This is an optimization exercise on Yosys and OpenROAD, whose aim is small area, not a production implementation.
In this exercise RTL edits were held to simulation tests only and were not proved equivalent to the original.
Not every run is shown, and edits may drop behaviour that the tests do not exercise.
Power is estimated from default activity; no workload was simulated.

==> design.v <==
module pong_start_text(input [9:0] x, input [9:0] y, output text);
  assign text = ((x >= 10'd121) & (x <= 10'd141) & (y >= 10'd20) & (y <= 10'd190)) |
    ((x >= 10'd191) & (x <= 10'd211) & (y >= 10'd20) & (y <= 10'd95)) |
    ((x >= 10'd141) & (x <= 10'd191) & (y >= 10'd20) & (y <= 10'd40)) |
    ((x >= 10'd141) & (x <= 10'd191) & (y >= 10'd85) & (y <= 10'd95)) |
    ((x >= 10'd231) & (x <= 10'd251) & (y >= 10'd20) & (y <= 10'd190)) |
    ((x >= 10'd291) & (x <= 10'd311) & (y >= 10'd20) & (y <= 10'd190)) |
    ((x >= 10'd251) & (x <= 10'd291) & (y >= 10'd20) & (y <= 10'd40)) |
    ((x >= 10'd251) & (x <= 10'd291) & (y >= 10'd170) & (y <= 10'd190)) |
    ((x >= 10'd321) & (x <= 10'd341) & (y >= 10'd20) & (y <= 10'd190)) |
    ((x >= 10'd391) & (x <= 10'd411) & (y >= 10'd20) & (y <= 10'd190)) |
    ((x >= 10'd341) & (x <= 10'd391) & (y >= 10'd20) & (y <= 10'd40)) |
    ((x >= 10'd421) & (x <= 10'd441) & (y >= 10'd20) & (y <= 10'd190)) |
    ((x >= 10'd491) & (x <= 10'd511) & (y >= 10'd85) & (y <= 10'd190)) |
    ((x >= 10'd441) & (x <= 10'd491) & (y >= 10'd20) & (y <= 10'd40)) |
    ((x >= 10'd441) & (x <= 10'd491) & (y >= 10'd85) & (y <= 10'd95)) |
    ((x >= 10'd441) & (x <= 10'd491) & (y >= 10'd170) & (y <= 10'd190)) |
    ((x >= 10'd131) & (x <= 10'd191) & (y >= 10'd200) & (y <= 10'd220)) |
    ((x >= 10'd151) & (x <= 10'd171) & (y >= 10'd220) & (y <= 10'd390)) |
    ((x >= 10'd211) & (x <= 10'd231) & (y >= 10'd200) & (y <= 10'd390)) |
    ((x >= 10'd271) & (x <= 10'd291) & (y >= 10'd200) & (y <= 10'd390)) |
    ((x >= 10'd231) & (x <= 10'd271) & (y >= 10'd200) & (y <= 10'd220)) |
    ((x >= 10'd231) & (x <= 10'd271) & (y >= 10'd370) & (y <= 10'd390)) |
    ((x >= 10'd311) & (x <= 10'd371) & (y >= 10'd200) & (y <= 10'd220)) |
    ((x >= 10'd311) & (x <= 10'd331) & (y >= 10'd220) & (y <= 10'd300)) |
    ((x >= 10'd311) & (x <= 10'd371) & (y >= 10'd300) & (y <= 10'd320)) |
    ((x >= 10'd351) & (x <= 10'd371) & (y >= 10'd320) & (y <= 10'd390)) |
    ((x >= 10'd311) & (x <= 10'd371) & (y >= 10'd370) & (y <= 10'd390)) |
    ((x >= 10'd391) & (x <= 10'd451) & (y >= 10'd200) & (y <= 10'd220)) |
    ((x >= 10'd391) & (x <= 10'd411) & (y >= 10'd220) & (y <= 10'd300)) |
    ((x >= 10'd391) & (x <= 10'd451) & (y >= 10'd300) & (y <= 10'd320)) |
    ((x >= 10'd431) & (x <= 10'd451) & (y >= 10'd320) & (y <= 10'd390)) |
    ((x >= 10'd391) & (x <= 10'd451) & (y >= 10'd370) & (y <= 10'd390)) |
    ((x >= 10'd21) & (x <= 10'd81) & (y >= 10'd400) & (y <= 10'd410)) |
    ((x >= 10'd21) & (x <= 10'd31) & (y >= 10'd410) & (y <= 10'd425)) |
    ((x >= 10'd21) & (x <= 10'd81) & (y >= 10'd425) & (y <= 10'd435)) |
    ((x >= 10'd71) & (x <= 10'd81) & (y >= 10'd435) & (y <= 10'd450)) |
    ((x >= 10'd21) & (x <= 10'd81) & (y >= 10'd450) & (y <= 10'd460)) |
    ((x >= 10'd91) & (x <= 10'd131) & (y >= 10'd400) & (y <= 10'd410)) |
    ((x >= 10'd106) & (x <= 10'd116) & (y >= 10'd410) & (y <= 10'd460)) |
    ((x >= 10'd141) & (x <= 10'd151) & (y >= 10'd400) & (y <= 10'd460)) |
    ((x >= 10'd151) & (x <= 10'd181) & (y >= 10'd400) & (y <= 10'd410)) |
    ((x >= 10'd151) & (x <= 10'd181) & (y >= 10'd425) & (y <= 10'd435)) |
    ((x >= 10'd181) & (x <= 10'd191) & (y >= 10'd400) & (y <= 10'd460)) |
    ((x >= 10'd201) & (x <= 10'd211) & (y >= 10'd400) & (y <= 10'd460)) |
    ((x >= 10'd211) & (x <= 10'd251) & (y >= 10'd400) & (y <= 10'd410)) |
    ((x >= 10'd211) & (x <= 10'd251) & (y >= 10'd425) & (y <= 10'd435)) |
    ((x >= 10'd251) & (x <= 10'd261) & (y >= 10'd410) & (y <= 10'd425)) |
    ((x >= 10'd251) & (x <= 10'd261) & (y >= 10'd435) & (y <= 10'd460)) |
    ((x >= 10'd271) & (x <= 10'd311) & (y >= 10'd400) & (y <= 10'd410)) |
    ((x >= 10'd286) & (x <= 10'd296) & (y >= 10'd410) & (y <= 10'd460)) |
    ((x >= 10'd381) & (x <= 10'd431) & (y >= 10'd400) & (y <= 10'd410)) |
    ((x >= 10'd381) & (x <= 10'd431) & (y >= 10'd450) & (y <= 10'd460)) |
    ((x >= 10'd381) & (x <= 10'd391) & (y >= 10'd410) & (y <= 10'd450)) |
    ((x >= 10'd421) & (x <= 10'd431) & (y >= 10'd435) & (y <= 10'd450)) |
    ((x >= 10'd401) & (x <= 10'd431) & (y >= 10'd425) & (y <= 10'd435)) |
    ((x >= 10'd451) & (x <= 10'd461) & (y >= 10'd400) & (y <= 10'd460)) |
    ((x >= 10'd461) & (x <= 10'd481) & (y >= 10'd400) & (y <= 10'd410)) |
    ((x >= 10'd461) & (x <= 10'd481) & (y >= 10'd425) & (y <= 10'd435)) |
    ((x >= 10'd481) & (x <= 10'd491) & (y >= 10'd400) & (y <= 10'd460)) |
    ((x >= 10'd501) & (x <= 10'd561) & (y >= 10'd400) & (y <= 10'd410)) |
    ((x >= 10'd501) & (x <= 10'd511) & (y >= 10'd410) & (y <= 10'd460)) |
    ((x >= 10'd526) & (x <= 10'd536) & (y >= 10'd410) & (y <= 10'd460)) |
    ((x >= 10'd551) & (x <= 10'd561) & (y >= 10'd410) & (y <= 10'd460)) |
    ((x >= 10'd571) & (x <= 10'd581) & (y >= 10'd400) & (y <= 10'd460)) |
    ((x >= 10'd581) & (x <= 10'd621) & (y >= 10'd400) & (y <= 10'd410)) |
    ((x >= 10'd581) & (x <= 10'd621) & (y >= 10'd425) & (y <= 10'd435)) |
    ((x >= 10'd581) & (x <= 10'd621) & (y >= 10'd450) & (y <= 10'd460));
endmodule
module pong_end_shapes(input [9:0] x, input [9:0] y, output t1, output t2, output td);
  wire common = ((x >= 10'd81) & (x <= 10'd101) & (y >= 10'd80) & (y <= 10'd210)) |
    ((x >= 10'd101) & (x <= 10'd141) & (y >= 10'd80) & (y <= 10'd100)) |
    ((x >= 10'd101) & (x <= 10'd141) & (y >= 10'd135) & (y <= 10'd145)) |
    ((x >= 10'd141) & (x <= 10'd161) & (y >= 10'd100) & (y <= 10'd135)) |
    ((x >= 10'd171) & (x <= 10'd191) & (y >= 10'd80) & (y <= 10'd210)) |
    ((x >= 10'd171) & (x <= 10'd231) & (y >= 10'd190) & (y <= 10'd210)) |
    ((x >= 10'd241) & (x <= 10'd261) & (y >= 10'd80) & (y <= 10'd210)) |
    ((x >= 10'd301) & (x <= 10'd321) & (y >= 10'd80) & (y <= 10'd210)) |
    ((x >= 10'd261) & (x <= 10'd301) & (y >= 10'd80) & (y <= 10'd100)) |
    ((x >= 10'd261) & (x <= 10'd301) & (y >= 10'd135) & (y <= 10'd145)) |
    ((x >= 10'd331) & (x <= 10'd351) & (y >= 10'd80) & (y <= 10'd135)) |
    ((x >= 10'd391) & (x <= 10'd411) & (y >= 10'd80) & (y <= 10'd135)) |
    ((x >= 10'd331) & (x <= 10'd411) & (y >= 10'd135) & (y <= 10'd145)) |
    ((x >= 10'd361) & (x <= 10'd381) & (y >= 10'd145) & (y <= 10'd210)) |
    ((x >= 10'd421) & (x <= 10'd441) & (y >= 10'd80) & (y <= 10'd210)) |
    ((x >= 10'd421) & (x <= 10'd481) & (y >= 10'd80) & (y <= 10'd100)) |
    ((x >= 10'd421) & (x <= 10'd481) & (y >= 10'd135) & (y <= 10'd145)) |
    ((x >= 10'd421) & (x <= 10'd481) & (y >= 10'd190) & (y <= 10'd210)) |
    ((x >= 10'd491) & (x <= 10'd511) & (y >= 10'd80) & (y <= 10'd210)) |
    ((x >= 10'd491) & (x <= 10'd551) & (y >= 10'd80) & (y <= 10'd100)) |
    ((x >= 10'd491) & (x <= 10'd551) & (y >= 10'd135) & (y <= 10'd145)) |
    ((x >= 10'd531) & (x <= 10'd551) & (y >= 10'd100) & (y <= 10'd135)) |
    ((x >= 10'd511) & (x <= 10'd551) & (y >= 10'd145) & (y <= 10'd210)) |
    ((x >= 10'd121) & (x <= 10'd141) & (y >= 10'd300) & (y <= 10'd400)) |
    ((x >= 10'd161) & (x <= 10'd181) & (y >= 10'd300) & (y <= 10'd370)) |
    ((x >= 10'd201) & (x <= 10'd221) & (y >= 10'd300) & (y <= 10'd400)) |
    ((x >= 10'd121) & (x <= 10'd221) & (y >= 10'd380) & (y <= 10'd400)) |
    ((x >= 10'd241) & (x <= 10'd301) & (y >= 10'd300) & (y <= 10'd310)) |
    ((x >= 10'd271) & (x <= 10'd281) & (y >= 10'd310) & (y <= 10'd390)) |
    ((x >= 10'd241) & (x <= 10'd301) & (y >= 10'd390) & (y <= 10'd400)) |
    ((x >= 10'd321) & (x <= 10'd341) & (y >= 10'd300) & (y <= 10'd400)) |
    ((x >= 10'd401) & (x <= 10'd421) & (y >= 10'd300) & (y <= 10'd400)) |
    ((x >= 10'd341) & (x <= 10'd401) & (y >= 10'd300) & (y <= 10'd320)) |
    ((x >= 10'd441) & (x <= 10'd501) & (y >= 10'd300) & (y <= 10'd310)) |
    ((x >= 10'd441) & (x <= 10'd461) & (y >= 10'd300) & (y <= 10'd340)) |
    ((x >= 10'd441) & (x <= 10'd501) & (y >= 10'd330) & (y <= 10'd340)) |
    ((x >= 10'd481) & (x <= 10'd501) & (y >= 10'd340) & (y <= 10'd390)) |
    ((x >= 10'd441) & (x <= 10'd501) & (y >= 10'd390) & (y <= 10'd400)) |
    ((x >= 10'd521) & (x <= 10'd531) & (y >= 10'd300) & (y <= 10'd380)) |
    ((x >= 10'd521) & (x <= 10'd531) & (y >= 10'd390) & (y <= 10'd400));
  assign t1 = common | ((x >= 10'd581) & (x <= 10'd601) & (y >= 10'd80) & (y <= 10'd210)) |
    ((x >= 10'd601) & (x <= 10'd621) & (y >= 10'd190) & (y <= 10'd210));
  assign t2 = common | ((x >= 10'd581) & (x <= 10'd621) & (y >= 10'd80) & (y <= 10'd100)) |
    ((x >= 10'd601) & (x <= 10'd621) & (y >= 10'd100) & (y <= 10'd145)) |
    ((x >= 10'd581) & (x <= 10'd621) & (y >= 10'd135) & (y <= 10'd145)) |
    ((x >= 10'd581) & (x <= 10'd601) & (y >= 10'd145) & (y <= 10'd190)) |
    ((x >= 10'd581) & (x <= 10'd621) & (y >= 10'd190) & (y <= 10'd210));
  assign td = ((x >= 10'd81) & (x <= 10'd101) & (y >= 10'd180) & (y <= 10'd300)) |
    ((x >= 10'd81) & (x <= 10'd161) & (y >= 10'd180) & (y <= 10'd200)) |
    ((x >= 10'd81) & (x <= 10'd161) & (y >= 10'd280) & (y <= 10'd300)) |
    ((x >= 10'd141) & (x <= 10'd161) & (y >= 10'd200) & (y <= 10'd280)) |
    ((x >= 10'd181) & (x <= 10'd201) & (y >= 10'd180) & (y <= 10'd300)) |
    ((x >= 10'd181) & (x <= 10'd261) & (y >= 10'd180) & (y <= 10'd200)) |
    ((x >= 10'd181) & (x <= 10'd261) & (y >= 10'd230) & (y <= 10'd250)) |
    ((x >= 10'd241) & (x <= 10'd261) & (y >= 10'd200) & (y <= 10'd230)) |
    ((x >= 10'd241) & (x <= 10'd261) & (y >= 10'd250) & (y <= 10'd270)) |
    ((x >= 10'd221) & (x <= 10'd241) & (y >= 10'd270) & (y <= 10'd290)) |
    ((x >= 10'd201) & (x <= 10'd221) & (y >= 10'd290) & (y <= 10'd300)) |
    ((x >= 10'd281) & (x <= 10'd301) & (y >= 10'd180) & (y <= 10'd300)) |
    ((x >= 10'd361) & (x <= 10'd381) & (y >= 10'd180) & (y <= 10'd300)) |
    ((x >= 10'd301) & (x <= 10'd361) & (y >= 10'd180) & (y <= 10'd200)) |
    ((x >= 10'd301) & (x <= 10'd361) & (y >= 10'd230) & (y <= 10'd250)) |
    ((x >= 10'd401) & (x <= 10'd421) & (y >= 10'd180) & (y <= 10'd300)) |
    ((x >= 10'd441) & (x <= 10'd461) & (y >= 10'd180) & (y <= 10'd270)) |
    ((x >= 10'd481) & (x <= 10'd501) & (y >= 10'd180) & (y <= 10'd300)) |
    ((x >= 10'd401) & (x <= 10'd501) & (y >= 10'd280) & (y <= 10'd300)) |
    ((x >= 10'd521) & (x <= 10'd541) & (y >= 10'd180) & (y <= 10'd260)) |
    ((x >= 10'd521) & (x <= 10'd541) & (y >= 10'd280) & (y <= 10'd300));
endmodule
module pong_game_text(input [9:0] x, input [9:0] y, output text);
  assign text = ((x >= 10'd100) & (x <= 10'd120) & (y >= 10'd120) & (y <= 10'd130)) |
    ((x >= 10'd100) & (x <= 10'd105) & (y >= 10'd130) & (y <= 10'd160)) |
    ((x >= 10'd115) & (x <= 10'd120) & (y >= 10'd130) & (y <= 10'd145)) |
    ((x >= 10'd100) & (x <= 10'd115) & (y >= 10'd145) & (y <= 10'd150)) |
    ((x >= 10'd125) & (x <= 10'd140) & (y >= 10'd120) & (y <= 10'd160)) |
    ((x >= 10'd500) & (x <= 10'd520) & (y >= 10'd120) & (y <= 10'd130)) |
    ((x >= 10'd500) & (x <= 10'd505) & (y >= 10'd130) & (y <= 10'd160)) |
    ((x >= 10'd515) & (x <= 10'd520) & (y >= 10'd130) & (y <= 10'd145)) |
    ((x >= 10'd500) & (x <= 10'd515) & (y >= 10'd145) & (y <= 10'd150)) |
    ((x >= 10'd525) & (x <= 10'd545) & (y >= 10'd120) & (y <= 10'd130)) |
    ((x >= 10'd540) & (x <= 10'd545) & (y >= 10'd130) & (y <= 10'd145)) |
    ((x >= 10'd525) & (x <= 10'd545) & (y >= 10'd145) & (y <= 10'd150)) |
    ((x >= 10'd525) & (x <= 10'd530) & (y >= 10'd150) & (y <= 10'd160)) |
    ((x >= 10'd525) & (x <= 10'd545) & (y >= 10'd155) & (y <= 10'd160));
endmodule
module pong_circles(input [9:0] x, input [9:0] y, output [5:0] circ);
    wire up = (y >= 10'd250) & (y <= 10'd310);      
    wire lo = (y >= 10'd320) & (y <= 10'd380);      
    wire [5:0] d6 = y[5:0] - (up ? 6'd24 : 6'd30);  
    wire [4:0] dy = d6[5] ? (5'd0 - d6[4:0]) : d6[4:0];
    reg [4:0] w;
    always @* begin
        case (dy)
            5'd0: w = 5'd30;
            5'd1, 5'd2, 5'd3, 5'd4, 5'd5, 5'd6, 5'd7: w = 5'd29;
            5'd8, 5'd9, 5'd10: w = 5'd28;
            5'd11, 5'd12, 5'd13: w = 5'd27;
            5'd14: w = 5'd26;
            5'd15, 5'd16: w = 5'd25;
            5'd17, 5'd18: w = 5'd24;
            5'd19: w = 5'd23;
            5'd20: w = 5'd22;
            5'd21: w = 5'd21;
            5'd22: w = 5'd20;
            5'd23: w = 5'd19;
            5'd24: w = 5'd18;
            5'd25: w = 5'd16;
            5'd26: w = 5'd14;
            5'd27: w = 5'd13;
            5'd28: w = 5'd10;
            5'd29: w = 5'd7;
            default: w = 5'd0;
        endcase
    end
    wire r = (x >= 10'd320);
    wire [9:0] t = {x[9:5] - (r ? 5'd15 : 5'd5), x[4:0]};
    wire near = (t[9:6] == 4'b0000) | (t[9:6] == 4'b1111);
    wire [6:0] a = t[9] ? (7'd0 - t[6:0]) : t[6:0];
    wire le0 = t[9] | (t == 10'd0);
    wire hit_up = near & up & (a <= {2'b00, w});
    wire hit_lo = near & lo & (a + {2'b00, w} >= 7'd30) & (a <= 7'd30 + {2'b00, w});
    assign circ[0] = ~r & hit_lo & le0;
    assign circ[1] = ~r & hit_lo & ~le0;
    assign circ[2] = ~r & hit_up;
    assign circ[3] = r & hit_lo & le0;
    assign circ[4] = r & hit_lo & ~le0;
    assign circ[5] = r & hit_up;
endmodule
module pong_cups_ball(input [9:0] x, input [9:0] y, output cup_l, output cup_r, output ball);
    wire yl = (y >= 10'd50) & (y <= 10'd150);
    wire yr = (y >= 10'd250) & (y <= 10'd350);
    wire [6:0] d = y[6:0] - (yr ? 7'd122 : 7'd50);    
    reg [3:0] q1, q2;
    always @* begin
        q1 = 4'd10; q2 = 4'd10;
        if (d < 7'd10) q1 = 4'd0; else if (d < 7'd20) q1 = 4'd1; else if (d < 7'd30) q1 = 4'd2;
        else if (d < 7'd40) q1 = 4'd3; else if (d < 7'd50) q1 = 4'd4; else if (d < 7'd60) q1 = 4'd5;
        else if (d < 7'd70) q1 = 4'd6; else if (d < 7'd80) q1 = 4'd7; else if (d < 7'd90) q1 = 4'd8;
        else if (d < 7'd100) q1 = 4'd9;
        if (d == 7'd0) q2 = 4'd10; else if (d < 7'd3) q2 = 4'd0; else if (d < 7'd13) q2 = 4'd1;
        else if (d < 7'd23) q2 = 4'd2; else if (d < 7'd33) q2 = 4'd3; else if (d < 7'd43) q2 = 4'd4;
        else if (d < 7'd53) q2 = 4'd5; else if (d < 7'd63) q2 = 4'd6; else if (d < 7'd73) q2 = 4'd7;
        else if (d < 7'd83) q2 = 4'd8; else if (d < 7'd93) q2 = 4'd9;
    end
    wire [5:0] lo_t = (yr ? 6'd39 : 6'd41) + {2'b00, q1};
    wire [5:0] hi_t = (yr ? 6'd35 : 6'd37) - {2'b00, q2};
    wire x_lo = (x[5:0] >= lo_t);
    wire x_hi = (x[5:0] <= hi_t);
    assign cup_l = yl & (((x[9:6] == 4'd0) & x_lo) | ((x[9:6] == 4'd1) & x_hi));
    assign cup_r = yr & (((x[9:6] == 4'd8) & x_lo) | ((x[9:6] == 4'd9) & x_hi));
    wire [5:0] dy6 = y[5:0] - 6'd28;                  
    wire [4:0] dy = dy6[5] ? (5'd0 - dy6[4:0]) : dy6[4:0];
    wire yb = (y >= 10'd205) & (y <= 10'd235);
    reg [3:0] w;
    always @* begin
        case (dy)
            5'd0: w = 4'd15;
            5'd1, 5'd2, 5'd3, 5'd4, 5'd5: w = 4'd14;
            5'd6, 5'd7: w = 4'd13;
            5'd8, 5'd9: w = 4'd12;
            5'd10: w = 4'd11;
            5'd11: w = 4'd10;
            5'd12: w = 4'd9;
            5'd13: w = 4'd7;
            5'd14: w = 4'd5;
            default: w = 4'd0;
        endcase
    end
    wire [6:0] dx = x[6] ? {1'b0, x[5:0]} : (7'd64 - {1'b0, x[5:0]});
    assign ball = yb & (x[9:7] == 3'b100) & (dx <= {3'b000, w});
endmodule
module pong_glyph(input [3:0] ch, input [2:0] row, input [2:0] col, output bit_o);
  function glyph(input [3:0] ch, input [2:0] row, input [2:0] col);
    reg [7:0] d;
    begin
      case ({ch, row})
        7'h00: d = 8'b00111100;
        7'h01: d = 8'b01100110;
        7'h02: d = 8'b01101110;
        7'h03: d = 8'b01110110;
        7'h04: d = 8'b01100110;
        7'h05: d = 8'b01100110;
        7'h06: d = 8'b00111100;
        7'h08: d = 8'b00011000;
        7'h09: d = 8'b00111000;
        7'h0a: d = 8'b00011000;
        7'h0b: d = 8'b00011000;
        7'h0c: d = 8'b00011000;
        7'h0d: d = 8'b00011000;
        7'h0e: d = 8'b01111110;
        7'h10: d = 8'b00111100;
        7'h11: d = 8'b01100110;
        7'h12: d = 8'b00000110;
        7'h13: d = 8'b00001100;
        7'h14: d = 8'b00011000;
        7'h15: d = 8'b00110000;
        7'h16: d = 8'b01111110;
        7'h18: d = 8'b00111100;
        7'h19: d = 8'b01100110;
        7'h1a: d = 8'b00000110;
        7'h1b: d = 8'b00011100;
        7'h1c: d = 8'b00000110;
        7'h1d: d = 8'b01100110;
        7'h1e: d = 8'b00111100;
        7'h20: d = 8'b00001100;
        7'h21: d = 8'b00011100;
        7'h22: d = 8'b00111100;
        7'h23: d = 8'b01101100;
        7'h24: d = 8'b01111110;
        7'h25: d = 8'b00001100;
        7'h26: d = 8'b00001100;
        7'h28: d = 8'b01111110;
        7'h29: d = 8'b01100000;
        7'h2a: d = 8'b01111100;
        7'h2b: d = 8'b00000110;
        7'h2c: d = 8'b00000110;
        7'h2d: d = 8'b01100110;
        7'h2e: d = 8'b00111100;
        7'h30: d = 8'b00111100;
        7'h31: d = 8'b01100000;
        7'h32: d = 8'b01111100;
        7'h33: d = 8'b01100110;
        7'h34: d = 8'b01100110;
        7'h35: d = 8'b01100110;
        7'h36: d = 8'b00111100;
        7'h38: d = 8'b01111110;
        7'h39: d = 8'b00000110;
        7'h3a: d = 8'b00001100;
        7'h3b: d = 8'b00011000;
        7'h3c: d = 8'b00110000;
        7'h3d: d = 8'b00110000;
        7'h3e: d = 8'b00110000;
        7'h40: d = 8'b00111100;
        7'h41: d = 8'b01100110;
        7'h42: d = 8'b01100110;
        7'h43: d = 8'b00111100;
        7'h44: d = 8'b01100110;
        7'h45: d = 8'b01100110;
        7'h46: d = 8'b00111100;
        7'h48: d = 8'b00111100;
        7'h49: d = 8'b01100110;
        7'h4a: d = 8'b01100110;
        7'h4b: d = 8'b00111110;
        7'h4c: d = 8'b00000110;
        7'h4d: d = 8'b00001100;
        7'h4e: d = 8'b00111100;
        7'h52: d = 8'b00011000;
        7'h53: d = 8'b00011000;
        7'h55: d = 8'b00011000;
        7'h56: d = 8'b00011000;
        default: d = 8'b00000000;
      endcase
      glyph = d[~col];
    end
  endfunction
  assign bit_o = glyph(ch, row, col);
endmodule
`timescale 1ns / 1ps
module VGATopModule #(
    parameter TICK_CYCLES = 5000,          
    parameter LOCKOUT_DURATION = 25000,    
    parameter DEBOUNCE_DELAY = 50,         
    parameter FLASH_DURATION = 5000,       
    parameter BUZZER_DURATION = 15000,     
    parameter BUZZER_HALF_PERIOD = 10      
) (
    input clk,
    input sys_rst,             
    input reset,               
    input start_button,        
    input enable,              
    input [2:0] ir_sensor_p1,  
    input [2:0] ir_sensor_p2,  
    output h_sync,
    output v_sync,
    output [3:0] red,
    output [3:0] green,
    output [3:0] blue,
    output buzzer_out          
);
    function [31:0] lf_taps(input integer w);
        case (w)
            2: lf_taps = 32'h3;     3: lf_taps = 32'h5;     4: lf_taps = 32'h9;
            5: lf_taps = 32'h12;    6: lf_taps = 32'h21;    7: lf_taps = 32'h41;
            8: lf_taps = 32'hc3;    9: lf_taps = 32'h108;   10: lf_taps = 32'h204;
            11: lf_taps = 32'h402;  12: lf_taps = 32'h883;  13: lf_taps = 32'h1013;
            14: lf_taps = 32'h2803; 15: lf_taps = 32'h4001; 16: lf_taps = 32'h8805;
            17: lf_taps = 32'h10004; 18: lf_taps = 32'h20040; 19: lf_taps = 32'h40023;
            20: lf_taps = 32'h80004; default: lf_taps = 32'h0;
        endcase
    endfunction
    function [31:0] lf_next(input [31:0] s, input integer w);
        lf_next = ((s << 1) | {31'd0, ~^(s & lf_taps(w))}) & ((32'd1 << w) - 32'd1);
    endfunction
    function [31:0] lf_adv(input integer n, input integer w);
        integer i, j;
        reg [31:0] sv;
        begin
            if (n == 50 && w == 6) lf_adv = 32'h27;
            if (n == 25001 && w == 15) lf_adv = 32'h195;
            if (n == 5001 && w == 13) lf_adv = 32'hee7;
            if (n == 1500 && w == 11) lf_adv = 32'h5bd;
            if (n == 9 && w == 4) lf_adv = 32'hd;
            if (n == 1 && w == 4) lf_adv = 32'h1;
            if (n == 2 && w == 13) lf_adv = 32'h2;
            sv = 32'd0;
            if (!((n == 50 && w == 6) || (n == 25001 && w == 15) || (n == 5001 && w == 13) ||
                  (n == 1500 && w == 11) || (n == 9 && w == 4) || (n == 1 && w == 4) || (n == 2 && w == 13))) begin
                for (j = 0; j < n; j = j + 4096)
                    for (i = j; i < n && i < j + 4096; i = i + 1)
                        sv = lf_next(sv, w);
                lf_adv = sv;
            end
        end
    endfunction
    function integer lf_clog2(input integer v);
        integer k;
        begin
            lf_clog2 = 0;
            for (k = 1; k < 31; k = k + 1)
                if ((32'd1 << k) < v) lf_clog2 = k;
            lf_clog2 = lf_clog2 + 1;
        end
    endfunction
    function [31:0] lf_prev(input [31:0] s, input integer w);
        reg [31:0] low;
        reg b;
        begin
            low = s >> 1;
            b = ~s[0] ^ (^(low & lf_taps(w) & ~(32'd1 << (w - 1))));
            lf_prev = low | ({31'd0, b} << (w - 1));
        end
    endfunction
    function [31:0] lf_load(input integer n, input integer w);
        integer i, j;
        reg [31:0] sv;
        begin
            if (n == 20003 && w == 15) lf_load = 32'h2ab8;
            else if (n == 25000 && w == 15) lf_load = 32'h6b39;
            else if (n == 15000 && w == 15) lf_load = 32'h4670;
            else begin
                sv = (32'd1 << (w - 1)) - 32'd1;
                for (j = 0; j < n; j = j + 4096)
                    for (i = j; i < n && i < j + 4096; i = i + 1)
                        sv = lf_prev(sv, w);
                lf_load = sv;
            end
        end
    endfunction
    localparam ST_START = 2'd0, ST_GAME = 2'd1, ST_END = 2'd2;
    reg [9:0] x, y;
    reg [1:0] p;
    reg fl;
    wire pix_en = (p == 2'd3);
    wire x_end = x[9] & x[8] & (&x[4:0]);    
    wire y_end = y[9] & y[3] & y[2];         
    wire x_zero = ~|x;
    always @(posedge clk) begin
        if (sys_rst) begin
            {x, p} <= 12'd2;
            y <= 10'd0;
            fl <= 1'b1;
        end else begin
            {x, p} <= (pix_en & x_end) ? 12'd0 : {x, p} + 12'd1;
            if (pix_en) begin
                if (x_end) fl <= 1'b0;
                if (x_zero & ~fl) y <= y_end ? 10'd0 : y + 10'd1;
            end
        end
    end
    assign h_sync = ~((x >= 10'd656) & (x < 10'd752));
    assign v_sync = ~((y >= 10'd490) & (y < 10'd492));
    wire video_on = (x < 10'd640) & (y < 10'd480);
    wire start_edge, reset_edge;
    reg rst_d;
    always @(posedge clk) rst_d <= sys_rst;
    pong_db #(.DELAY(DEBOUNCE_DELAY)) start_db(
        .clk(clk), .rst(sys_rst), .rst_d(rst_d), .in(start_button), .out(), .rise(start_edge));
    pong_db #(.DELAY(DEBOUNCE_DELAY)) reset_db(
        .clk(clk), .rst(sys_rst), .rst_d(rst_d), .in(reset), .out(), .rise(reset_edge));
    reg [1:0] st;
    wire stopped;
    always @(posedge clk) begin
        if (sys_rst | reset_edge)
            st <= ST_START;
        else case (st)
            ST_START: if (start_edge) st <= ST_GAME;
            ST_GAME:  if (stopped) st <= ST_END;
            ST_END:   ;
            default:  st <= ST_START;
        endcase
    end
    wire in_start = (st == ST_START);
    wire in_game = (st == ST_GAME);
    wire in_end = (st == ST_END);
    wire grst = sys_rst | ~in_game;
    wire clr = sys_rst | in_start;
    wire [2:0] s1t, s2t;
    wire [3:0] s1o, s2o;
    wire lk_last, lk_idle;
    pong_score #(.LOCKOUT(LOCKOUT_DURATION), .DELAY(DEBOUNCE_DELAY), .BUZZ(BUZZER_DURATION)) sc1(
        .clk(clk), .sys_rst(sys_rst), .rst_d(rst_d), .clr(clr), .run(in_game & ~stopped), .bload(in_game & stopped),
        .ir(ir_sensor_p1), .tens(s1t), .ones(s1o), .last(lk_last), .idle(lk_idle));
    pong_score #(.LOCKOUT(LOCKOUT_DURATION), .DELAY(DEBOUNCE_DELAY), .BUZZ(BUZZER_DURATION)) sc2(
        .clk(clk), .sys_rst(sys_rst), .rst_d(rst_d), .clr(clr), .run(in_game & ~stopped), .bload(1'b0),
        .ir(ir_sensor_p2), .tens(s2t), .ones(s2o), .last(), .idle());
    wire [1:0] res = {{s1t, s1o} > {s2t, s2o}, {s2t, s2o} > {s1t, s1o}};
    reg ev;
    always @(posedge clk)
        ev <= ~sys_rst & in_end & (ev | pix_en);
    localparam TW = lf_clog2(TICK_CYCLES + 3);
    localparam [TW-1:0] T_TICK = lf_adv(TICK_CYCLES + 1, TW);
    localparam [TW-1:0] T_C1 = lf_adv(2, TW);
    reg [TW-1:0] tc;
    wire tick = (tc == T_TICK);
    reg m1;              
    reg [2:0] s10;
    reg [3:0] s1;        
    assign stopped = s1[3] & s1[2];
    always @(posedge clk) begin
        if (grst) begin
            tc <= {TW{1'b0}};
            m1 <= 1'b1;
            s10 <= 3'd5;
            s1 <= 4'd9;
        end else begin
            tc <= tick ? T_C1 : lf_next(tc, TW);
            if (tick & ~stopped) begin
                if (!m1 && s10 == 3'd0 && s1 == 4'd0)
                    s1 <= 4'd15;
                else if (s1 == 4'd0) begin
                    s1 <= 4'd9;
                    if (s10 == 3'd0) begin
                        s10 <= 3'd5;
                        m1 <= 1'b0;
                    end else
                        s10 <= s10 - 3'd1;
                end else
                    s1 <= s1 - 4'd1;
            end
        end
    end
    wire [5:0] cup_green;
    genvar gi;
    generate
        for (gi = 0; gi < 6; gi = gi + 1) begin : flash
            pong_flash #(.DURATION(FLASH_DURATION)) f(
                .clk(clk), .rst(grst), .en(pix_en),
                .ir(gi < 3 ? ir_sensor_p1[gi % 3] : ir_sensor_p2[gi % 3]),
                .green(cup_green[gi]));
        end
    endgenerate
    wire band_t = (y >= 10'd64) & (y <= 10'd91);
    wire band_s = (y >= 10'd192) & (y <= 10'd219);
    reg [3:0] ch;
    reg ch_ok;
    always @* begin
        ch = 4'd0;
        ch_ok = 1'b0;
        case (x[9:5])
            5'd5:  begin ch = {1'b0, s1t}; ch_ok = band_s; end
            5'd6:  begin ch = s1o;         ch_ok = band_s; end
            5'd8:  begin ch = 4'd0;        ch_ok = band_t; end
            5'd9:  begin ch = {3'd0, m1};  ch_ok = band_t; end
            5'd10: begin ch = 4'd10;       ch_ok = band_t; end
            5'd11: begin ch = {1'b0, s10}; ch_ok = band_t; end
            5'd12: begin ch = s1;          ch_ok = band_t; end
            5'd13: begin ch = {1'b0, s2t}; ch_ok = band_s; end
            5'd14: begin ch = s2o;         ch_ok = band_s; end
            default: ;
        endcase
    end
    wire [2:0] ncol = x[4:2] + {2'b00, &x[1:0]};
    wire gbit;
    pong_glyph glyph_rom(.ch(ch), .row(y[4:2]), .col(ncol), .bit_o(gbit));
    reg nb;
    always @(posedge clk)
        if (grst) nb <= 1'b0;
        else if (pix_en) nb <= ch_ok & gbit;
    wire digit_area = ((y >= 10'd30) & (y <= 10'd93) & (x >= 10'd256) & (x <= 10'd415)) |
                      ((y >= 10'd192) & (y <= 10'd255) &
                       (((x >= 10'd160) & (x <= 10'd223)) | ((x >= 10'd416) & (x <= 10'd479))));
    wire g_text;
    wire [5:0] circ;
    pong_game_text gtext(.x(x), .y(y), .text(g_text));
    pong_circles circles(.x(x), .y(y), .circ(circ));
    reg [3:0] g_c;    
    always @* begin
        if (digit_area)      g_c = nb ? 4'b1100 : 4'b0111;
        else if (g_text)     g_c = 4'b1100;
        else if (circ[0])    g_c = cup_green[0] ? 4'b0110 : 4'b1000;
        else if (circ[1])    g_c = cup_green[1] ? 4'b0110 : 4'b1000;
        else if (circ[2])    g_c = cup_green[2] ? 4'b0110 : 4'b1000;
        else if (circ[3])    g_c = cup_green[3] ? 4'b0110 : 4'b1000;
        else if (circ[4])    g_c = cup_green[4] ? 4'b0110 : 4'b1000;
        else if (circ[5])    g_c = cup_green[5] ? 4'b0110 : 4'b1000;
        else                 g_c = 4'b0111;
        if (!video_on)       g_c = 4'b0000;
    end
    wire prev_vis = (x == 10'd1) ? (fl | ((y != 10'd0) & (y <= 10'd480)))
                                 : ((x != 10'd0) & (x <= 10'd640) & (y < 10'd480));
    wire cup_l, cup_r, ball, s_text;
    pong_start_text stext(.x(x), .y(y), .text(s_text));
    pong_cups_ball cups(.x(x), .y(y), .cup_l(cup_l), .cup_r(cup_r), .ball(ball));
    reg [3:0] s_c;
    always @* begin
        if (cup_l)       s_c = 4'b1000;
        else if (cup_r)  s_c = 4'b0011;
        else if (ball)   s_c = 4'b1111;
        else if (s_text) s_c = 4'b1100;
        else             s_c = 4'b0111;
        if (!prev_vis)   s_c = 4'b0000;
    end
    wire e_t1, e_t2, e_td;
    pong_end_shapes eshapes(.x(x), .y(y), .t1(e_t1), .t2(e_t2), .td(e_td));
    wire e_on = ev & (res[1] ? e_t1 : res[0] ? e_t2 : e_td);
    wire [3:0] e_c = !prev_vis ? 4'b0000 : e_on ? 4'b1100 : 4'b0111;
    wire [3:0] c = (st == ST_START) ? s_c : in_game ? g_c : in_end ? e_c : 4'b0000;
    assign red = {4{c[3]}};
    assign green = {c[2], c[1], c[2], c[1]};
    assign blue = {4{c[0]}};
    localparam RW = lf_clog2(BUZZER_HALF_PERIOD + 2);
    localparam [RW-1:0] R_ZERO = lf_adv(BUZZER_HALF_PERIOD - 1, RW);
    reg ben;
    reg [RW-1:0] br;
    reg bz;
    always @(posedge clk) begin
        ben <= ~sys_rst & ~reset_edge & in_end & ~lk_last & ~lk_idle;
        if (sys_rst || !ben) begin
            br <= R_ZERO;
            bz <= 1'b0;
        end else if (br == R_ZERO) begin
            br <= {RW{1'b0}};
            bz <= ~bz;
        end else
            br <= lf_next(br, RW);
    end
    assign buzzer_out = bz;
endmodule
module pong_db #(parameter DELAY = 50) (
    input clk,
    input rst,
    input rst_d,       
    input in,
    output reg out,
    output rise
);
    function [31:0] lf_taps(input integer w);
        case (w)
            2: lf_taps = 32'h3;     3: lf_taps = 32'h5;     4: lf_taps = 32'h9;
            5: lf_taps = 32'h12;    6: lf_taps = 32'h21;    7: lf_taps = 32'h41;
            8: lf_taps = 32'hc3;    9: lf_taps = 32'h108;   10: lf_taps = 32'h204;
            11: lf_taps = 32'h402;  12: lf_taps = 32'h883;  13: lf_taps = 32'h1013;
            14: lf_taps = 32'h2803; 15: lf_taps = 32'h4001; 16: lf_taps = 32'h8805;
            17: lf_taps = 32'h10004; 18: lf_taps = 32'h20040; 19: lf_taps = 32'h40023;
            20: lf_taps = 32'h80004; default: lf_taps = 32'h0;
        endcase
    endfunction
    function [31:0] lf_next(input [31:0] s, input integer w);
        lf_next = ((s << 1) | {31'd0, ~^(s & lf_taps(w))}) & ((32'd1 << w) - 32'd1);
    endfunction
    function [31:0] lf_adv(input integer n, input integer w);
        integer i, j;
        reg [31:0] sv;
        begin
            if (n == 50 && w == 6) lf_adv = 32'h27;
            if (n == 25001 && w == 15) lf_adv = 32'h195;
            if (n == 5001 && w == 13) lf_adv = 32'hee7;
            if (n == 1500 && w == 11) lf_adv = 32'h5bd;
            if (n == 9 && w == 4) lf_adv = 32'hd;
            if (n == 1 && w == 4) lf_adv = 32'h1;
            if (n == 2 && w == 13) lf_adv = 32'h2;
            sv = 32'd0;
            if (!((n == 50 && w == 6) || (n == 25001 && w == 15) || (n == 5001 && w == 13) ||
                  (n == 1500 && w == 11) || (n == 9 && w == 4) || (n == 1 && w == 4) || (n == 2 && w == 13))) begin
                for (j = 0; j < n; j = j + 4096)
                    for (i = j; i < n && i < j + 4096; i = i + 1)
                        sv = lf_next(sv, w);
                lf_adv = sv;
            end
        end
    endfunction
    function integer lf_clog2(input integer v);
        integer k;
        begin
            lf_clog2 = 0;
            for (k = 1; k < 31; k = k + 1)
                if ((32'd1 << k) < v) lf_clog2 = k;
            lf_clog2 = lf_clog2 + 1;
        end
    endfunction
    function [31:0] lf_prev(input [31:0] s, input integer w);
        reg [31:0] low;
        reg b;
        begin
            low = s >> 1;
            b = ~s[0] ^ (^(low & lf_taps(w) & ~(32'd1 << (w - 1))));
            lf_prev = low | ({31'd0, b} << (w - 1));
        end
    endfunction
    function [31:0] lf_load(input integer n, input integer w);
        integer i, j;
        reg [31:0] sv;
        begin
            if (n == 20003 && w == 15) lf_load = 32'h2ab8;
            else if (n == 25000 && w == 15) lf_load = 32'h6b39;
            else if (n == 15000 && w == 15) lf_load = 32'h4670;
            else begin
                sv = (32'd1 << (w - 1)) - 32'd1;
                for (j = 0; j < n; j = j + 4096)
                    for (i = j; i < n && i < j + 4096; i = i + 1)
                        sv = lf_prev(sv, w);
                lf_load = sv;
            end
        end
    endfunction
    localparam W = lf_clog2(DELAY + 3);
    localparam [W-1:0] C_END = lf_adv(DELAY, W);
    localparam [W-1:0] J = {1'b1, {(W-1){1'b0}}};    
    reg s0, s1;
    reg [W-1:0] c;
    wire is_j = (c == J);
    wire [W-1:0] nx = lf_next(c, W) | {{(W-1){1'b0}}, is_j};
    always @(posedge clk) begin
        s0 <= in;
        s1 <= (rst | rst_d) ? 1'b0 : s0;
        if (rst) begin
            out <= 1'b0;
            c <= {W{1'b0}};
        end else begin
            if (s1 == out)
                c <= {W{1'b0}};
            else if (c == C_END) begin
                c <= J;
                out <= s1;
            end else
                c <= nx;
        end
    end
    assign rise = out & is_j;
endmodule
module pong_score #(parameter LOCKOUT = 25000, parameter DELAY = 50, parameter BUZZ = 15000) (
    input clk,
    input sys_rst,
    input rst_d,
    input clr,
    input run,
    input bload,
    input [2:0] ir,
    output reg [2:0] tens,
    output reg [3:0] ones,
    output last,
    output idle
);
    function [31:0] lf_taps(input integer w);
        case (w)
            2: lf_taps = 32'h3;     3: lf_taps = 32'h5;     4: lf_taps = 32'h9;
            5: lf_taps = 32'h12;    6: lf_taps = 32'h21;    7: lf_taps = 32'h41;
            8: lf_taps = 32'hc3;    9: lf_taps = 32'h108;   10: lf_taps = 32'h204;
            11: lf_taps = 32'h402;  12: lf_taps = 32'h883;  13: lf_taps = 32'h1013;
            14: lf_taps = 32'h2803; 15: lf_taps = 32'h4001; 16: lf_taps = 32'h8805;
            17: lf_taps = 32'h10004; 18: lf_taps = 32'h20040; 19: lf_taps = 32'h40023;
            20: lf_taps = 32'h80004; default: lf_taps = 32'h0;
        endcase
    endfunction
    function [31:0] lf_next(input [31:0] s, input integer w);
        lf_next = ((s << 1) | {31'd0, ~^(s & lf_taps(w))}) & ((32'd1 << w) - 32'd1);
    endfunction
    function [31:0] lf_adv(input integer n, input integer w);
        integer i, j;
        reg [31:0] sv;
        begin
            if (n == 50 && w == 6) lf_adv = 32'h27;
            if (n == 25001 && w == 15) lf_adv = 32'h195;
            if (n == 5001 && w == 13) lf_adv = 32'hee7;
            if (n == 1500 && w == 11) lf_adv = 32'h5bd;
            if (n == 9 && w == 4) lf_adv = 32'hd;
            if (n == 1 && w == 4) lf_adv = 32'h1;
            if (n == 2 && w == 13) lf_adv = 32'h2;
            sv = 32'd0;
            if (!((n == 50 && w == 6) || (n == 25001 && w == 15) || (n == 5001 && w == 13) ||
                  (n == 1500 && w == 11) || (n == 9 && w == 4) || (n == 1 && w == 4) || (n == 2 && w == 13))) begin
                for (j = 0; j < n; j = j + 4096)
                    for (i = j; i < n && i < j + 4096; i = i + 1)
                        sv = lf_next(sv, w);
                lf_adv = sv;
            end
        end
    endfunction
    function integer lf_clog2(input integer v);
        integer k;
        begin
            lf_clog2 = 0;
            for (k = 1; k < 31; k = k + 1)
                if ((32'd1 << k) < v) lf_clog2 = k;
            lf_clog2 = lf_clog2 + 1;
        end
    endfunction
    function [31:0] lf_prev(input [31:0] s, input integer w);
        reg [31:0] low;
        reg b;
        begin
            low = s >> 1;
            b = ~s[0] ^ (^(low & lf_taps(w) & ~(32'd1 << (w - 1))));
            lf_prev = low | ({31'd0, b} << (w - 1));
        end
    endfunction
    function [31:0] lf_load(input integer n, input integer w);
        integer i, j;
        reg [31:0] sv;
        begin
            if (n == 20003 && w == 15) lf_load = 32'h2ab8;
            else if (n == 25000 && w == 15) lf_load = 32'h6b39;
            else if (n == 15000 && w == 15) lf_load = 32'h4670;
            else begin
                sv = (32'd1 << (w - 1)) - 32'd1;
                for (j = 0; j < n; j = j + 4096)
                    for (i = j; i < n && i < j + 4096; i = i + 1)
                        sv = lf_prev(sv, w);
                lf_load = sv;
            end
        end
    endfunction
    localparam W = lf_clog2(LOCKOUT + 3);
    localparam [W-1:0] LOAD = lf_load(LOCKOUT, W);
    localparam [W-1:0] BLOAD = lf_load(BUZZ, W);
    localparam [W-1:0] LAST = {1'b0, {(W-1){1'b1}}};
    wire [2:0] e;
    genvar i;
    generate
        for (i = 0; i < 3; i = i + 1) begin : s
            pong_db #(.DELAY(DELAY)) db(.clk(clk), .rst(sys_rst), .rst_d(rst_d), .in(ir[i]), .out(), .rise(e[i]));
        end
    endgenerate
    reg [W-1:0] lk;
    assign idle = &lk;
    assign last = (lk == LAST);
    wire [W-1:0] lk_nx = lf_next(lk, W) | {{(W-1){1'b0}}, last};
    wire hit = run & idle & (|e) & (tens != 3'd5);
    always @(posedge clk) begin
        if (clr) begin
            lk <= {W{1'b1}};
            tens <= 3'd0;
            ones <= 4'd0;
        end else begin
            lk <= bload ? BLOAD : hit ? LOAD : lk_nx;
            if (hit) begin
                if (ones == 4'd9) begin
                    ones <= 4'd0;
                    tens <= tens + 3'd1;
                end else
                    ones <= ones + 4'd1;
            end
        end
    end
endmodule
module pong_flash #(parameter DURATION = 5000) (
    input clk,
    input rst,
    input en,
    input ir,
    output green
);
    function [31:0] lf_taps(input integer w);
        case (w)
            2: lf_taps = 32'h3;     3: lf_taps = 32'h5;     4: lf_taps = 32'h9;
            5: lf_taps = 32'h12;    6: lf_taps = 32'h21;    7: lf_taps = 32'h41;
            8: lf_taps = 32'hc3;    9: lf_taps = 32'h108;   10: lf_taps = 32'h204;
            11: lf_taps = 32'h402;  12: lf_taps = 32'h883;  13: lf_taps = 32'h1013;
            14: lf_taps = 32'h2803; 15: lf_taps = 32'h4001; 16: lf_taps = 32'h8805;
            17: lf_taps = 32'h10004; 18: lf_taps = 32'h20040; 19: lf_taps = 32'h40023;
            20: lf_taps = 32'h80004; default: lf_taps = 32'h0;
        endcase
    endfunction
    function [31:0] lf_next(input [31:0] s, input integer w);
        lf_next = ((s << 1) | {31'd0, ~^(s & lf_taps(w))}) & ((32'd1 << w) - 32'd1);
    endfunction
    function [31:0] lf_adv(input integer n, input integer w);
        integer i, j;
        reg [31:0] sv;
        begin
            if (n == 50 && w == 6) lf_adv = 32'h27;
            if (n == 25001 && w == 15) lf_adv = 32'h195;
            if (n == 5001 && w == 13) lf_adv = 32'hee7;
            if (n == 1500 && w == 11) lf_adv = 32'h5bd;
            if (n == 9 && w == 4) lf_adv = 32'hd;
            if (n == 1 && w == 4) lf_adv = 32'h1;
            if (n == 2 && w == 13) lf_adv = 32'h2;
            sv = 32'd0;
            if (!((n == 50 && w == 6) || (n == 25001 && w == 15) || (n == 5001 && w == 13) ||
                  (n == 1500 && w == 11) || (n == 9 && w == 4) || (n == 1 && w == 4) || (n == 2 && w == 13))) begin
                for (j = 0; j < n; j = j + 4096)
                    for (i = j; i < n && i < j + 4096; i = i + 1)
                        sv = lf_next(sv, w);
                lf_adv = sv;
            end
        end
    endfunction
    function integer lf_clog2(input integer v);
        integer k;
        begin
            lf_clog2 = 0;
            for (k = 1; k < 31; k = k + 1)
                if ((32'd1 << k) < v) lf_clog2 = k;
            lf_clog2 = lf_clog2 + 1;
        end
    endfunction
    function [31:0] lf_prev(input [31:0] s, input integer w);
        reg [31:0] low;
        reg b;
        begin
            low = s >> 1;
            b = ~s[0] ^ (^(low & lf_taps(w) & ~(32'd1 << (w - 1))));
            lf_prev = low | ({31'd0, b} << (w - 1));
        end
    endfunction
    function [31:0] lf_load(input integer n, input integer w);
        integer i, j;
        reg [31:0] sv;
        begin
            if (n == 20003 && w == 15) lf_load = 32'h2ab8;
            else if (n == 25000 && w == 15) lf_load = 32'h6b39;
            else if (n == 15000 && w == 15) lf_load = 32'h4670;
            else begin
                sv = (32'd1 << (w - 1)) - 32'd1;
                for (j = 0; j < n; j = j + 4096)
                    for (i = j; i < n && i < j + 4096; i = i + 1)
                        sv = lf_prev(sv, w);
                lf_load = sv;
            end
        end
    endfunction
    reg prev;
    wire load = en & ir & ~prev;
    always @(posedge clk)
        if (rst) prev <= 1'b0;
        else if (en) prev <= ir;
    generate
        if (DURATION == 5000) begin : rot
            localparam [12:0] LOAD = 13'h16ce;
            localparam [12:0] Q = 13'h0fff;
            reg [12:0] t;
            assign green = ~&t;
            wire b0 = en ? (~(t[12] ^ t[0]) | (t == Q)) : t[12];
            always @(posedge clk)
                if (rst) t <= 13'h1fff;
                else t <= load ? LOAD : {t[11:0], b0};
        end else begin : plain
            localparam N = 4 * (DURATION + 1);
            localparam W = lf_clog2(N + 2);
            localparam [W-1:0] LOAD = lf_load(N - 1, W);
            localparam [W-1:0] LAST = {1'b0, {(W-1){1'b1}}};
            reg [W-1:0] t;
            assign green = ~&t;
            always @(posedge clk)
                if (rst) t <= {W{1'b1}};
                else t <= load ? LOAD : (lf_next(t, W) | {{(W-1){1'b0}}, t == LAST});
        end
    endgenerate
endmodule
==> flow/run.sh <==
#!/bin/bash
# Layout flow: the standard flow (standard.sh) with these changes, all
# aimed at cell area (the clock period is met with several ns to spare):
#  - synthesis: an area-oriented ABC script (deep AIG resynthesis, then
#    area-oriented mapping) in place of ORFS's mapping script, and adders
#    left to ABC instead of being mapped to full and half adder cells.
#    Registers are untouched: ABC only sees the logic between them.
#  - port buffers: the smallest buffer cell.
#  - clock tree: clkbuf_8 buffers, sinks clustered by 16, no dummy loads.
# Everything else is ORFS's own.
set -euo pipefail
HERE=$(pwd)
rm -rf "$HERE/orfs_scripts"
cp -r "$FLOW_HOME/scripts" "$HERE/orfs_scripts"
cp "$HERE/flow/abc_deep.script" "$HERE/orfs_scripts/abc_speed.script"
cp "$HERE/flow/abc_deep.script" "$HERE/orfs_scripts/abc_area.script"
bash standard.sh SCRIPTS_DIR="$HERE/orfs_scripts" ADDER_MAP_FILE= \
  GPL_TIMING_DRIVEN=0 \
  BUFFER_PORTS_ARGS="-buffer_cell sky130_fd_sc_hd__buf_1" \
  CTS_ARGS="-sink_clustering_enable -repair_clock_nets -dont_use_dummy_load -buf_list sky130_fd_sc_hd__clkbuf_8 -root_buf sky130_fd_sc_hd__clkbuf_16 -sink_clustering_size 16 -sink_clustering_max_diameter 100" \
  finish > "$HERE/flow_make.log" 2>&1
==> flow/abc_deep.script <==
strash
&get -n
&deepsyn -T 300
&put
&get -n
&dch -f
&nf -R 1000
&put
topo
stime -c
==> standard.sh <==
#!/bin/bash
# synth_recipe.tcl (not shown) runs the flow's synth.tcl, then flattens the netlist and writes it again
# the make line also repeats each setting of config.mk as NAME=value (left out here)
make -C /OpenROAD-flow-scripts/flow DESIGN_CONFIG=/design/flow/config.mk WORK_HOME=/design/flow/orfs CLKGATE_MAP_FILE= SYNTH_SCRIPT=/design/flow/synth_recipe.tcl "${@:-finish}"
==> config.mk <==
export PLATFORM = sky130hd
export DESIGN_NAME = VGATopModule
export DESIGN_NICKNAME = VGATopModule
export VERILOG_FILES = /design/flow/design.v
export SDC_FILE = /design/flow/constraint.sdc
export NUM_CORES = 4
export LEC_CHECK = 0
export CAP_MARGIN = 20
export CORE_MARGIN = 2
export CORE_UTILIZATION = 40
export GPL_TIMING_DRIVEN = 0
export PLACE_DENSITY = 0.6
export SLEW_MARGIN = 40
==> constraint.sdc <==
create_clock -name core_clock -period 20.0 [get_ports {clk}]
set_input_delay 4.0000 -clock core_clock [delete_from_list [all_inputs] [get_ports {clk}]]
set_output_delay 4.0000 -clock core_clock [all_outputs]
set_load 0.01 [all_outputs]
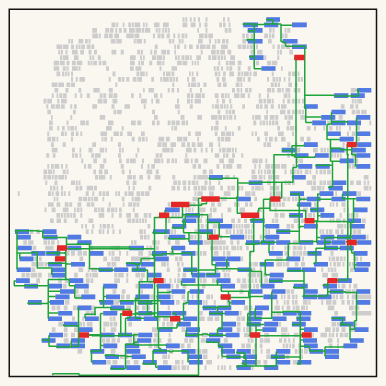
*Clock wires, drivers and flops, run 1*
Scale: 2 px per um.
green -> clock wires  # length 2890 um
red -> cells driving clock nets  # count 20
blue -> flip-flops  # count 255
routed clock nets = 21

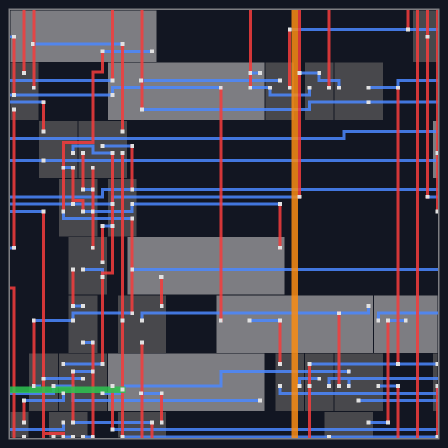
*A small window of the routed layout, run 1*
Window x 81 to 101, y 45 to 65 um. Cells in grey, sequential cells in the stronger grey; small squares are vias.
green -> met3
blue -> met1
red -> met2
orange -> met4
netlist names of flops here include = `flash.f.rot.t` (4), `p` (1)
sequential cells in the window = 5
most frequent = dfxtp_1 (5), nor2_1 (4)
cells with their middle in the window = 20

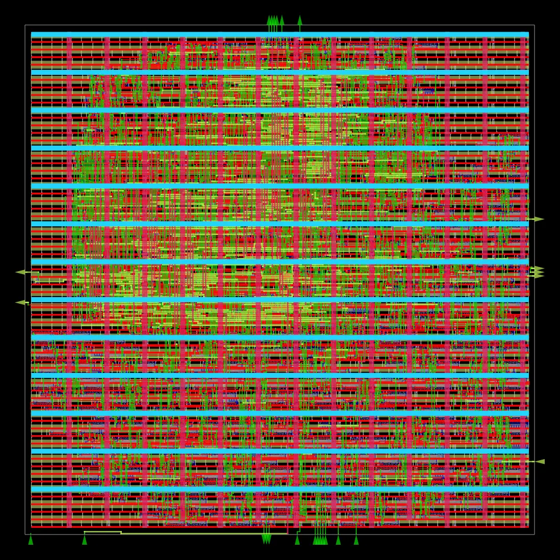
*Final layout, run 1*
number of ports placed on the die boundary: 26
Chip Height: 183 um
final design utilization: 0.441

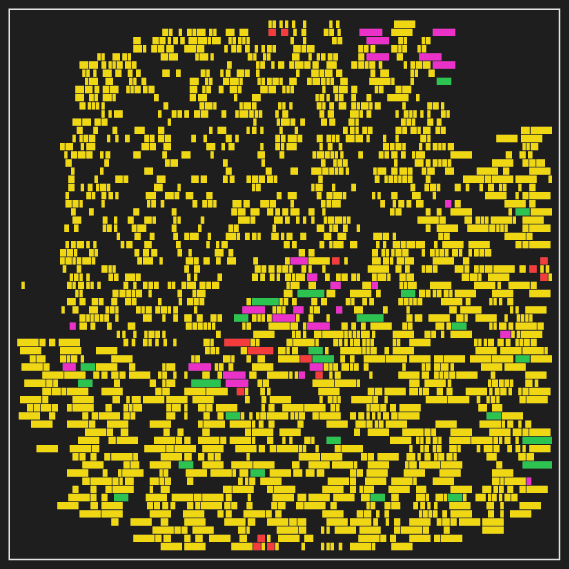
*Cells by drive strength, run 1*
Scale: 3 px per um.
red -> drive 3 to 4  # cells 14, share 0.82%
magenta -> drive 2  # cells 25, share 1.5%
yellow -> drive 1 or less  # cells 1653, share 96%
green -> drive 6 and up  # cells 24, share 1.4%

==> implementation parameters, run 1 <==
Parameter                              Value

Timing
  Worst slew pin tran ... ~930 ps
  Post-route fraction of the period consumed by the critical path ... 0.682
  Highest clock frequency the design can meet ... around 73 MHz
  Number of hold violations in the final report ... 0
  Number of max-slew violations in the final report ... 0
  Worst setup skew after layout ... about 86 ps
  Total Neg Setup Slack ... 0 ps
  Crit path time final ... roughly 14000 ps
  Final count of negative-setup-slack endpoints ... 0
  Worst slew margin ... 0.374
  Unrepaired setup endpoints after global routing ... no

Power
  Overall Power ... approximately 0.82 mW
  Internal power summed over all cells ... around 0.63 mW
  Maximum VDD drop ... a little under 0.00004 V
  Power density cells ... between 50 and 60 nW/um^2
  Net switching share of the total power ... 0.230
  Clk pwr share ... 0.319
  Switch Pwr ... ~0.19 mW
  Sequential cell fraction of total power ... 0.632
  Leakage component of the power ... 4.92 nW
  Relative contribution of combinational cells to total power ... 0.049

Global route
  Via count of the first global-routing pass ... 12200
  Number of antenna violations at the first check in global routing ... 0
  Overall overflow remaining after global route ... 0
  Met2 GRT Util ... 0.405
  M1 GR Usage ... 0.371
  All-Layer GR Usage ... 0.270
  Met3 track demand over resource ... 0.0572
  Global-route wire length before repair ... just over 70000 um
  Layer with the highest usage after global routing ... met2
  Largest net degree at the start of global routing ... between 40 and 50

Critical path
  Data required time of the worst path ... 16000 ps
  Crit-path max cell delay ... 730 ps
  Arrival time at the worst endpoint ... slightly below 10000 ps
  Critical setup path kind ... reg -> out
  Total buffers and inverters traversed by the critical path ... 4
  Endpoint class of the critical path ... primary output
  Cell family with most CP delay ... compound AO/OA/AOI/OAI gates
  Library cell contributing the largest single delay on the critical path ... dfxtp_2
  Startpoint type of the worst setup path ... flip-flop
  Crit path top cell by count ... nand2_1
  Largest driver fanout on the critical path ... 27

Floorplanning
  Die area ... between 30000 and 40000 um^2
  Chip Width ... about 180 um
  Initial Util ... 0.406
  Area of the core ... about 32000 um^2
  Number of placement rows ... 65

Layout
  Area delta synth->final ... 8.64%
  Share of cells above drive strength 1 ... 0.0367
  Layout Cells excl Fill ... 2118
  Number of filler instances in the final layout ... 3240
  Layout Cell Area excl Fill ... roughly 14000 um^2
  Number of nets in the layout ... ~1700
  Diodes inserted ... 0

Logic synthesis
  Most frequently used cell type in the post-synthesis netlist ... dfxtp_1
  Top area cells in the synthesized netlist ... dfxtp_1, nor2_1, nand2_1
  Number of distinct standard cells referenced by the synthesized netlist ... about 60
  Number of instances in the synthesized netlist ... 1665
  Top FF cell, synth ... dfxtp_1
  Number of flops mapped to enable cells by yosys ... 0
  Sequential cell area fraction in the yosys report ... 0.399
  Post-synthesis cell type with the largest combined area ... dfxtp_1
  Syn_nets ... approximately 1700
  Area share of the largest cell type after synthesis ... 0.399
  Mean post-synth cell area ... roughly 7.7 um^2
  Flop and latch count out of synthesis ... 255
  Synth Cell Area ... around 13000 um^2
  Synthesis warning total ... 7
  Async set-reset flop share out of synthesis ... 0
  Most instantiated cells after synthesis ... dfxtp_1, nor2_1, nand2_1

CTS
  Post-CTS Setup Inserts ... 0
  CTS HTree Levels ... 1
  Hold buffers post-CTS ... 0
  Clock Root Buffer ... clkbuf_16
  Number of buffers on the longest clock path ... 3
  Clk slew on worst S/H paths ... around 100 ps
  Source-to-sink clock delay at the later pin of the worst-skew pair ... 500 ps
  Cells resized by post-CTS repair ... 0
  Sinks on Clock Net ... approximately 260
  Clock buffer count from CTS ... 20
  Clock tree from TritonCTS ... yes

Route
  Detailed-route via count ... 13300
  Remaining antenna violation count ... 0
  Number of detailed-routing iterations run before antenna repair ... 6
  Detailed-route DRC error count ... 0
  Number of DRC markers in iteration 0 ... about 1600
  DR vias/cell ... 6.26
  DRT Wirelength ... approximately 46000 um
  Detail-routed net length per standard cell ... ~22 um

Place
  HPWL after DPL ... about 34000 um
  Instance area at placement ... between 10000 and 15000 um^2
  # port buffers ... 24
  Cells after DPL ... approximately 2100
  Routability Congestion ... around 1.1

Outcome
  Result of the run ... no timing/DRC/antenna violations

Job
  Maximum capacitance violations ... 0

Hold path
  Hold Path Class ... reg -> reg
[run 1: power groups by stage]
stage                     registers (mW)  logic, mW  clock network [mW]
after floorplan                    0.525     0.0243                   0
after global placement             0.527     0.0376                   0
after detailed placement           0.527     0.0391                   0
after CTS                          0.515     0.0392               0.271
after global routing               0.516     0.0430               0.290
final                              0.515     0.0400               0.260
[run 1: cell usage in the layout, fill, tap and decap left out, types with 10 or more instances in the layout]
cell type / netlist / layout
a211oi_1: 20 / 20
dfxtp_2: 0 / 12
nand2b_1: 58 / 58
nor2b_1: 12 / 12
a31oi_1: 35 / 35
nor2_1: 226 / 221
o21a_1: 31 / 31
and3_1: 28 / 28
buf_4: 8 / 11
clkinv_1: 47 / 47
o21ai_0: 115 / 110
o22ai_1: 19 / 19
dfxtp_1: 255 / 241
or3_1: 27 / 27
a21boi_0: 10 / 10
a21oi_1: 112 / 112
nor4_1: 13 / 12
or2_0: 14 / 13
nand4_1: 41 / 41
buf_1: 0 / 23
o211ai_1: 16 / 16
clkbuf_8: 0 / 17
and2_0: 64 / 64
nand2_1: 211 / 211
o31ai_1: 13 / 13
nand3_1: 56 / 56
nor3_1: 67 / 63
xor2_1: 11 / 11
xnor2_1: 22 / 22
[run 1: logic make-up after synthesis]
| logic type | count (synthesis) | share of synthesized area |
|---|---|---|
| simple gates | 849 | 0.322 |
| compound gates | 464 | 0.231 |
| flops | 255 | 0.399 |
| buf+inv | 55 | 0.0185 |
| xor+xnor | 33 | 0.0226 |
| mux | 9 | 0.00713 |
[run 1: state kept, by name, indices dropped and copies added, names as in the netlist, 4 cells and up]
| register | cells |
|---|---|
| sc1.lk | 15 |
| sc1.s.db.c | 18 |
| flash.f.prev | 6 |
| sc2.s.db.c | 18 |
| sc1.ones | 4 |
| br | 4 |
| tc | 13 |
| reset_db.c | 6 |
| sc2.lk | 15 |
| x | 10 |
| s1 | 4 |
| y | 10 |
| flash.f.rot.t | 78 |
| sc2.ones | 4 |
| start_db.c | 6 |
[run 1: path summary, 6_finish.rpt]
check | start | endpoint | slack, ps | cells after the start
max | y[3]$_SDFFE_PP0P_ | green[2] | 6360 | 30
min reg2reg | sc1.s[1].db.s0$_DFF_P_ | sc1.s[1].db.s1$_SDFF_PP0_ | 430 | 1
max reg2reg | x[6]$_SDFF_PP0_ | nb$_SDFFE_PP0P_ | 15300 | 17
min | sc1.s[1].db.s0$_DFF_P_ | sc1.s[1].db.s1$_SDFF_PP0_ | 430 | 1
[run 1: metal layers]
metal | routed length [um] | up-vias
met4 | 2540 | 0
met2 | 18900 | 700
met5 | 0 | -
met3 | 4500 | 156
li1 | - | 6182
met1 | 20100 | 6224
[run 1: through the flow]
step	hold WS, ps	worst slack, ps
finish	434	6360
global route	442	5690
CTS	426	6610
detailed placement	417	7180
global placement	413	6710
floorplan	407	9760
[run 1: layout make-up]
cell class,count,area (um^2),area share
plain buffers,8,60.1,0.00432
clock buffers,20,309,0.0222
inverters,47,176,0.0127
multi-input cells,1355,7520,0.540
flip-flops and latches,255,5130,0.369
well taps,402,503,0.0362
repair buffers,31,216,0.0156
### Logic cells by family, run 1

Scale: 2 px per um.
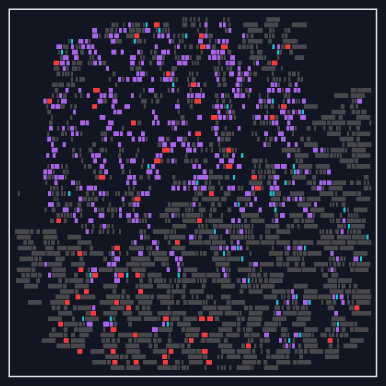

==> inputs of run 2 (changes only) <==
--- a/flow/run.sh
+++ b/flow/run.sh
@@ -7,3 +7,4 @@
 #    Registers are untouched: ABC only sees the logic between them.
-#  - port buffers: the smallest buffer cell.
+#  - port buffers, and the buffers synthesis puts on outputs that share a
+#    net: the smallest buffer cell.
 #  - clock tree: clkbuf_8 buffers, sinks clustered by 16, no dummy loads.
@@ -18,2 +19,3 @@
   GPL_TIMING_DRIVEN=0 \
+  MIN_BUF_CELL_AND_PORTS="sky130_fd_sc_hd__buf_1 A X" \
   BUFFER_PORTS_ARGS="-buffer_cell sky130_fd_sc_hd__buf_1" \
--- a/config.mk
+++ b/config.mk
@@ -9,5 +9,5 @@
 export CORE_MARGIN = 2
-export CORE_UTILIZATION = 40
+export CORE_UTILIZATION = 55
 export GPL_TIMING_DRIVEN = 0
-export PLACE_DENSITY = 0.6
-export SLEW_MARGIN = 40
+export PLACE_DENSITY = 0.75
+export SLEW_MARGIN = 30
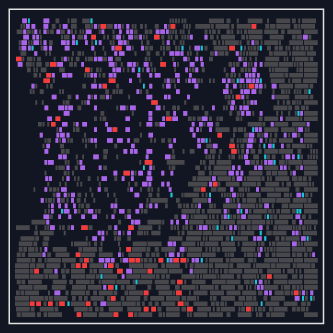
*Logic cells by family, run 2*
Scale: 2 px per um.
red -> AND-OR and OR-AND gates  # cells 65
cyan -> inverters  # cells 47, where all over the die
purple -> inverting AOI/OAI gates  # cells 399, where all over the die

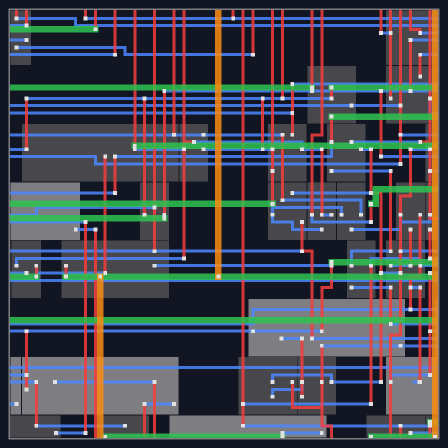
*A small window of the routed layout, run 2*
Window x 68 to 88, y 37 to 57 um. Cells in grey, sequential cells in the stronger grey; small squares are vias.
red -> met2
orange -> met4
green -> met3
blue -> met1
netlist names of flops here include = `flash.f.rot.t` (1), `x` (1)
sequential cells in the window = 2
cells with their middle in the window = 19
most frequent = nor2_1 (5), a21oi_1 (3)

==> implementation parameters, run 2 <==
Parameter                              Value

Outcome
  Result of the run ... no timing/DRC/antenna violations

Layout
  Diodes inserted ... 0
  Top Registers ... flash.f.rot.t: 78 flops, sc1.s.db.c: 18 flops, sc2.s.db.c: 18 flops
  Final design utilization ... 0.602
  Number of nets in the layout ... between 1500 and 2000
  Most frequent cells in the layout ... dfxtp_1, nor2_1, nand2_1
  Share of cells above drive strength 1 ... 0.0245
  Commonest non-fill, non-tap cell in the layout ... dfxtp_1
  Largest Register ... flash.f.rot.t
  Area delta synth->final ... 7.10%
  Flip-flop count of the largest register, all copies and words added ... 78

Logic synthesis
  Most frequently used cell type in the post-synthesis netlist ... dfxtp_1
  Top FF cell, synth ... dfxtp_1
  Async set-reset flop share out of synthesis ... 0
  Mean post-synth cell area ... 7.67 um^2
  Syn_nets ... about 1700
  Most instantiated cells after synthesis ... dfxtp_1, nor2_1, nand2_1
  Sequential cell area fraction in the yosys report ... 0.400
  Top area cells in the synthesized netlist ... dfxtp_1, nor2_1, nand2_1
  Number of distinct standard cells referenced by the synthesized netlist ... approximately 60
  Post-synthesis cell type with the largest combined area ... dfxtp_1
  Number of flops mapped to enable cells by yosys ... 0
  Area share of the largest cell type after synthesis ... 0.400
  Synthesis warning total ... 7
  Synth Cell Area ... ~13000 um^2
  Flop and latch count out of synthesis ... 255
  Number of instances in the synthesized netlist ... between 1500 and 2000

Power
  Power density cells ... between 50 and 60 nW/um^2
  Leakage component of the power ... between 4 and 5 nW
  Maximum VDD drop ... approximately 0.000065 V

Route
  DRT Wirelength ... ~47000 um
  Met2 wire length ... around 20000 um
  Number of DRC markers in iteration 0 ... 1848
  Detailed-route via count ... roughly 14000
  Number of detailed-routing iterations run before antenna repair ... 6
  Detailed-route DRC error count ... 0
  DR vias/cell ... approximately 6.8
  Sum of met3 wire segment lengths after detailed routing ... ~4800 um
  Detail-routed net length per standard cell ... between 20 and 25 um
  Remaining antenna violation count ... 0
  Wire length on met1 ... a little under 20000 um
  Top sig layer ... met5

CTS
  Clk slew on worst S/H paths ... 90 ps
  Clock Root Buffer ... clkbuf_16
  Source-to-sink clock delay at the later pin of the worst-skew pair ... about 500 ps
  Clock buffer count from CTS ... 19
  Hold buffers post-CTS ... 0
  Number of buffers on the longest clock path ... 3
  Post-CTS Setup Inserts ... 0
  CTS HTree Levels ... 1
  Sinks on Clock Net ... around 260
  Clock tree from TritonCTS ... yes
  Cells resized by post-CTS repair ... 0

Critical path
  Library cell contributing the largest single delay on the critical path ... dfxtp_2
  Setup slack of the most critical reg-to-reg path ... 15520 ps
  Startpoint type of the worst setup path ... flip-flop
  Critical setup path kind ... reg -> out
  Data required time of the worst path ... 16000 ps
  Critical Path End ... green[2]
  Endpoint class of the critical path ... primary output
  Startpoint of the lowest-slack register-to-register path ... x[6]$_SDFF_PP0_
  Crit-path max cell delay ... 740 ps
  Largest driver fanout on the critical path ... 27
  CP Launch Point ... y[3]$_SDFFE_PP0P_
  Arrival time at the worst endpoint ... between 9000 and 10000 ps
  Worst R2R End ... nb$_SDFFE_PP0P_
  Reg2Reg Depth ... 16

Timing
  Number of max-slew violations in the final report ... 0
  Worst setup skew after layout ... about 44 ps
  Crit path time final ... approximately 14000 ps
  Worst slew margin ... 0.313
  Unrepaired setup endpoints after global routing ... no
  Post-route fraction of the period consumed by the critical path ... 0.681
  Number of hold violations in the final report ... 0
  Worst slew pin tran ... 1030 ps
  Highest clock frequency the design can meet ... between 70 and 80 MHz
  Total Neg Setup Slack ... 0 ps
  Final count of negative-setup-slack endpoints ... 0

Floorplanning
  Initial Util ... 0.562
  Die area ... 24500 um^2
  Area of the core ... around 23000 um^2
  Number of ports placed on the die boundary ... 26

Global route
  Number of antenna violations at the first check in global routing ... 1
  Largest net degree at the start of global routing ... 37
  Via count of the first global-routing pass ... between 10000 and 15000
  Overall overflow remaining after global route ... 0
  All-Layer GR Usage ... 0.383
  Global-route wire length before repair ... around 73000 um

Hold path
  Hold Path Class ... reg -> reg

Place
  HPWL after DPL ... roughly 35000 um
  # port buffers ... 24
  Routability Congestion ... roughly 1.1

Job
  Maximum capacitance violations ... 0
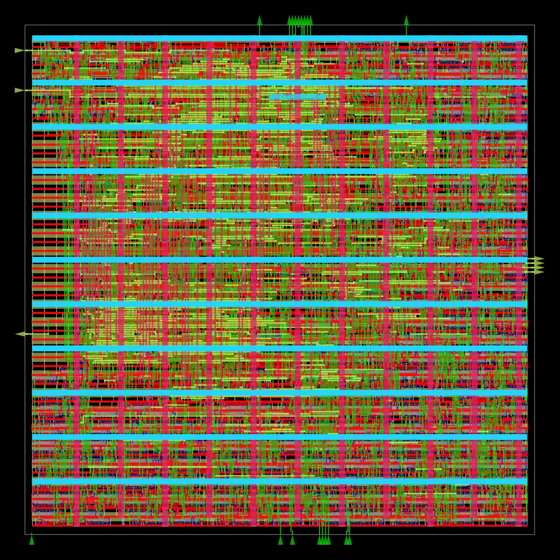
*Final layout, run 2*
Chip Width: 156 um
Layout Cells excl Fill: 2000
Chip Height: 156 um
number of placement rows: 55

-- run 2: final cells by class --
cell class | count | area [um^2]
fill | 2036 | 9030
timing repair buffer | 31 | 221
multi-input combinational | 1355 | 7480
buffer | 8 | 30.0
inverter | 47 | 176
sequential | 255 | 5120
clock buffer | 19 | 295
tap | 285 | 357
-- run 2: routing by layer --
layer  vias up  global-route usage
li1       6181                   -
met1      6381               0.497
met2       802               0.598
met3       182              0.0917
met4         2               0.189
met5         -                   0
-- run 2: how the worst min path moves through the flow --
stage	to	start	depth (start not counted)
after floorplan	reset_db.s1$_SDFF_PP0_	reset_db.s0$_DFF_P_	1
after global placement	flash[1].f.rot.t[10]$_SDFF_PP1_	flash[1].f.rot.t[9]$_SDFF_PP1_	1
after detailed placement	sc2.s[0].db.s1$_SDFF_PP0_	sc2.s[0].db.s0$_DFF_P_	1
after CTS	sc2.s[2].db.s1$_SDFF_PP0_	sc2.s[2].db.s0$_DFF_P_	1
after global routing	sc2.s[1].db.s1$_SDFF_PP0_	sc2.s[1].db.s0$_DFF_P_	1
final	sc2.s[2].db.s1$_SDFF_PP0_	sc2.s[2].db.s0$_DFF_P_	1
-- run 2: kinds of logic after synthesis --
logic type | share of synthesized area
AOI/OAI and AO/OA | 0.232
xor gates and xnor gates | 0.0226
buffers and inverters | 0.0162
DFF | 0.400
muxes | 0.00715
and+or+nand+nor | 0.323
-- run 2: worst max-delay path: cells and delay by family, from the launching register on --
family	cells	cell delay [ps]
compound gates	14	4300
xor+xnor	1	260
simple gates	13	2800
buf+inv	4	1040
flops	1	740
-- run 2: power by group --
part / switching (mW) / total, mW / internal [mW]
combinational: 0.0252 / 0.0372 / 0.0120
sequential: 0.00520 / 0.515 / 0.510
clock: 0.148 / 0.248 / 0.0995
total: 0.179 / 0.800 / 0.622
-- run 2: stage by stage --
stage | instances | worst slack (ps) | instance area (um^2) | total power, mW | hold WS [ps]
4_1_cts | 2000 | 6830 | 13700 | 0.803 | 420
2_1_floorplan | 1665 | 9780 | 12800 | 0.547 | 407
5_1_grt | 2000 | 5810 | 13700 | 0.825 | 429
3_3_place_gp | 1974 | 6930 | 13200 | 0.562 | 413
6_report | 2000 | 6390 | 13700 | 0.800 | 421
3_5_place_dp | 1981 | 7390 | 13400 | 0.563 | 422
### Cells by drive strength, run 2

Scale: 4 px per um.
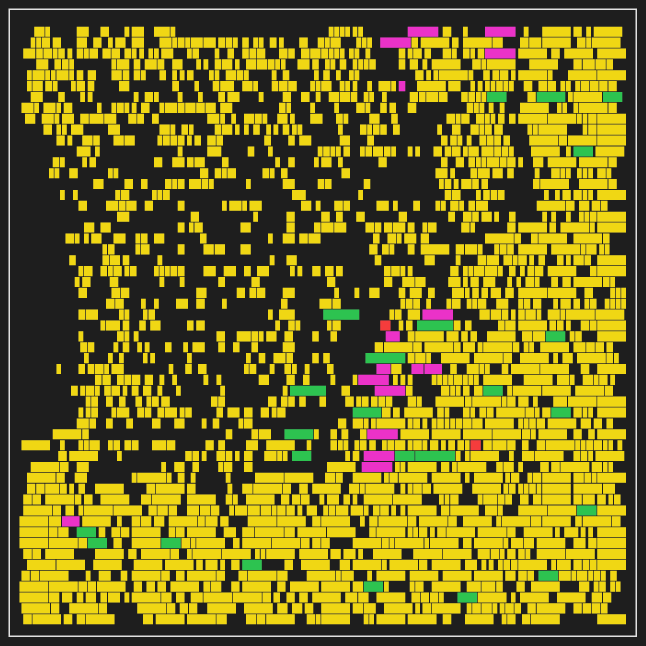

==> inputs of run 3 (changes only) <==
==> flow/run.sh (replaced) <==
#!/bin/bash
# Layout flow: the standard flow (standard.sh) with these changes, all
# aimed at cell area (the clock period is met with several ns to spare):
#  - synthesis: an area-oriented ABC script (deep AIG resynthesis, then
#    area-oriented mapping) in place of ORFS's mapping script, and adders
#    left to ABC instead of being mapped to full and half adder cells.
#    Registers are untouched: ABC only sees the logic between them.
#    Synthesis runs with four ABC random seeds at once (seed 0 in the main
#    work area through standard.sh, seeds 1-3 in work areas of their own);
#    the layout continues from the netlist with the smallest cell area.
#  - port buffers, and the buffers synthesis puts on outputs that share a
#    net: the smallest buffer cell.
#  - clock tree: clkbuf_8 buffers, sinks clustered by 16, no dummy loads.
# Everything else is ORFS's own. Each make run logs to a file of its own.
set -euo pipefail
HERE=$(pwd)
ARGS=(ADDER_MAP_FILE= GPL_TIMING_DRIVEN=0
  "MIN_BUF_CELL_AND_PORTS=sky130_fd_sc_hd__buf_1 A X"
  "BUFFER_PORTS_ARGS=-buffer_cell sky130_fd_sc_hd__buf_1"
  "CTS_ARGS=-sink_clustering_enable -repair_clock_nets -dont_use_dummy_load -buf_list sky130_fd_sc_hd__clkbuf_8 -root_buf sky130_fd_sc_hd__clkbuf_16 -sink_clustering_size 16 -sink_clustering_max_diameter 100")
prep_scripts() {
  rm -rf "$1"
  cp -r "$FLOW_HOME/scripts" "$1"
  sed "s/&deepsyn -T 300/\&deepsyn -T 300 -S $2/" "$HERE/flow/abc_deep.script" > "$1/abc_speed.script"
  cp "$1/abc_speed.script" "$1/abc_area.script"
}
area_of() {
  awk '/Chip area for module/ {print $NF}' "$1/reports/sky130hd/VGATopModule/base/synth_stat.txt" 2>/dev/null || true
}
pids=()
for s in 1 2 3; do
  mkdir -p "$HERE/seed$s"
  prep_scripts "$HERE/seed$s/scripts" "$s"
  make -C "$FLOW_HOME" DESIGN_CONFIG="$FLOW_CONFIG" WORK_HOME="$HERE/seed$s/orfs" \
    CLKGATE_MAP_FILE= SYNTH_SCRIPT="$HERE/synth_recipe.tcl" SCRIPTS_DIR="$HERE/seed$s/scripts" \
    "${ARGS[@]}" synth > "$HERE/seed$s/make_synth.log" 2>&1 &
  pids+=($!)
done
prep_scripts "$HERE/orfs_scripts" 0
bash standard.sh SCRIPTS_DIR="$HERE/orfs_scripts" "${ARGS[@]}" synth > "$HERE/flow_make_synth.log" 2>&1
for p in "${pids[@]}"; do wait "$p" || true; done

MAIN="$HERE/orfs"
best=0
best_area=$(area_of "$MAIN")
for s in 1 2 3; do
  a=$(area_of "$HERE/seed$s/orfs")
  if [[ -n "$a" && -f "$HERE/seed$s/orfs/results/sky130hd/VGATopModule/base/1_synth.odb" ]] &&
     awk -v a="$a" -v b="$best_area" 'BEGIN { exit !(a < b) }'; then
    best=$s
    best_area=$a
  fi
done
echo "synthesis areas: seed0 $(area_of "$MAIN") seed1 $(area_of "$HERE/seed1/orfs") seed2 $(area_of "$HERE/seed2/orfs") seed3 $(area_of "$HERE/seed3/orfs"); using seed $best" > "$HERE/seed_choice.log"
if [[ $best != 0 ]]; then
  SRC="$HERE/seed$best/orfs"
  for d in results logs reports objects; do
    cp -r "$SRC/$d/sky130hd/VGATopModule/base/." "$MAIN/$d/sky130hd/VGATopModule/base/"
  done
  # keep make's view of the synthesis steps up to date, in step order
  R="$MAIN/results/sky130hd/VGATopModule/base"
  for f in 1_1_yosys_canonicalize.rtlil 1_2_yosys.v 1_2_yosys.sdc 1_synth.odb 1_synth.sdc; do
    [[ -f "$R/$f" ]] && touch "$R/$f"
    sleep 1
  done
fi
bash standard.sh SCRIPTS_DIR="$HERE/orfs_scripts" "${ARGS[@]}" finish > "$HERE/flow_make.log" 2>&1
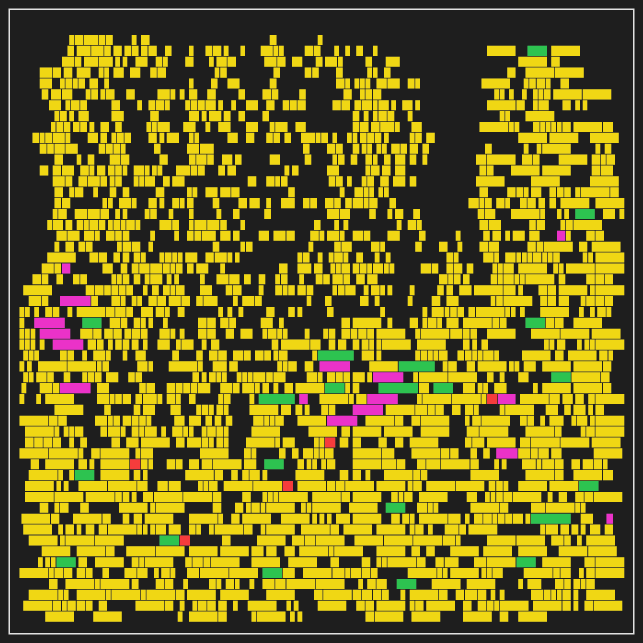
*Cells by drive strength, run 3*
Scale: 4 px per um.
red -> drive 3 to 4  # cells 5, share 0.30%
magenta -> drive 2  # cells 16, share 0.95%
green -> drive 6 and up  # cells 21, share 1.2%
yellow -> drive 1 or less  # cells 1644, share 98%

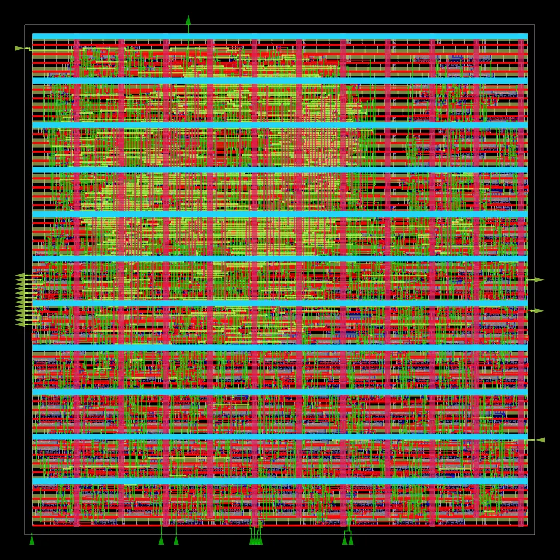
*Final layout, run 3*
Chip Width: 156 um
DRT Wirelength: 40800 um

==> implementation parameters, run 3 <==
Parameter                              Value

Timing
  Final count of negative-setup-slack endpoints ... 0
  Worst setup skew after layout ... 29.2 ps
  Unrepaired setup endpoints after global routing ... no
  Worst slew pin tran ... roughly 1000 ps
  Worst slew margin ... 0.345
  Post-route fraction of the period consumed by the critical path ... 0.603
  Crit path time final ... approximately 12000 ps
  Number of max-slew violations in the final report ... 0

CTS
  Sinks on Clock Net ... ~260
  Post-CTS Setup Inserts ... 0
  CTS HTree Levels ... 1
  Clock Root Buffer ... clkbuf_16
  Cells resized by post-CTS repair ... 0
  Number of buffers on the longest clock path ... 3
  Hold buffers post-CTS ... 0
  Clock tree from TritonCTS ... yes
  Clock buffer count from CTS ... 19

Critical path
  Largest driver fanout on the critical path ... 29
  Startpoint type of the worst setup path ... flip-flop
  Library cell contributing the largest single delay on the critical path ... dfxtp_2
  Critical setup path kind ... reg -> out
  Cell family with most CP delay ... compound AO/OA/AOI/OAI gates

Logic synthesis
  Number of flops mapped to enable cells by yosys ... 0
  Area share of the largest cell type after synthesis ... 0.403
  Most frequently used cell type in the post-synthesis netlist ... dfxtp_1
  Async set-reset flop share out of synthesis ... 0
  Synthesis warning total ... 7
  Post-synthesis cell type with the largest combined area ... dfxtp_1
  Number of distinct standard cells referenced by the synthesized netlist ... 63
  Mean post-synth cell area ... approximately 7.7 um^2
  Top FF cell, synth ... dfxtp_1
  Sequential cell area fraction in the yosys report ... 0.403
  Synth Cell Area ... between 10000 and 15000 um^2
  Syn_nets ... around 1600

Route
  DR vias/cell ... 6.58
  Remaining antenna violation count ... 0
  Detailed-route via count ... around 13000
  Number of detailed-routing iterations run before antenna repair ... 12
  Detail-routed net length per standard cell ... just over 20 um
  Detailed-route DRC error count ... 0

Place
  HPWL after DPL ... 30100 um
  Cells after DPL ... 1952
  Routability Congestion ... roughly 1.1
  Instance area at placement ... around 13000 um^2

Power
  Maximum VDD drop ... 0.0000581 V
  Overall Power ... about 0.79 mW
  Power density cells ... 58.7 nW/um^2

Layout
  Largest Register ... flash.f.rot.t
  Flip-flop count of the largest register, all copies and words added ... 78
  Top Registers ... flash.f.rot.t: 78 flops, sc1.s.db.c: 18 flops, sc2.s.db.c: 18 flops
  Area delta synth->final ... 6.85%
  Most frequent cells in the layout ... dfxtp_1, nand2_1, nor2_1
  Commonest non-fill, non-tap cell in the layout ... dfxtp_1
  Layout Cell Area excl Fill ... 13500 um^2

Global route
  M1 GR Usage ... 0.443
  Global-route wire length before repair ... about 64000 um
  Via count of the first global-routing pass ... roughly 12000
  Overall overflow remaining after global route ... 0
  Layer with the highest usage after global routing ... met2
  Met2 GRT Util ... 0.511
  Number of antenna violations at the first check in global routing ... 0
  Met3 track demand over resource ... 0.0842

Outcome
  Result of the run ... no timing/DRC/antenna violations

Floorplanning
  Die area ... approximately 24000 um^2
  Number of ports placed on the die boundary ... 26
  Area of the core ... around 23000 um^2

Job
  Maximum capacitance violations ... 0

Hold path
  Hold Path Class ... reg -> reg
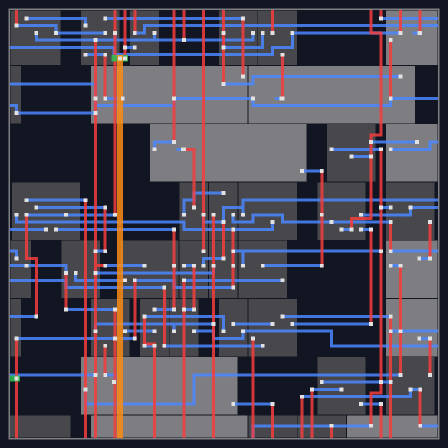
*A small window of the routed layout, run 3*
Window x 68 to 88, y 37 to 57 um. Cells in grey, sequential cells in the stronger grey; small squares are vias.
red -> met2
blue -> met1
green -> met3
orange -> met4
netlist names of flops here include = `flash.f.rot.t` (2), `x` (2)
sequential cells in the window = 4
cells with their middle in the window = 29
most frequent = nand2_1 (6), or2_0 (5), dfxtp_1 (3)

-- run 3: changes by cell type in the layout (fill, tap and decap cells not counted), sizes merged, moves of 10 or more --
cell    previous run  this run
a21oi            112       122
nand2            211       237
nand2b            58        26
nor2             226       184
o21a              31        13
o21ai            115       103
or2               14        56
or3               27        16
-- run 3: kinds of logic after synthesis --
group,synth area share
XOR/XNOR,0.0277
AND/OR/NAND/NOR,0.324
buffers and inverters,0.0148
multiplexers,0.00870
flip-flops,0.403
AO/OA/AOI/OAI,0.220
adder cells (fa/ha/maj),0.00158
-- run 3: metrics by stage --
step / hold slack [ps] / util / setup WS [ps]
finish: 431 / 0.598 / 7940
global route: 461 / 0.598 / 7570
CTS: 434 / 0.597 / 7860
detailed placement: 422 / 0.584 / 8430
global placement: 415 / 0.579 / 8250
floorplan: 407 / - / 10180
-- run 3: area by class of cell --
| cell class | count | area (um^2) | share of cell area |
|---|---|---|---|
| buffer | 8 | 30.0 | 0.00222 |
| multi-input combinational | 1331 | 7390 | 0.546 |
| timing repair buffer | 31 | 184 | 0.0136 |
| inverter | 42 | 158 | 0.0117 |
| tap | 285 | 357 | 0.0264 |
| clock buffer | 19 | 295 | 0.0218 |
| sequential | 255 | 5120 | 0.378 |
-- run 3: routing by layer --
layer | wire length [um] | vias to the layer above
li1 | - | 6071
met1 | 17100 | 5918
met2 | 16800 | 779
met3 | 4630 | 208
met4 | 2310 | 0
met5 | 0 | -
-- run 3: worst register-to-register path, cell delays in order (launching register included) --
cell	delay, ps
dfxtp_1	980
clkinv_1	830
o32ai_1	460
o21ai_0	130
a31oi_1	160
nor2_1	80
a21oi_1	680
o21ai_0	240
a21oi_1	250
nor3_1	70
a31oi_1	150
o21ai_0	100
a221oi_1	300
o21ai_0	120
-- run 3: report_power, final --
part | leakage, nW | switching, mW | total, mW | internal [mW]
Sequential | 2.07 | 0.00347 | 0.513 | 0.510
Combinational | 2.73 | 0.0202 | 0.0303 | 0.0102
Clock | 0.152 | 0.151 | 0.251 | 0.0995
Total | 4.95 | 0.175 | 0.795 | 0.620
-- run 3: path summary, 6_finish.rpt --
path / startpoint / end / slack, ps / cells after the start
hold / removal: flash[1].f.rot.t[7]$_SDFF_PP1_ / flash[1].f.rot.t[8]$_SDFF_PP1_ / 430 / 2
hold reg to reg: flash[1].f.rot.t[7]$_SDFF_PP1_ / flash[1].f.rot.t[8]$_SDFF_PP1_ / 430 / 2
setup reg to reg: x[6]$_SDFF_PP0_ / nb$_SDFFE_PP0P_ / 15350 / 13
setup / recovery: y[6]$_SDFFE_PP0P_ / red[1] / 7940 / 25
==> inputs of run 4 (changes only) <==
--- a/flow/run.sh
+++ b/flow/run.sh
@@ -7,4 +7,4 @@
 #    Registers are untouched: ABC only sees the logic between them.
-#    Synthesis runs with four ABC random seeds at once (seed 0 in the main
-#    work area through standard.sh, seeds 1-3 in work areas of their own);
+#    Synthesis runs with seven ABC random seeds at once (seed 0 in the main
+#    work area through standard.sh, seeds 1-6 in work areas of their own);
 #    the layout continues from the netlist with the smallest cell area.
@@ -30,3 +30,3 @@
 pids=()
-for s in 1 2 3; do
+for s in 1 2 3 4 5 6; do
   mkdir -p "$HERE/seed$s"
@@ -45,3 +45,3 @@
 best_area=$(area_of "$MAIN")
-for s in 1 2 3; do
+for s in 1 2 3 4 5 6; do
   a=$(area_of "$HERE/seed$s/orfs")
@@ -53,3 +53,3 @@
 done
-echo "synthesis areas: seed0 $(area_of "$MAIN") seed1 $(area_of "$HERE/seed1/orfs") seed2 $(area_of "$HERE/seed2/orfs") seed3 $(area_of "$HERE/seed3/orfs"); using seed $best" > "$HERE/seed_choice.log"
+{ echo "synthesis areas: seed0 $(area_of "$MAIN")"; for s in 1 2 3 4 5 6; do echo "seed$s $(area_of "$HERE/seed$s/orfs")"; done; echo "using seed $best"; } > "$HERE/seed_choice.log"
 if [[ $best != 0 ]]; then
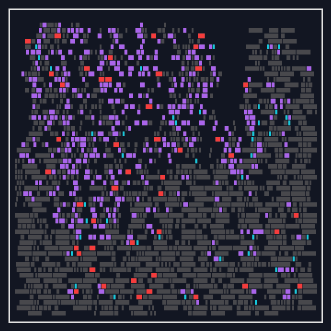
*Logic cells by family, run 4*
Scale: 2 px per um.
cyan -> inverters  # cells 42, where all over the die
red -> AND-OR and OR-AND gates  # cells 45
purple -> inverting AOI/OAI gates  # cells 395
commonest non-fill, non-tap cell in the layout: dfxtp_1
Layout Cells excl Fill: 1971

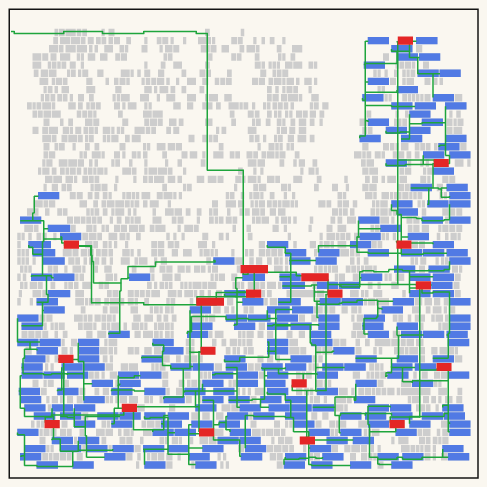
*Clock wires, drivers and flops, run 4*
Scale: 3 px per um.
blue -> flip-flops  # count 255
green -> clock wires  # length 2590 um
red -> cells driving clock nets  # count 19
routed clock nets = 20
flops lie = all over the die

==> implementation parameters, run 4 <==
Parameter                              Value

Timing
  Post-route fraction of the period consumed by the critical path ... 0.603
  Unrepaired setup endpoints after global routing ... no
  Worst slew margin ... 0.345
  Highest clock frequency the design can meet ... 82.9 MHz
  Total Neg Setup Slack ... 0 ps
  Number of max-slew violations in the final report ... 0
  Crit path time final ... approximately 12000 ps
  Final-layout worst hold slack ... around 430 ps
  Number of hold violations in the final report ... 0
  Worst slew pin tran ... 982 ps

Logic synthesis
  Sequential cell area fraction in the yosys report ... 0.403
  Synthesis warning total ... 7
  Area share of the largest cell type after synthesis ... 0.403
  Syn_nets ... roughly 1600
  Number of flops mapped to enable cells by yosys ... 0
  Async set-reset flop share out of synthesis ... 0
  Post-synthesis cell type with the largest combined area ... dfxtp_1
  Number of distinct standard cells referenced by the synthesized netlist ... between 60 and 70
  Most frequently used cell type in the post-synthesis netlist ... dfxtp_1
  Synth Cell Area ... 12700 um^2
  Number of instances in the synthesized netlist ... between 1500 and 2000
  Top area cells in the synthesized netlist ... dfxtp_1, nand2_1, nor2_1
  Top FF cell, synth ... dfxtp_1
  Mean post-synth cell area ... 7.74 um^2
  Most instantiated cells after synthesis ... dfxtp_1, nand2_1, nor2_1

Critical path
  Endpoint class of the critical path ... primary output
  Critical Path End ... red[1]
  Library cell contributing the largest single delay on the critical path ... dfxtp_2
  CP Launch Point ... y[6]$_SDFFE_PP0P_
  Setup slack of the most critical reg-to-reg path ... 15350 ps
  Arrival time at the worst endpoint ... 8060 ps
  Worst R2R End ... nb$_SDFFE_PP0P_
  Crit-path max cell delay ... 800 ps
  Number of stages on the worst setup path ... 25
  Startpoint of the lowest-slack register-to-register path ... x[6]$_SDFF_PP0_
  Startpoint type of the worst setup path ... flip-flop
  Reg2Reg Depth ... 13
  Largest driver fanout on the critical path ... 29
  Critical setup path kind ... reg -> out
  Crit path top cell by count ... a21oi_1
  Data required time of the worst path ... ~16000 ps

Layout
  Number of nets in the layout ... about 1700
  Flip-flop and latch area ... 5120 um^2
  Share of cells above drive strength 1 ... 0.0249
  Area delta synth->final ... 6.85%
  Number of filler instances in the final layout ... about 2100
  Area used by multi-input combinational logic ... between 7000 and 8000 um^2
  Flip-flop count of the largest register, all copies and words added ... a little under 80
  Largest Register ... flash.f.rot.t
  Most frequent cells in the layout ... dfxtp_1, nand2_1, nor2_1

Job
  Maximum capacitance violations ... 0

Place
  HPWL after DPL ... approximately 30000 um
  # port buffers ... 24

Route
  DR vias/cell ... about 6.6
  Detailed-route via count ... 13000
  DRT Wirelength ... slightly above 40000 um
  Number of detailed-routing iterations run before antenna repair ... 12
  Number of DRC markers in iteration 0 ... ~1700
  Detail-routed net length per standard cell ... 20.7 um

CTS
  Post-CTS Setup Inserts ... 0
  Sinks on Clock Net ... 255
  Number of buffers on the longest clock path ... 3
  Clock Root Buffer ... clkbuf_16
  CTS HTree Levels ... 1
  Clock tree from TritonCTS ... yes
  Source-to-sink clock delay at the later pin of the worst-skew pair ... between 400 and 500 ps
  Clk slew on worst S/H paths ... between 100 and 150 ps
  Hold buffers post-CTS ... 0
  Clock buffer count from CTS ... 19
  Cells resized by post-CTS repair ... 0

Global route
  Via count of the first global-routing pass ... 12000
  Number of antenna violations at the first check in global routing ... 0
  Largest net degree at the start of global routing ... 36
  All-Layer GR Usage ... 0.332
  Overall overflow remaining after global route ... 0

Floorplanning
  Chip Height ... 156 um
  Initial Util ... 0.559
  Number of placement rows ... 55
  Area of the core ... approximately 23000 um^2
  Die area ... 24300 um^2
  Chip Width ... between 150 and 200 um

Power
  Power density cells ... 58.7 nW/um^2
  Maximum VDD drop ... ~0.000058 V
  Leakage component of the power ... between 4 and 5 nW

Hold path
  Hold Path Class ... reg -> reg

Outcome
  Result of the run ... no timing/DRC/antenna violations
-- run 4: cell counts after synthesis --
Identical to the previous run, type by type.
-- run 4: cell families after synthesis --
kind of cell	count (synthesis)	synth area share
buf+inv	50	0.0148
fa+ha+maj	2	0.00158
flops	255	0.403
simple gates	838	0.324
xor+xnor	40	0.0277
compound gates	440	0.220
mux	11	0.00870
-- run 4: where the power goes --
group	total (mW)	switching (mW)	leakage, nW	internal (mW)
sequential	0.513	0.00347	2.07	0.510
combinational	0.0303	0.0202	2.73	0.0102
clock	0.251	0.151	0.152	0.0995
-- run 4: area by class of cell --
cell class              count  share of cell area
plain buffers               8             0.00222
clock buffers              19              0.0218
inverters                  42              0.0117
multi-input cells        1331               0.546
flip-flops and latches    255               0.378
well taps                 285              0.0264
repair buffers             31              0.0136
-- run 4: routing by layer --
metal  vias to the layer above  GRT usage  share of wire
met1                      5918      0.443           0.42
met3                       208     0.0842           0.11
met2                       779      0.511           0.41
met5                         -          0              0
li1                       6071          -              -
met4                         0      0.145          0.057
-- run 4: metrics by stage --
step	power, mW	cells	setup slack [ps]	area (um^2)	utilization
floorplan	0.543	1636	10180	12700	-
global placement	0.554	1945	8250	13100	0.579
detailed placement	0.555	1952	8430	13200	0.584
CTS	0.801	1971	7860	13500	0.597
global route	0.823	1971	7570	13500	0.598
finish	0.795	1971	7940	13500	0.598
-- run 4: worst min-delay path by stage --
stage	slack, ps	start	endpoint	cells past startpoint
floorplan	410	p[0]$_SDFF_PP0_	p[0]$_SDFF_PP0_	1
global placement	420	sc1.s[1].db.s0$_DFF_P_	sc1.s[1].db.s1$_SDFF_PP0_	1
detailed placement	420	sc1.s[1].db.s0$_DFF_P_	sc1.s[1].db.s1$_SDFF_PP0_	1
CTS	430	tc[8]$_SDFF_PP0_	tc[9]$_SDFF_PP0_	1
global route	460	flash[3].f.rot.t[4]$_SDFF_PP1_	flash[3].f.rot.t[5]$_SDFF_PP1_	2
finish	430	flash[1].f.rot.t[7]$_SDFF_PP1_	flash[1].f.rot.t[8]$_SDFF_PP1_	2
-- run 4: worst register-to-register path, stage by stage, from the launching register on --
cell,delay (ps)
dfxtp_1,980
clkinv_1,830
o32ai_1,460
o21ai_0,130
a31oi_1,160
nor2_1,80
a21oi_1,680
o21ai_0,240
a21oi_1,250
nor3_1,70
a31oi_1,150
o21ai_0,100
a221oi_1,300
o21ai_0,120
==> inputs of run 5 (changes only) <==
--- a/design.v
+++ b/design.v
@@ -253,2 +253,3 @@
         7'h06: d = 8'b00111100;
+        7'h07: d = 8'b00111100;
         7'h08: d = 8'b00011000;
@@ -260,2 +261,3 @@
         7'h0e: d = 8'b01111110;
+        7'h0f: d = 8'b01111110;
         7'h10: d = 8'b00111100;
@@ -267,2 +269,3 @@
         7'h16: d = 8'b01111110;
+        7'h17: d = 8'b01111110;
         7'h18: d = 8'b00111100;
@@ -274,2 +277,3 @@
         7'h1e: d = 8'b00111100;
+        7'h1f: d = 8'b00111100;
         7'h20: d = 8'b00001100;
@@ -281,2 +285,3 @@
         7'h26: d = 8'b00001100;
+        7'h27: d = 8'b00001100;
         7'h28: d = 8'b01111110;
@@ -288,2 +293,3 @@
         7'h2e: d = 8'b00111100;
+        7'h2f: d = 8'b00111100;
         7'h30: d = 8'b00111100;
@@ -295,2 +301,3 @@
         7'h36: d = 8'b00111100;
+        7'h37: d = 8'b00111100;
         7'h38: d = 8'b01111110;
@@ -302,2 +309,3 @@
         7'h3e: d = 8'b00110000;
+        7'h3f: d = 8'b00110000;
         7'h40: d = 8'b00111100;
@@ -309,2 +317,3 @@
         7'h46: d = 8'b00111100;
+        7'h47: d = 8'b00111100;
         7'h48: d = 8'b00111100;
@@ -316,2 +325,3 @@
         7'h4e: d = 8'b00111100;
+        7'h4f: d = 8'b00111100;
         7'h52: d = 8'b00011000;
@@ -320,2 +330,28 @@
         7'h56: d = 8'b00011000;
+        7'h57: d = 8'b00011000;
+        7'h5a: d = 8'b00011000;
+        7'h5b: d = 8'b00011000;
+        7'h5d: d = 8'b00011000;
+        7'h5e: d = 8'b00011000;
+        7'h5f: d = 8'b00011000;
+        7'h62: d = 8'b00011000;
+        7'h63: d = 8'b00011000;
+        7'h65: d = 8'b00011000;
+        7'h66: d = 8'b00011000;
+        7'h67: d = 8'b00011000;
+        7'h6a: d = 8'b00011000;
+        7'h6b: d = 8'b00011000;
+        7'h6d: d = 8'b00011000;
+        7'h6e: d = 8'b00011000;
+        7'h6f: d = 8'b00011000;
+        7'h72: d = 8'b00011000;
+        7'h73: d = 8'b00011000;
+        7'h75: d = 8'b00011000;
+        7'h76: d = 8'b00011000;
+        7'h77: d = 8'b00011000;
+        7'h7a: d = 8'b00011000;
+        7'h7b: d = 8'b00011000;
+        7'h7d: d = 8'b00011000;
+        7'h7e: d = 8'b00011000;
+        7'h7f: d = 8'b00011000;
         default: d = 8'b00000000;
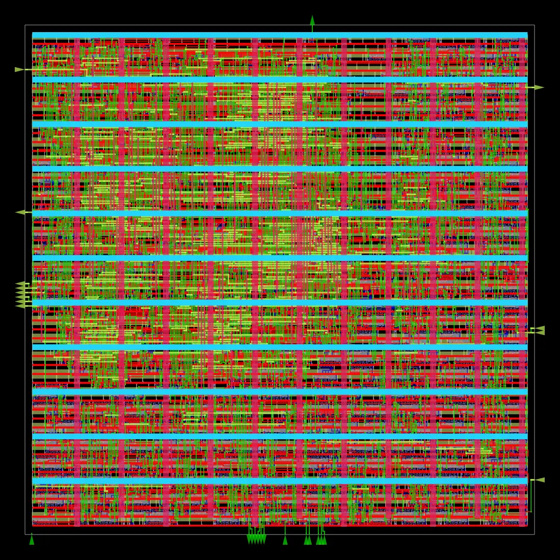
*Final layout, run 5*
final design utilization: 0.598
Layout Cell Area excl Fill: 13500 um^2
die area: 24100 um^2
Layout Cells excl Fill: 1948

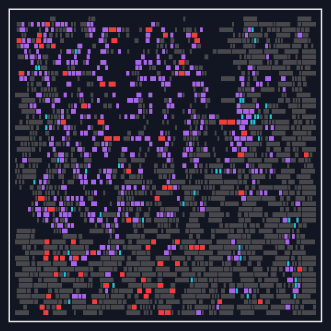
*Logic cells by family, run 5*
Scale: 2 px per um.
purple -> inverting AOI/OAI gates  # cells 374
cyan -> inverters  # cells 45, where all over the die
red -> AND-OR and OR-AND gates  # cells 74
share of cell area taken by multi-input logic gates: 0.543

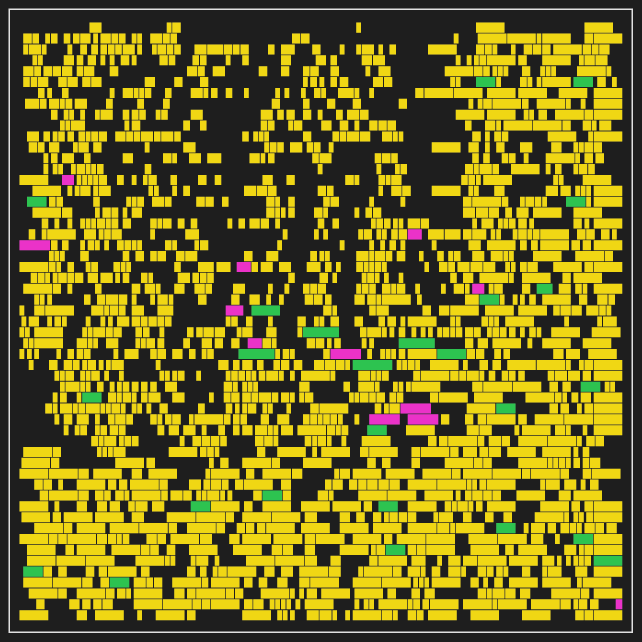
*Cells by drive strength, run 5*
Scale: 4 px per um.
yellow -> drive 1 or less  # cells 1626, share 98%
magenta -> drive 2  # cells 12, share 0.72%
green -> drive 6 and up  # cells 25, share 1.5%
area delta synth->final: 7.07%
Final WS setup: 7560 ps

==> implementation parameters, run 5 <==
Parameter                              Value

CTS
  Hold buffers post-CTS ... 0
  Clock buffer count from CTS ... 20
  Clock Root Buffer ... clkbuf_16
  CTS HTree Levels ... 1
  Cells resized by post-CTS repair ... 0
  Clock tree from TritonCTS ... yes
  Sinks on Clock Net ... around 260
  Source-to-sink clock delay at the later pin of the worst-skew pair ... about 500 ps
  Number of buffers on the longest clock path ... 3
  Post-CTS Setup Inserts ... 0
  Clk slew on worst S/H paths ... approximately 110 ps

Logic synthesis
  Number of flops mapped to enable cells by yosys ... 0
  Top area cells in the synthesized netlist ... dfxtp_1, nor2_1, nand2_1
  Number of distinct standard cells referenced by the synthesized netlist ... 65
  Mean post-synth cell area ... ~8 um^2
  Synthesis warning total ... 7
  Async set-reset flop share out of synthesis ... 0
  Fraction of synthesized cell area in xor and xnor cells ... 0.0229
  Adder-cell share of the synthesized area ... 0.000794
  Compound-gate portion of the synthesized area ... 0.229
  Combinational family with the most area after synthesis ... simple AND/OR/NAND/NOR gates
  Number of instances in the synthesized netlist ... between 1500 and 2000
  Most instantiated cells after synthesis ... dfxtp_1, nor2_1, nand2_1
  Fraction of the mapped netlist area in simple logic gates ... 0.315
  Multiplexer area fraction after synthesis ... 0.0114
  Flop and latch count out of synthesis ... around 260
  Top FF cell, synth ... dfxtp_1
  Syn_nets ... 1625
  Sequential cell area fraction in the yosys report ... 0.405
  Post-synthesis cell type with the largest combined area ... dfxtp_1
  Synth Cell Area ... about 13000 um^2
  Area share of the largest cell type after synthesis ... 0.405
  Most frequently used cell type in the post-synthesis netlist ... dfxtp_1

Layout
  Number of nets in the layout ... around 1700
  Commonest non-fill, non-tap cell in the layout ... dfxtp_1
  Flip-flop count of the largest register, all copies and words added ... 78
  Diodes inserted ... 0
  Most frequent cells in the layout ... dfxtp_1, nor2_1, nand2_1
  Share of cells above drive strength 1 ... 0.0222
  Top Registers ... flash.f.rot.t: 78 flops, sc1.s.db.c: 18 flops, sc2.s.db.c: 18 flops
  Largest Register ... flash.f.rot.t
  Number of filler instances in the final layout ... ~2100

Floorplanning
  Chip Height ... 155 um
  Initial Util ... 0.558
  Number of placement rows ... 55
  Chip Width ... roughly 160 um
  Area of the core ... approximately 23000 um^2
  Number of ports placed on the die boundary ... 26

Route
  DR vias/cell ... approximately 6.5
  Number of DRC markers in iteration 0 ... 1596
  Detail-routed net length per standard cell ... about 21 um
  Detailed-route DRC error count ... 0
  DRT Wirelength ... roughly 41000 um
  Number of detailed-routing iterations run before antenna repair ... 8
  Detailed-route via count ... 12700
  Remaining antenna violation count ... 0

Critical path
  Setup slack of the most critical reg-to-reg path ... approximately 15000 ps
  Startpoint of the lowest-slack register-to-register path ... x[7]$_SDFF_PP0_
  Data required time of the worst path ... 16000 ps
  Largest driver fanout on the critical path ... 24
  Reg2Reg Depth ... 14
  Critical setup path kind ... reg -> out
  Worst R2R End ... nb$_SDFFE_PP0P_
  Startpoint type of the worst setup path ... flip-flop
  Endpoint class of the critical path ... primary output
  Arrival time at the worst endpoint ... roughly 8400 ps

Place
  Post-placement worst setup slack ... 8380 ps
  Routability Congestion ... between 1 and 1.5
  # port buffers ... 24
  HPWL after DPL ... between 30000 and 40000 um

Hold path
  Worst min-delay path startpoint ... flash[3].f.rot.t[11]$_SDFF_PP1_
  Destination of the worst hold path ... flash[3].f.rot.t[12]$_SDFF_PP1_
  Hold Path Class ... reg -> reg
  Worst hold stages ... 1

Timing
  Worst setup skew after layout ... around 73 ps
  Number of hold violations in the final report ... 0
  Number of max-slew violations in the final report ... 0
  Highest clock frequency the design can meet ... just over 80 MHz
  Final-layout worst hold slack ... ~420 ps
  Total Neg Setup Slack ... 0 ps
  Final count of negative-setup-slack endpoints ... 0
  Crit path time final ... roughly 12000 ps
  Worst slew margin ... 0.270
  Unrepaired setup endpoints after global routing ... no
  Post-route fraction of the period consumed by the critical path ... 0.622
  Worst slew pin tran ... ~1100 ps

Job
  Maximum capacitance violations ... 0

Global route
  Via count of the first global-routing pass ... approximately 12000
  Overall overflow remaining after global route ... 0
  All-Layer GR Usage ... 0.340
  Number of antenna violations at the first check in global routing ... 0
  Largest net degree at the start of global routing ... 43
  Global-route wire length before repair ... ~65000 um

Power
  Power density cells ... roughly 60 nW/um^2
  Maximum VDD drop ... roughly 0.000074 V
  Leakage component of the power ... 4.89 nW

Outcome
  Result of the run ... no timing/DRC/antenna violations
==> run 5: layout make-up <==
cell class              instances  area, um^2  area share
flip-flops and latches        255        5110       0.379
plain buffers                   8        30.0     0.00223
multi-input cells            1306        7330       0.543
clock buffers                  20         309      0.0229
well taps                     285         357      0.0264
repair buffers                 29         190      0.0141
inverters                      45         169      0.0125
==> run 5: critical path, stage by stage (launching register included) <==
cell      delay (ps)
dfxtp_1         1010
clkinv_1         580
nor2_1           560
xnor2_1          170
o21ai_0          140
o21ai_0          520
o21ai_0          380
o31ai_1          350
xor2_1           380
nor2b_1          210
a21oi_1           50
nor2_1           470
nor2_1            80
o211ai_1         430
nor2_1           190
or3_1            410
a21oi_1          140
nor3_1            80
or4_1            560
nor3_1           260
nor2_1            70
o21ai_0          140
a21oi_1          120
a21oi_1          340
buf_1            140
buf_1            150
==> run 5: power breakdown <==
part           switching [mW]  internal (mW)
sequential            0.00310          0.510
clock                   0.154          0.104
combinational          0.0151        0.00696
total                   0.172          0.621
==> run 5: worst max path at each step <==
stage,depth (start not counted),start,end
after floorplan,25,y[5]$_SDFFE_PP0P_,blue[1]
after global placement,25,y[4]$_SDFFE_PP0P_,red[1]
after detailed placement,25,y[4]$_SDFFE_PP0P_,red[1]
after CTS,25,y[4]$_SDFFE_PP0P_,red[1]
after global routing,27,y[4]$_SDFFE_PP0P_,red[1]
final,25,y[4]$_SDFFE_PP0P_,red[1]
==> run 5: per-stage QoR <==
step	area (um^2)	total power, mW	std cells	utilization
after floorplan	12600	0.536	1614	-
after global placement	13100	0.545	1923	0.578
after detailed placement	13200	0.546	1928	0.584
after CTS	13500	0.799	1948	0.597
after global routing	13500	0.819	1948	0.598
final	13500	0.793	1948	0.598
==> run 5: cell families (layout without fill, tap and decap cells) <==
logic type,Yosys count,after routing
flops,255,255
compound gates,448,448
xor+xnor,33,33
fa+ha+maj,1,1
simple gates,810,810
mux,14,14
buf+inv,53,102
==> run 5: routing by layer <==
layer	wire, um	track usage
met3	3850	0.0563
met2	17700	0.525
met4	2070	0.144
met5	0	0
met1	17800	0.471

[port drivers added, routing unchanged]
The flow's constraints put no driver on any port. The routed layouts listed below were extracted and timed again, unchanged, in two steps. Step 1: set_driving_cell puts a clkbuf_16 on clk and a buf_2 on each other input, an assumption about the parent block. Step 2, shift: input delay + t, output delay - t, t = (earliest + latest rising clock arrival at the registers) / 2. This alone moves slack from input paths to output paths. Slacks: ideal / step 1 / step 2; pairs: ideal / step 1.
run	t, ns	setup WS [ns]	hold slack, ns	worst register clock-pin slew, ns	worst data-port slew with drivers (ns)
run 1	0.497	6.360 / 6.316 / 6.813	0.434 / 0.434 / 0.434	0.11 / 0.11	0.03
run 2	0.518	6.390 / 6.337 / 6.855	0.421 / 0.421 / 0.421	0.11 / 0.11	0.12
run 3	0.517	7.940 / 7.888 / 8.405	0.431 / 0.431 / 0.431	0.12 / 0.12	0.03
run 4	0.517	7.940 / 7.888 / 8.405	0.431 / 0.431 / 0.431	0.12 / 0.12	0.03
run 5	0.516	7.563 / 7.513 / 8.028	0.420 / 0.420 / 0.420	0.11 / 0.11	0.04
After both steps setup and hold are still met in every run listed.
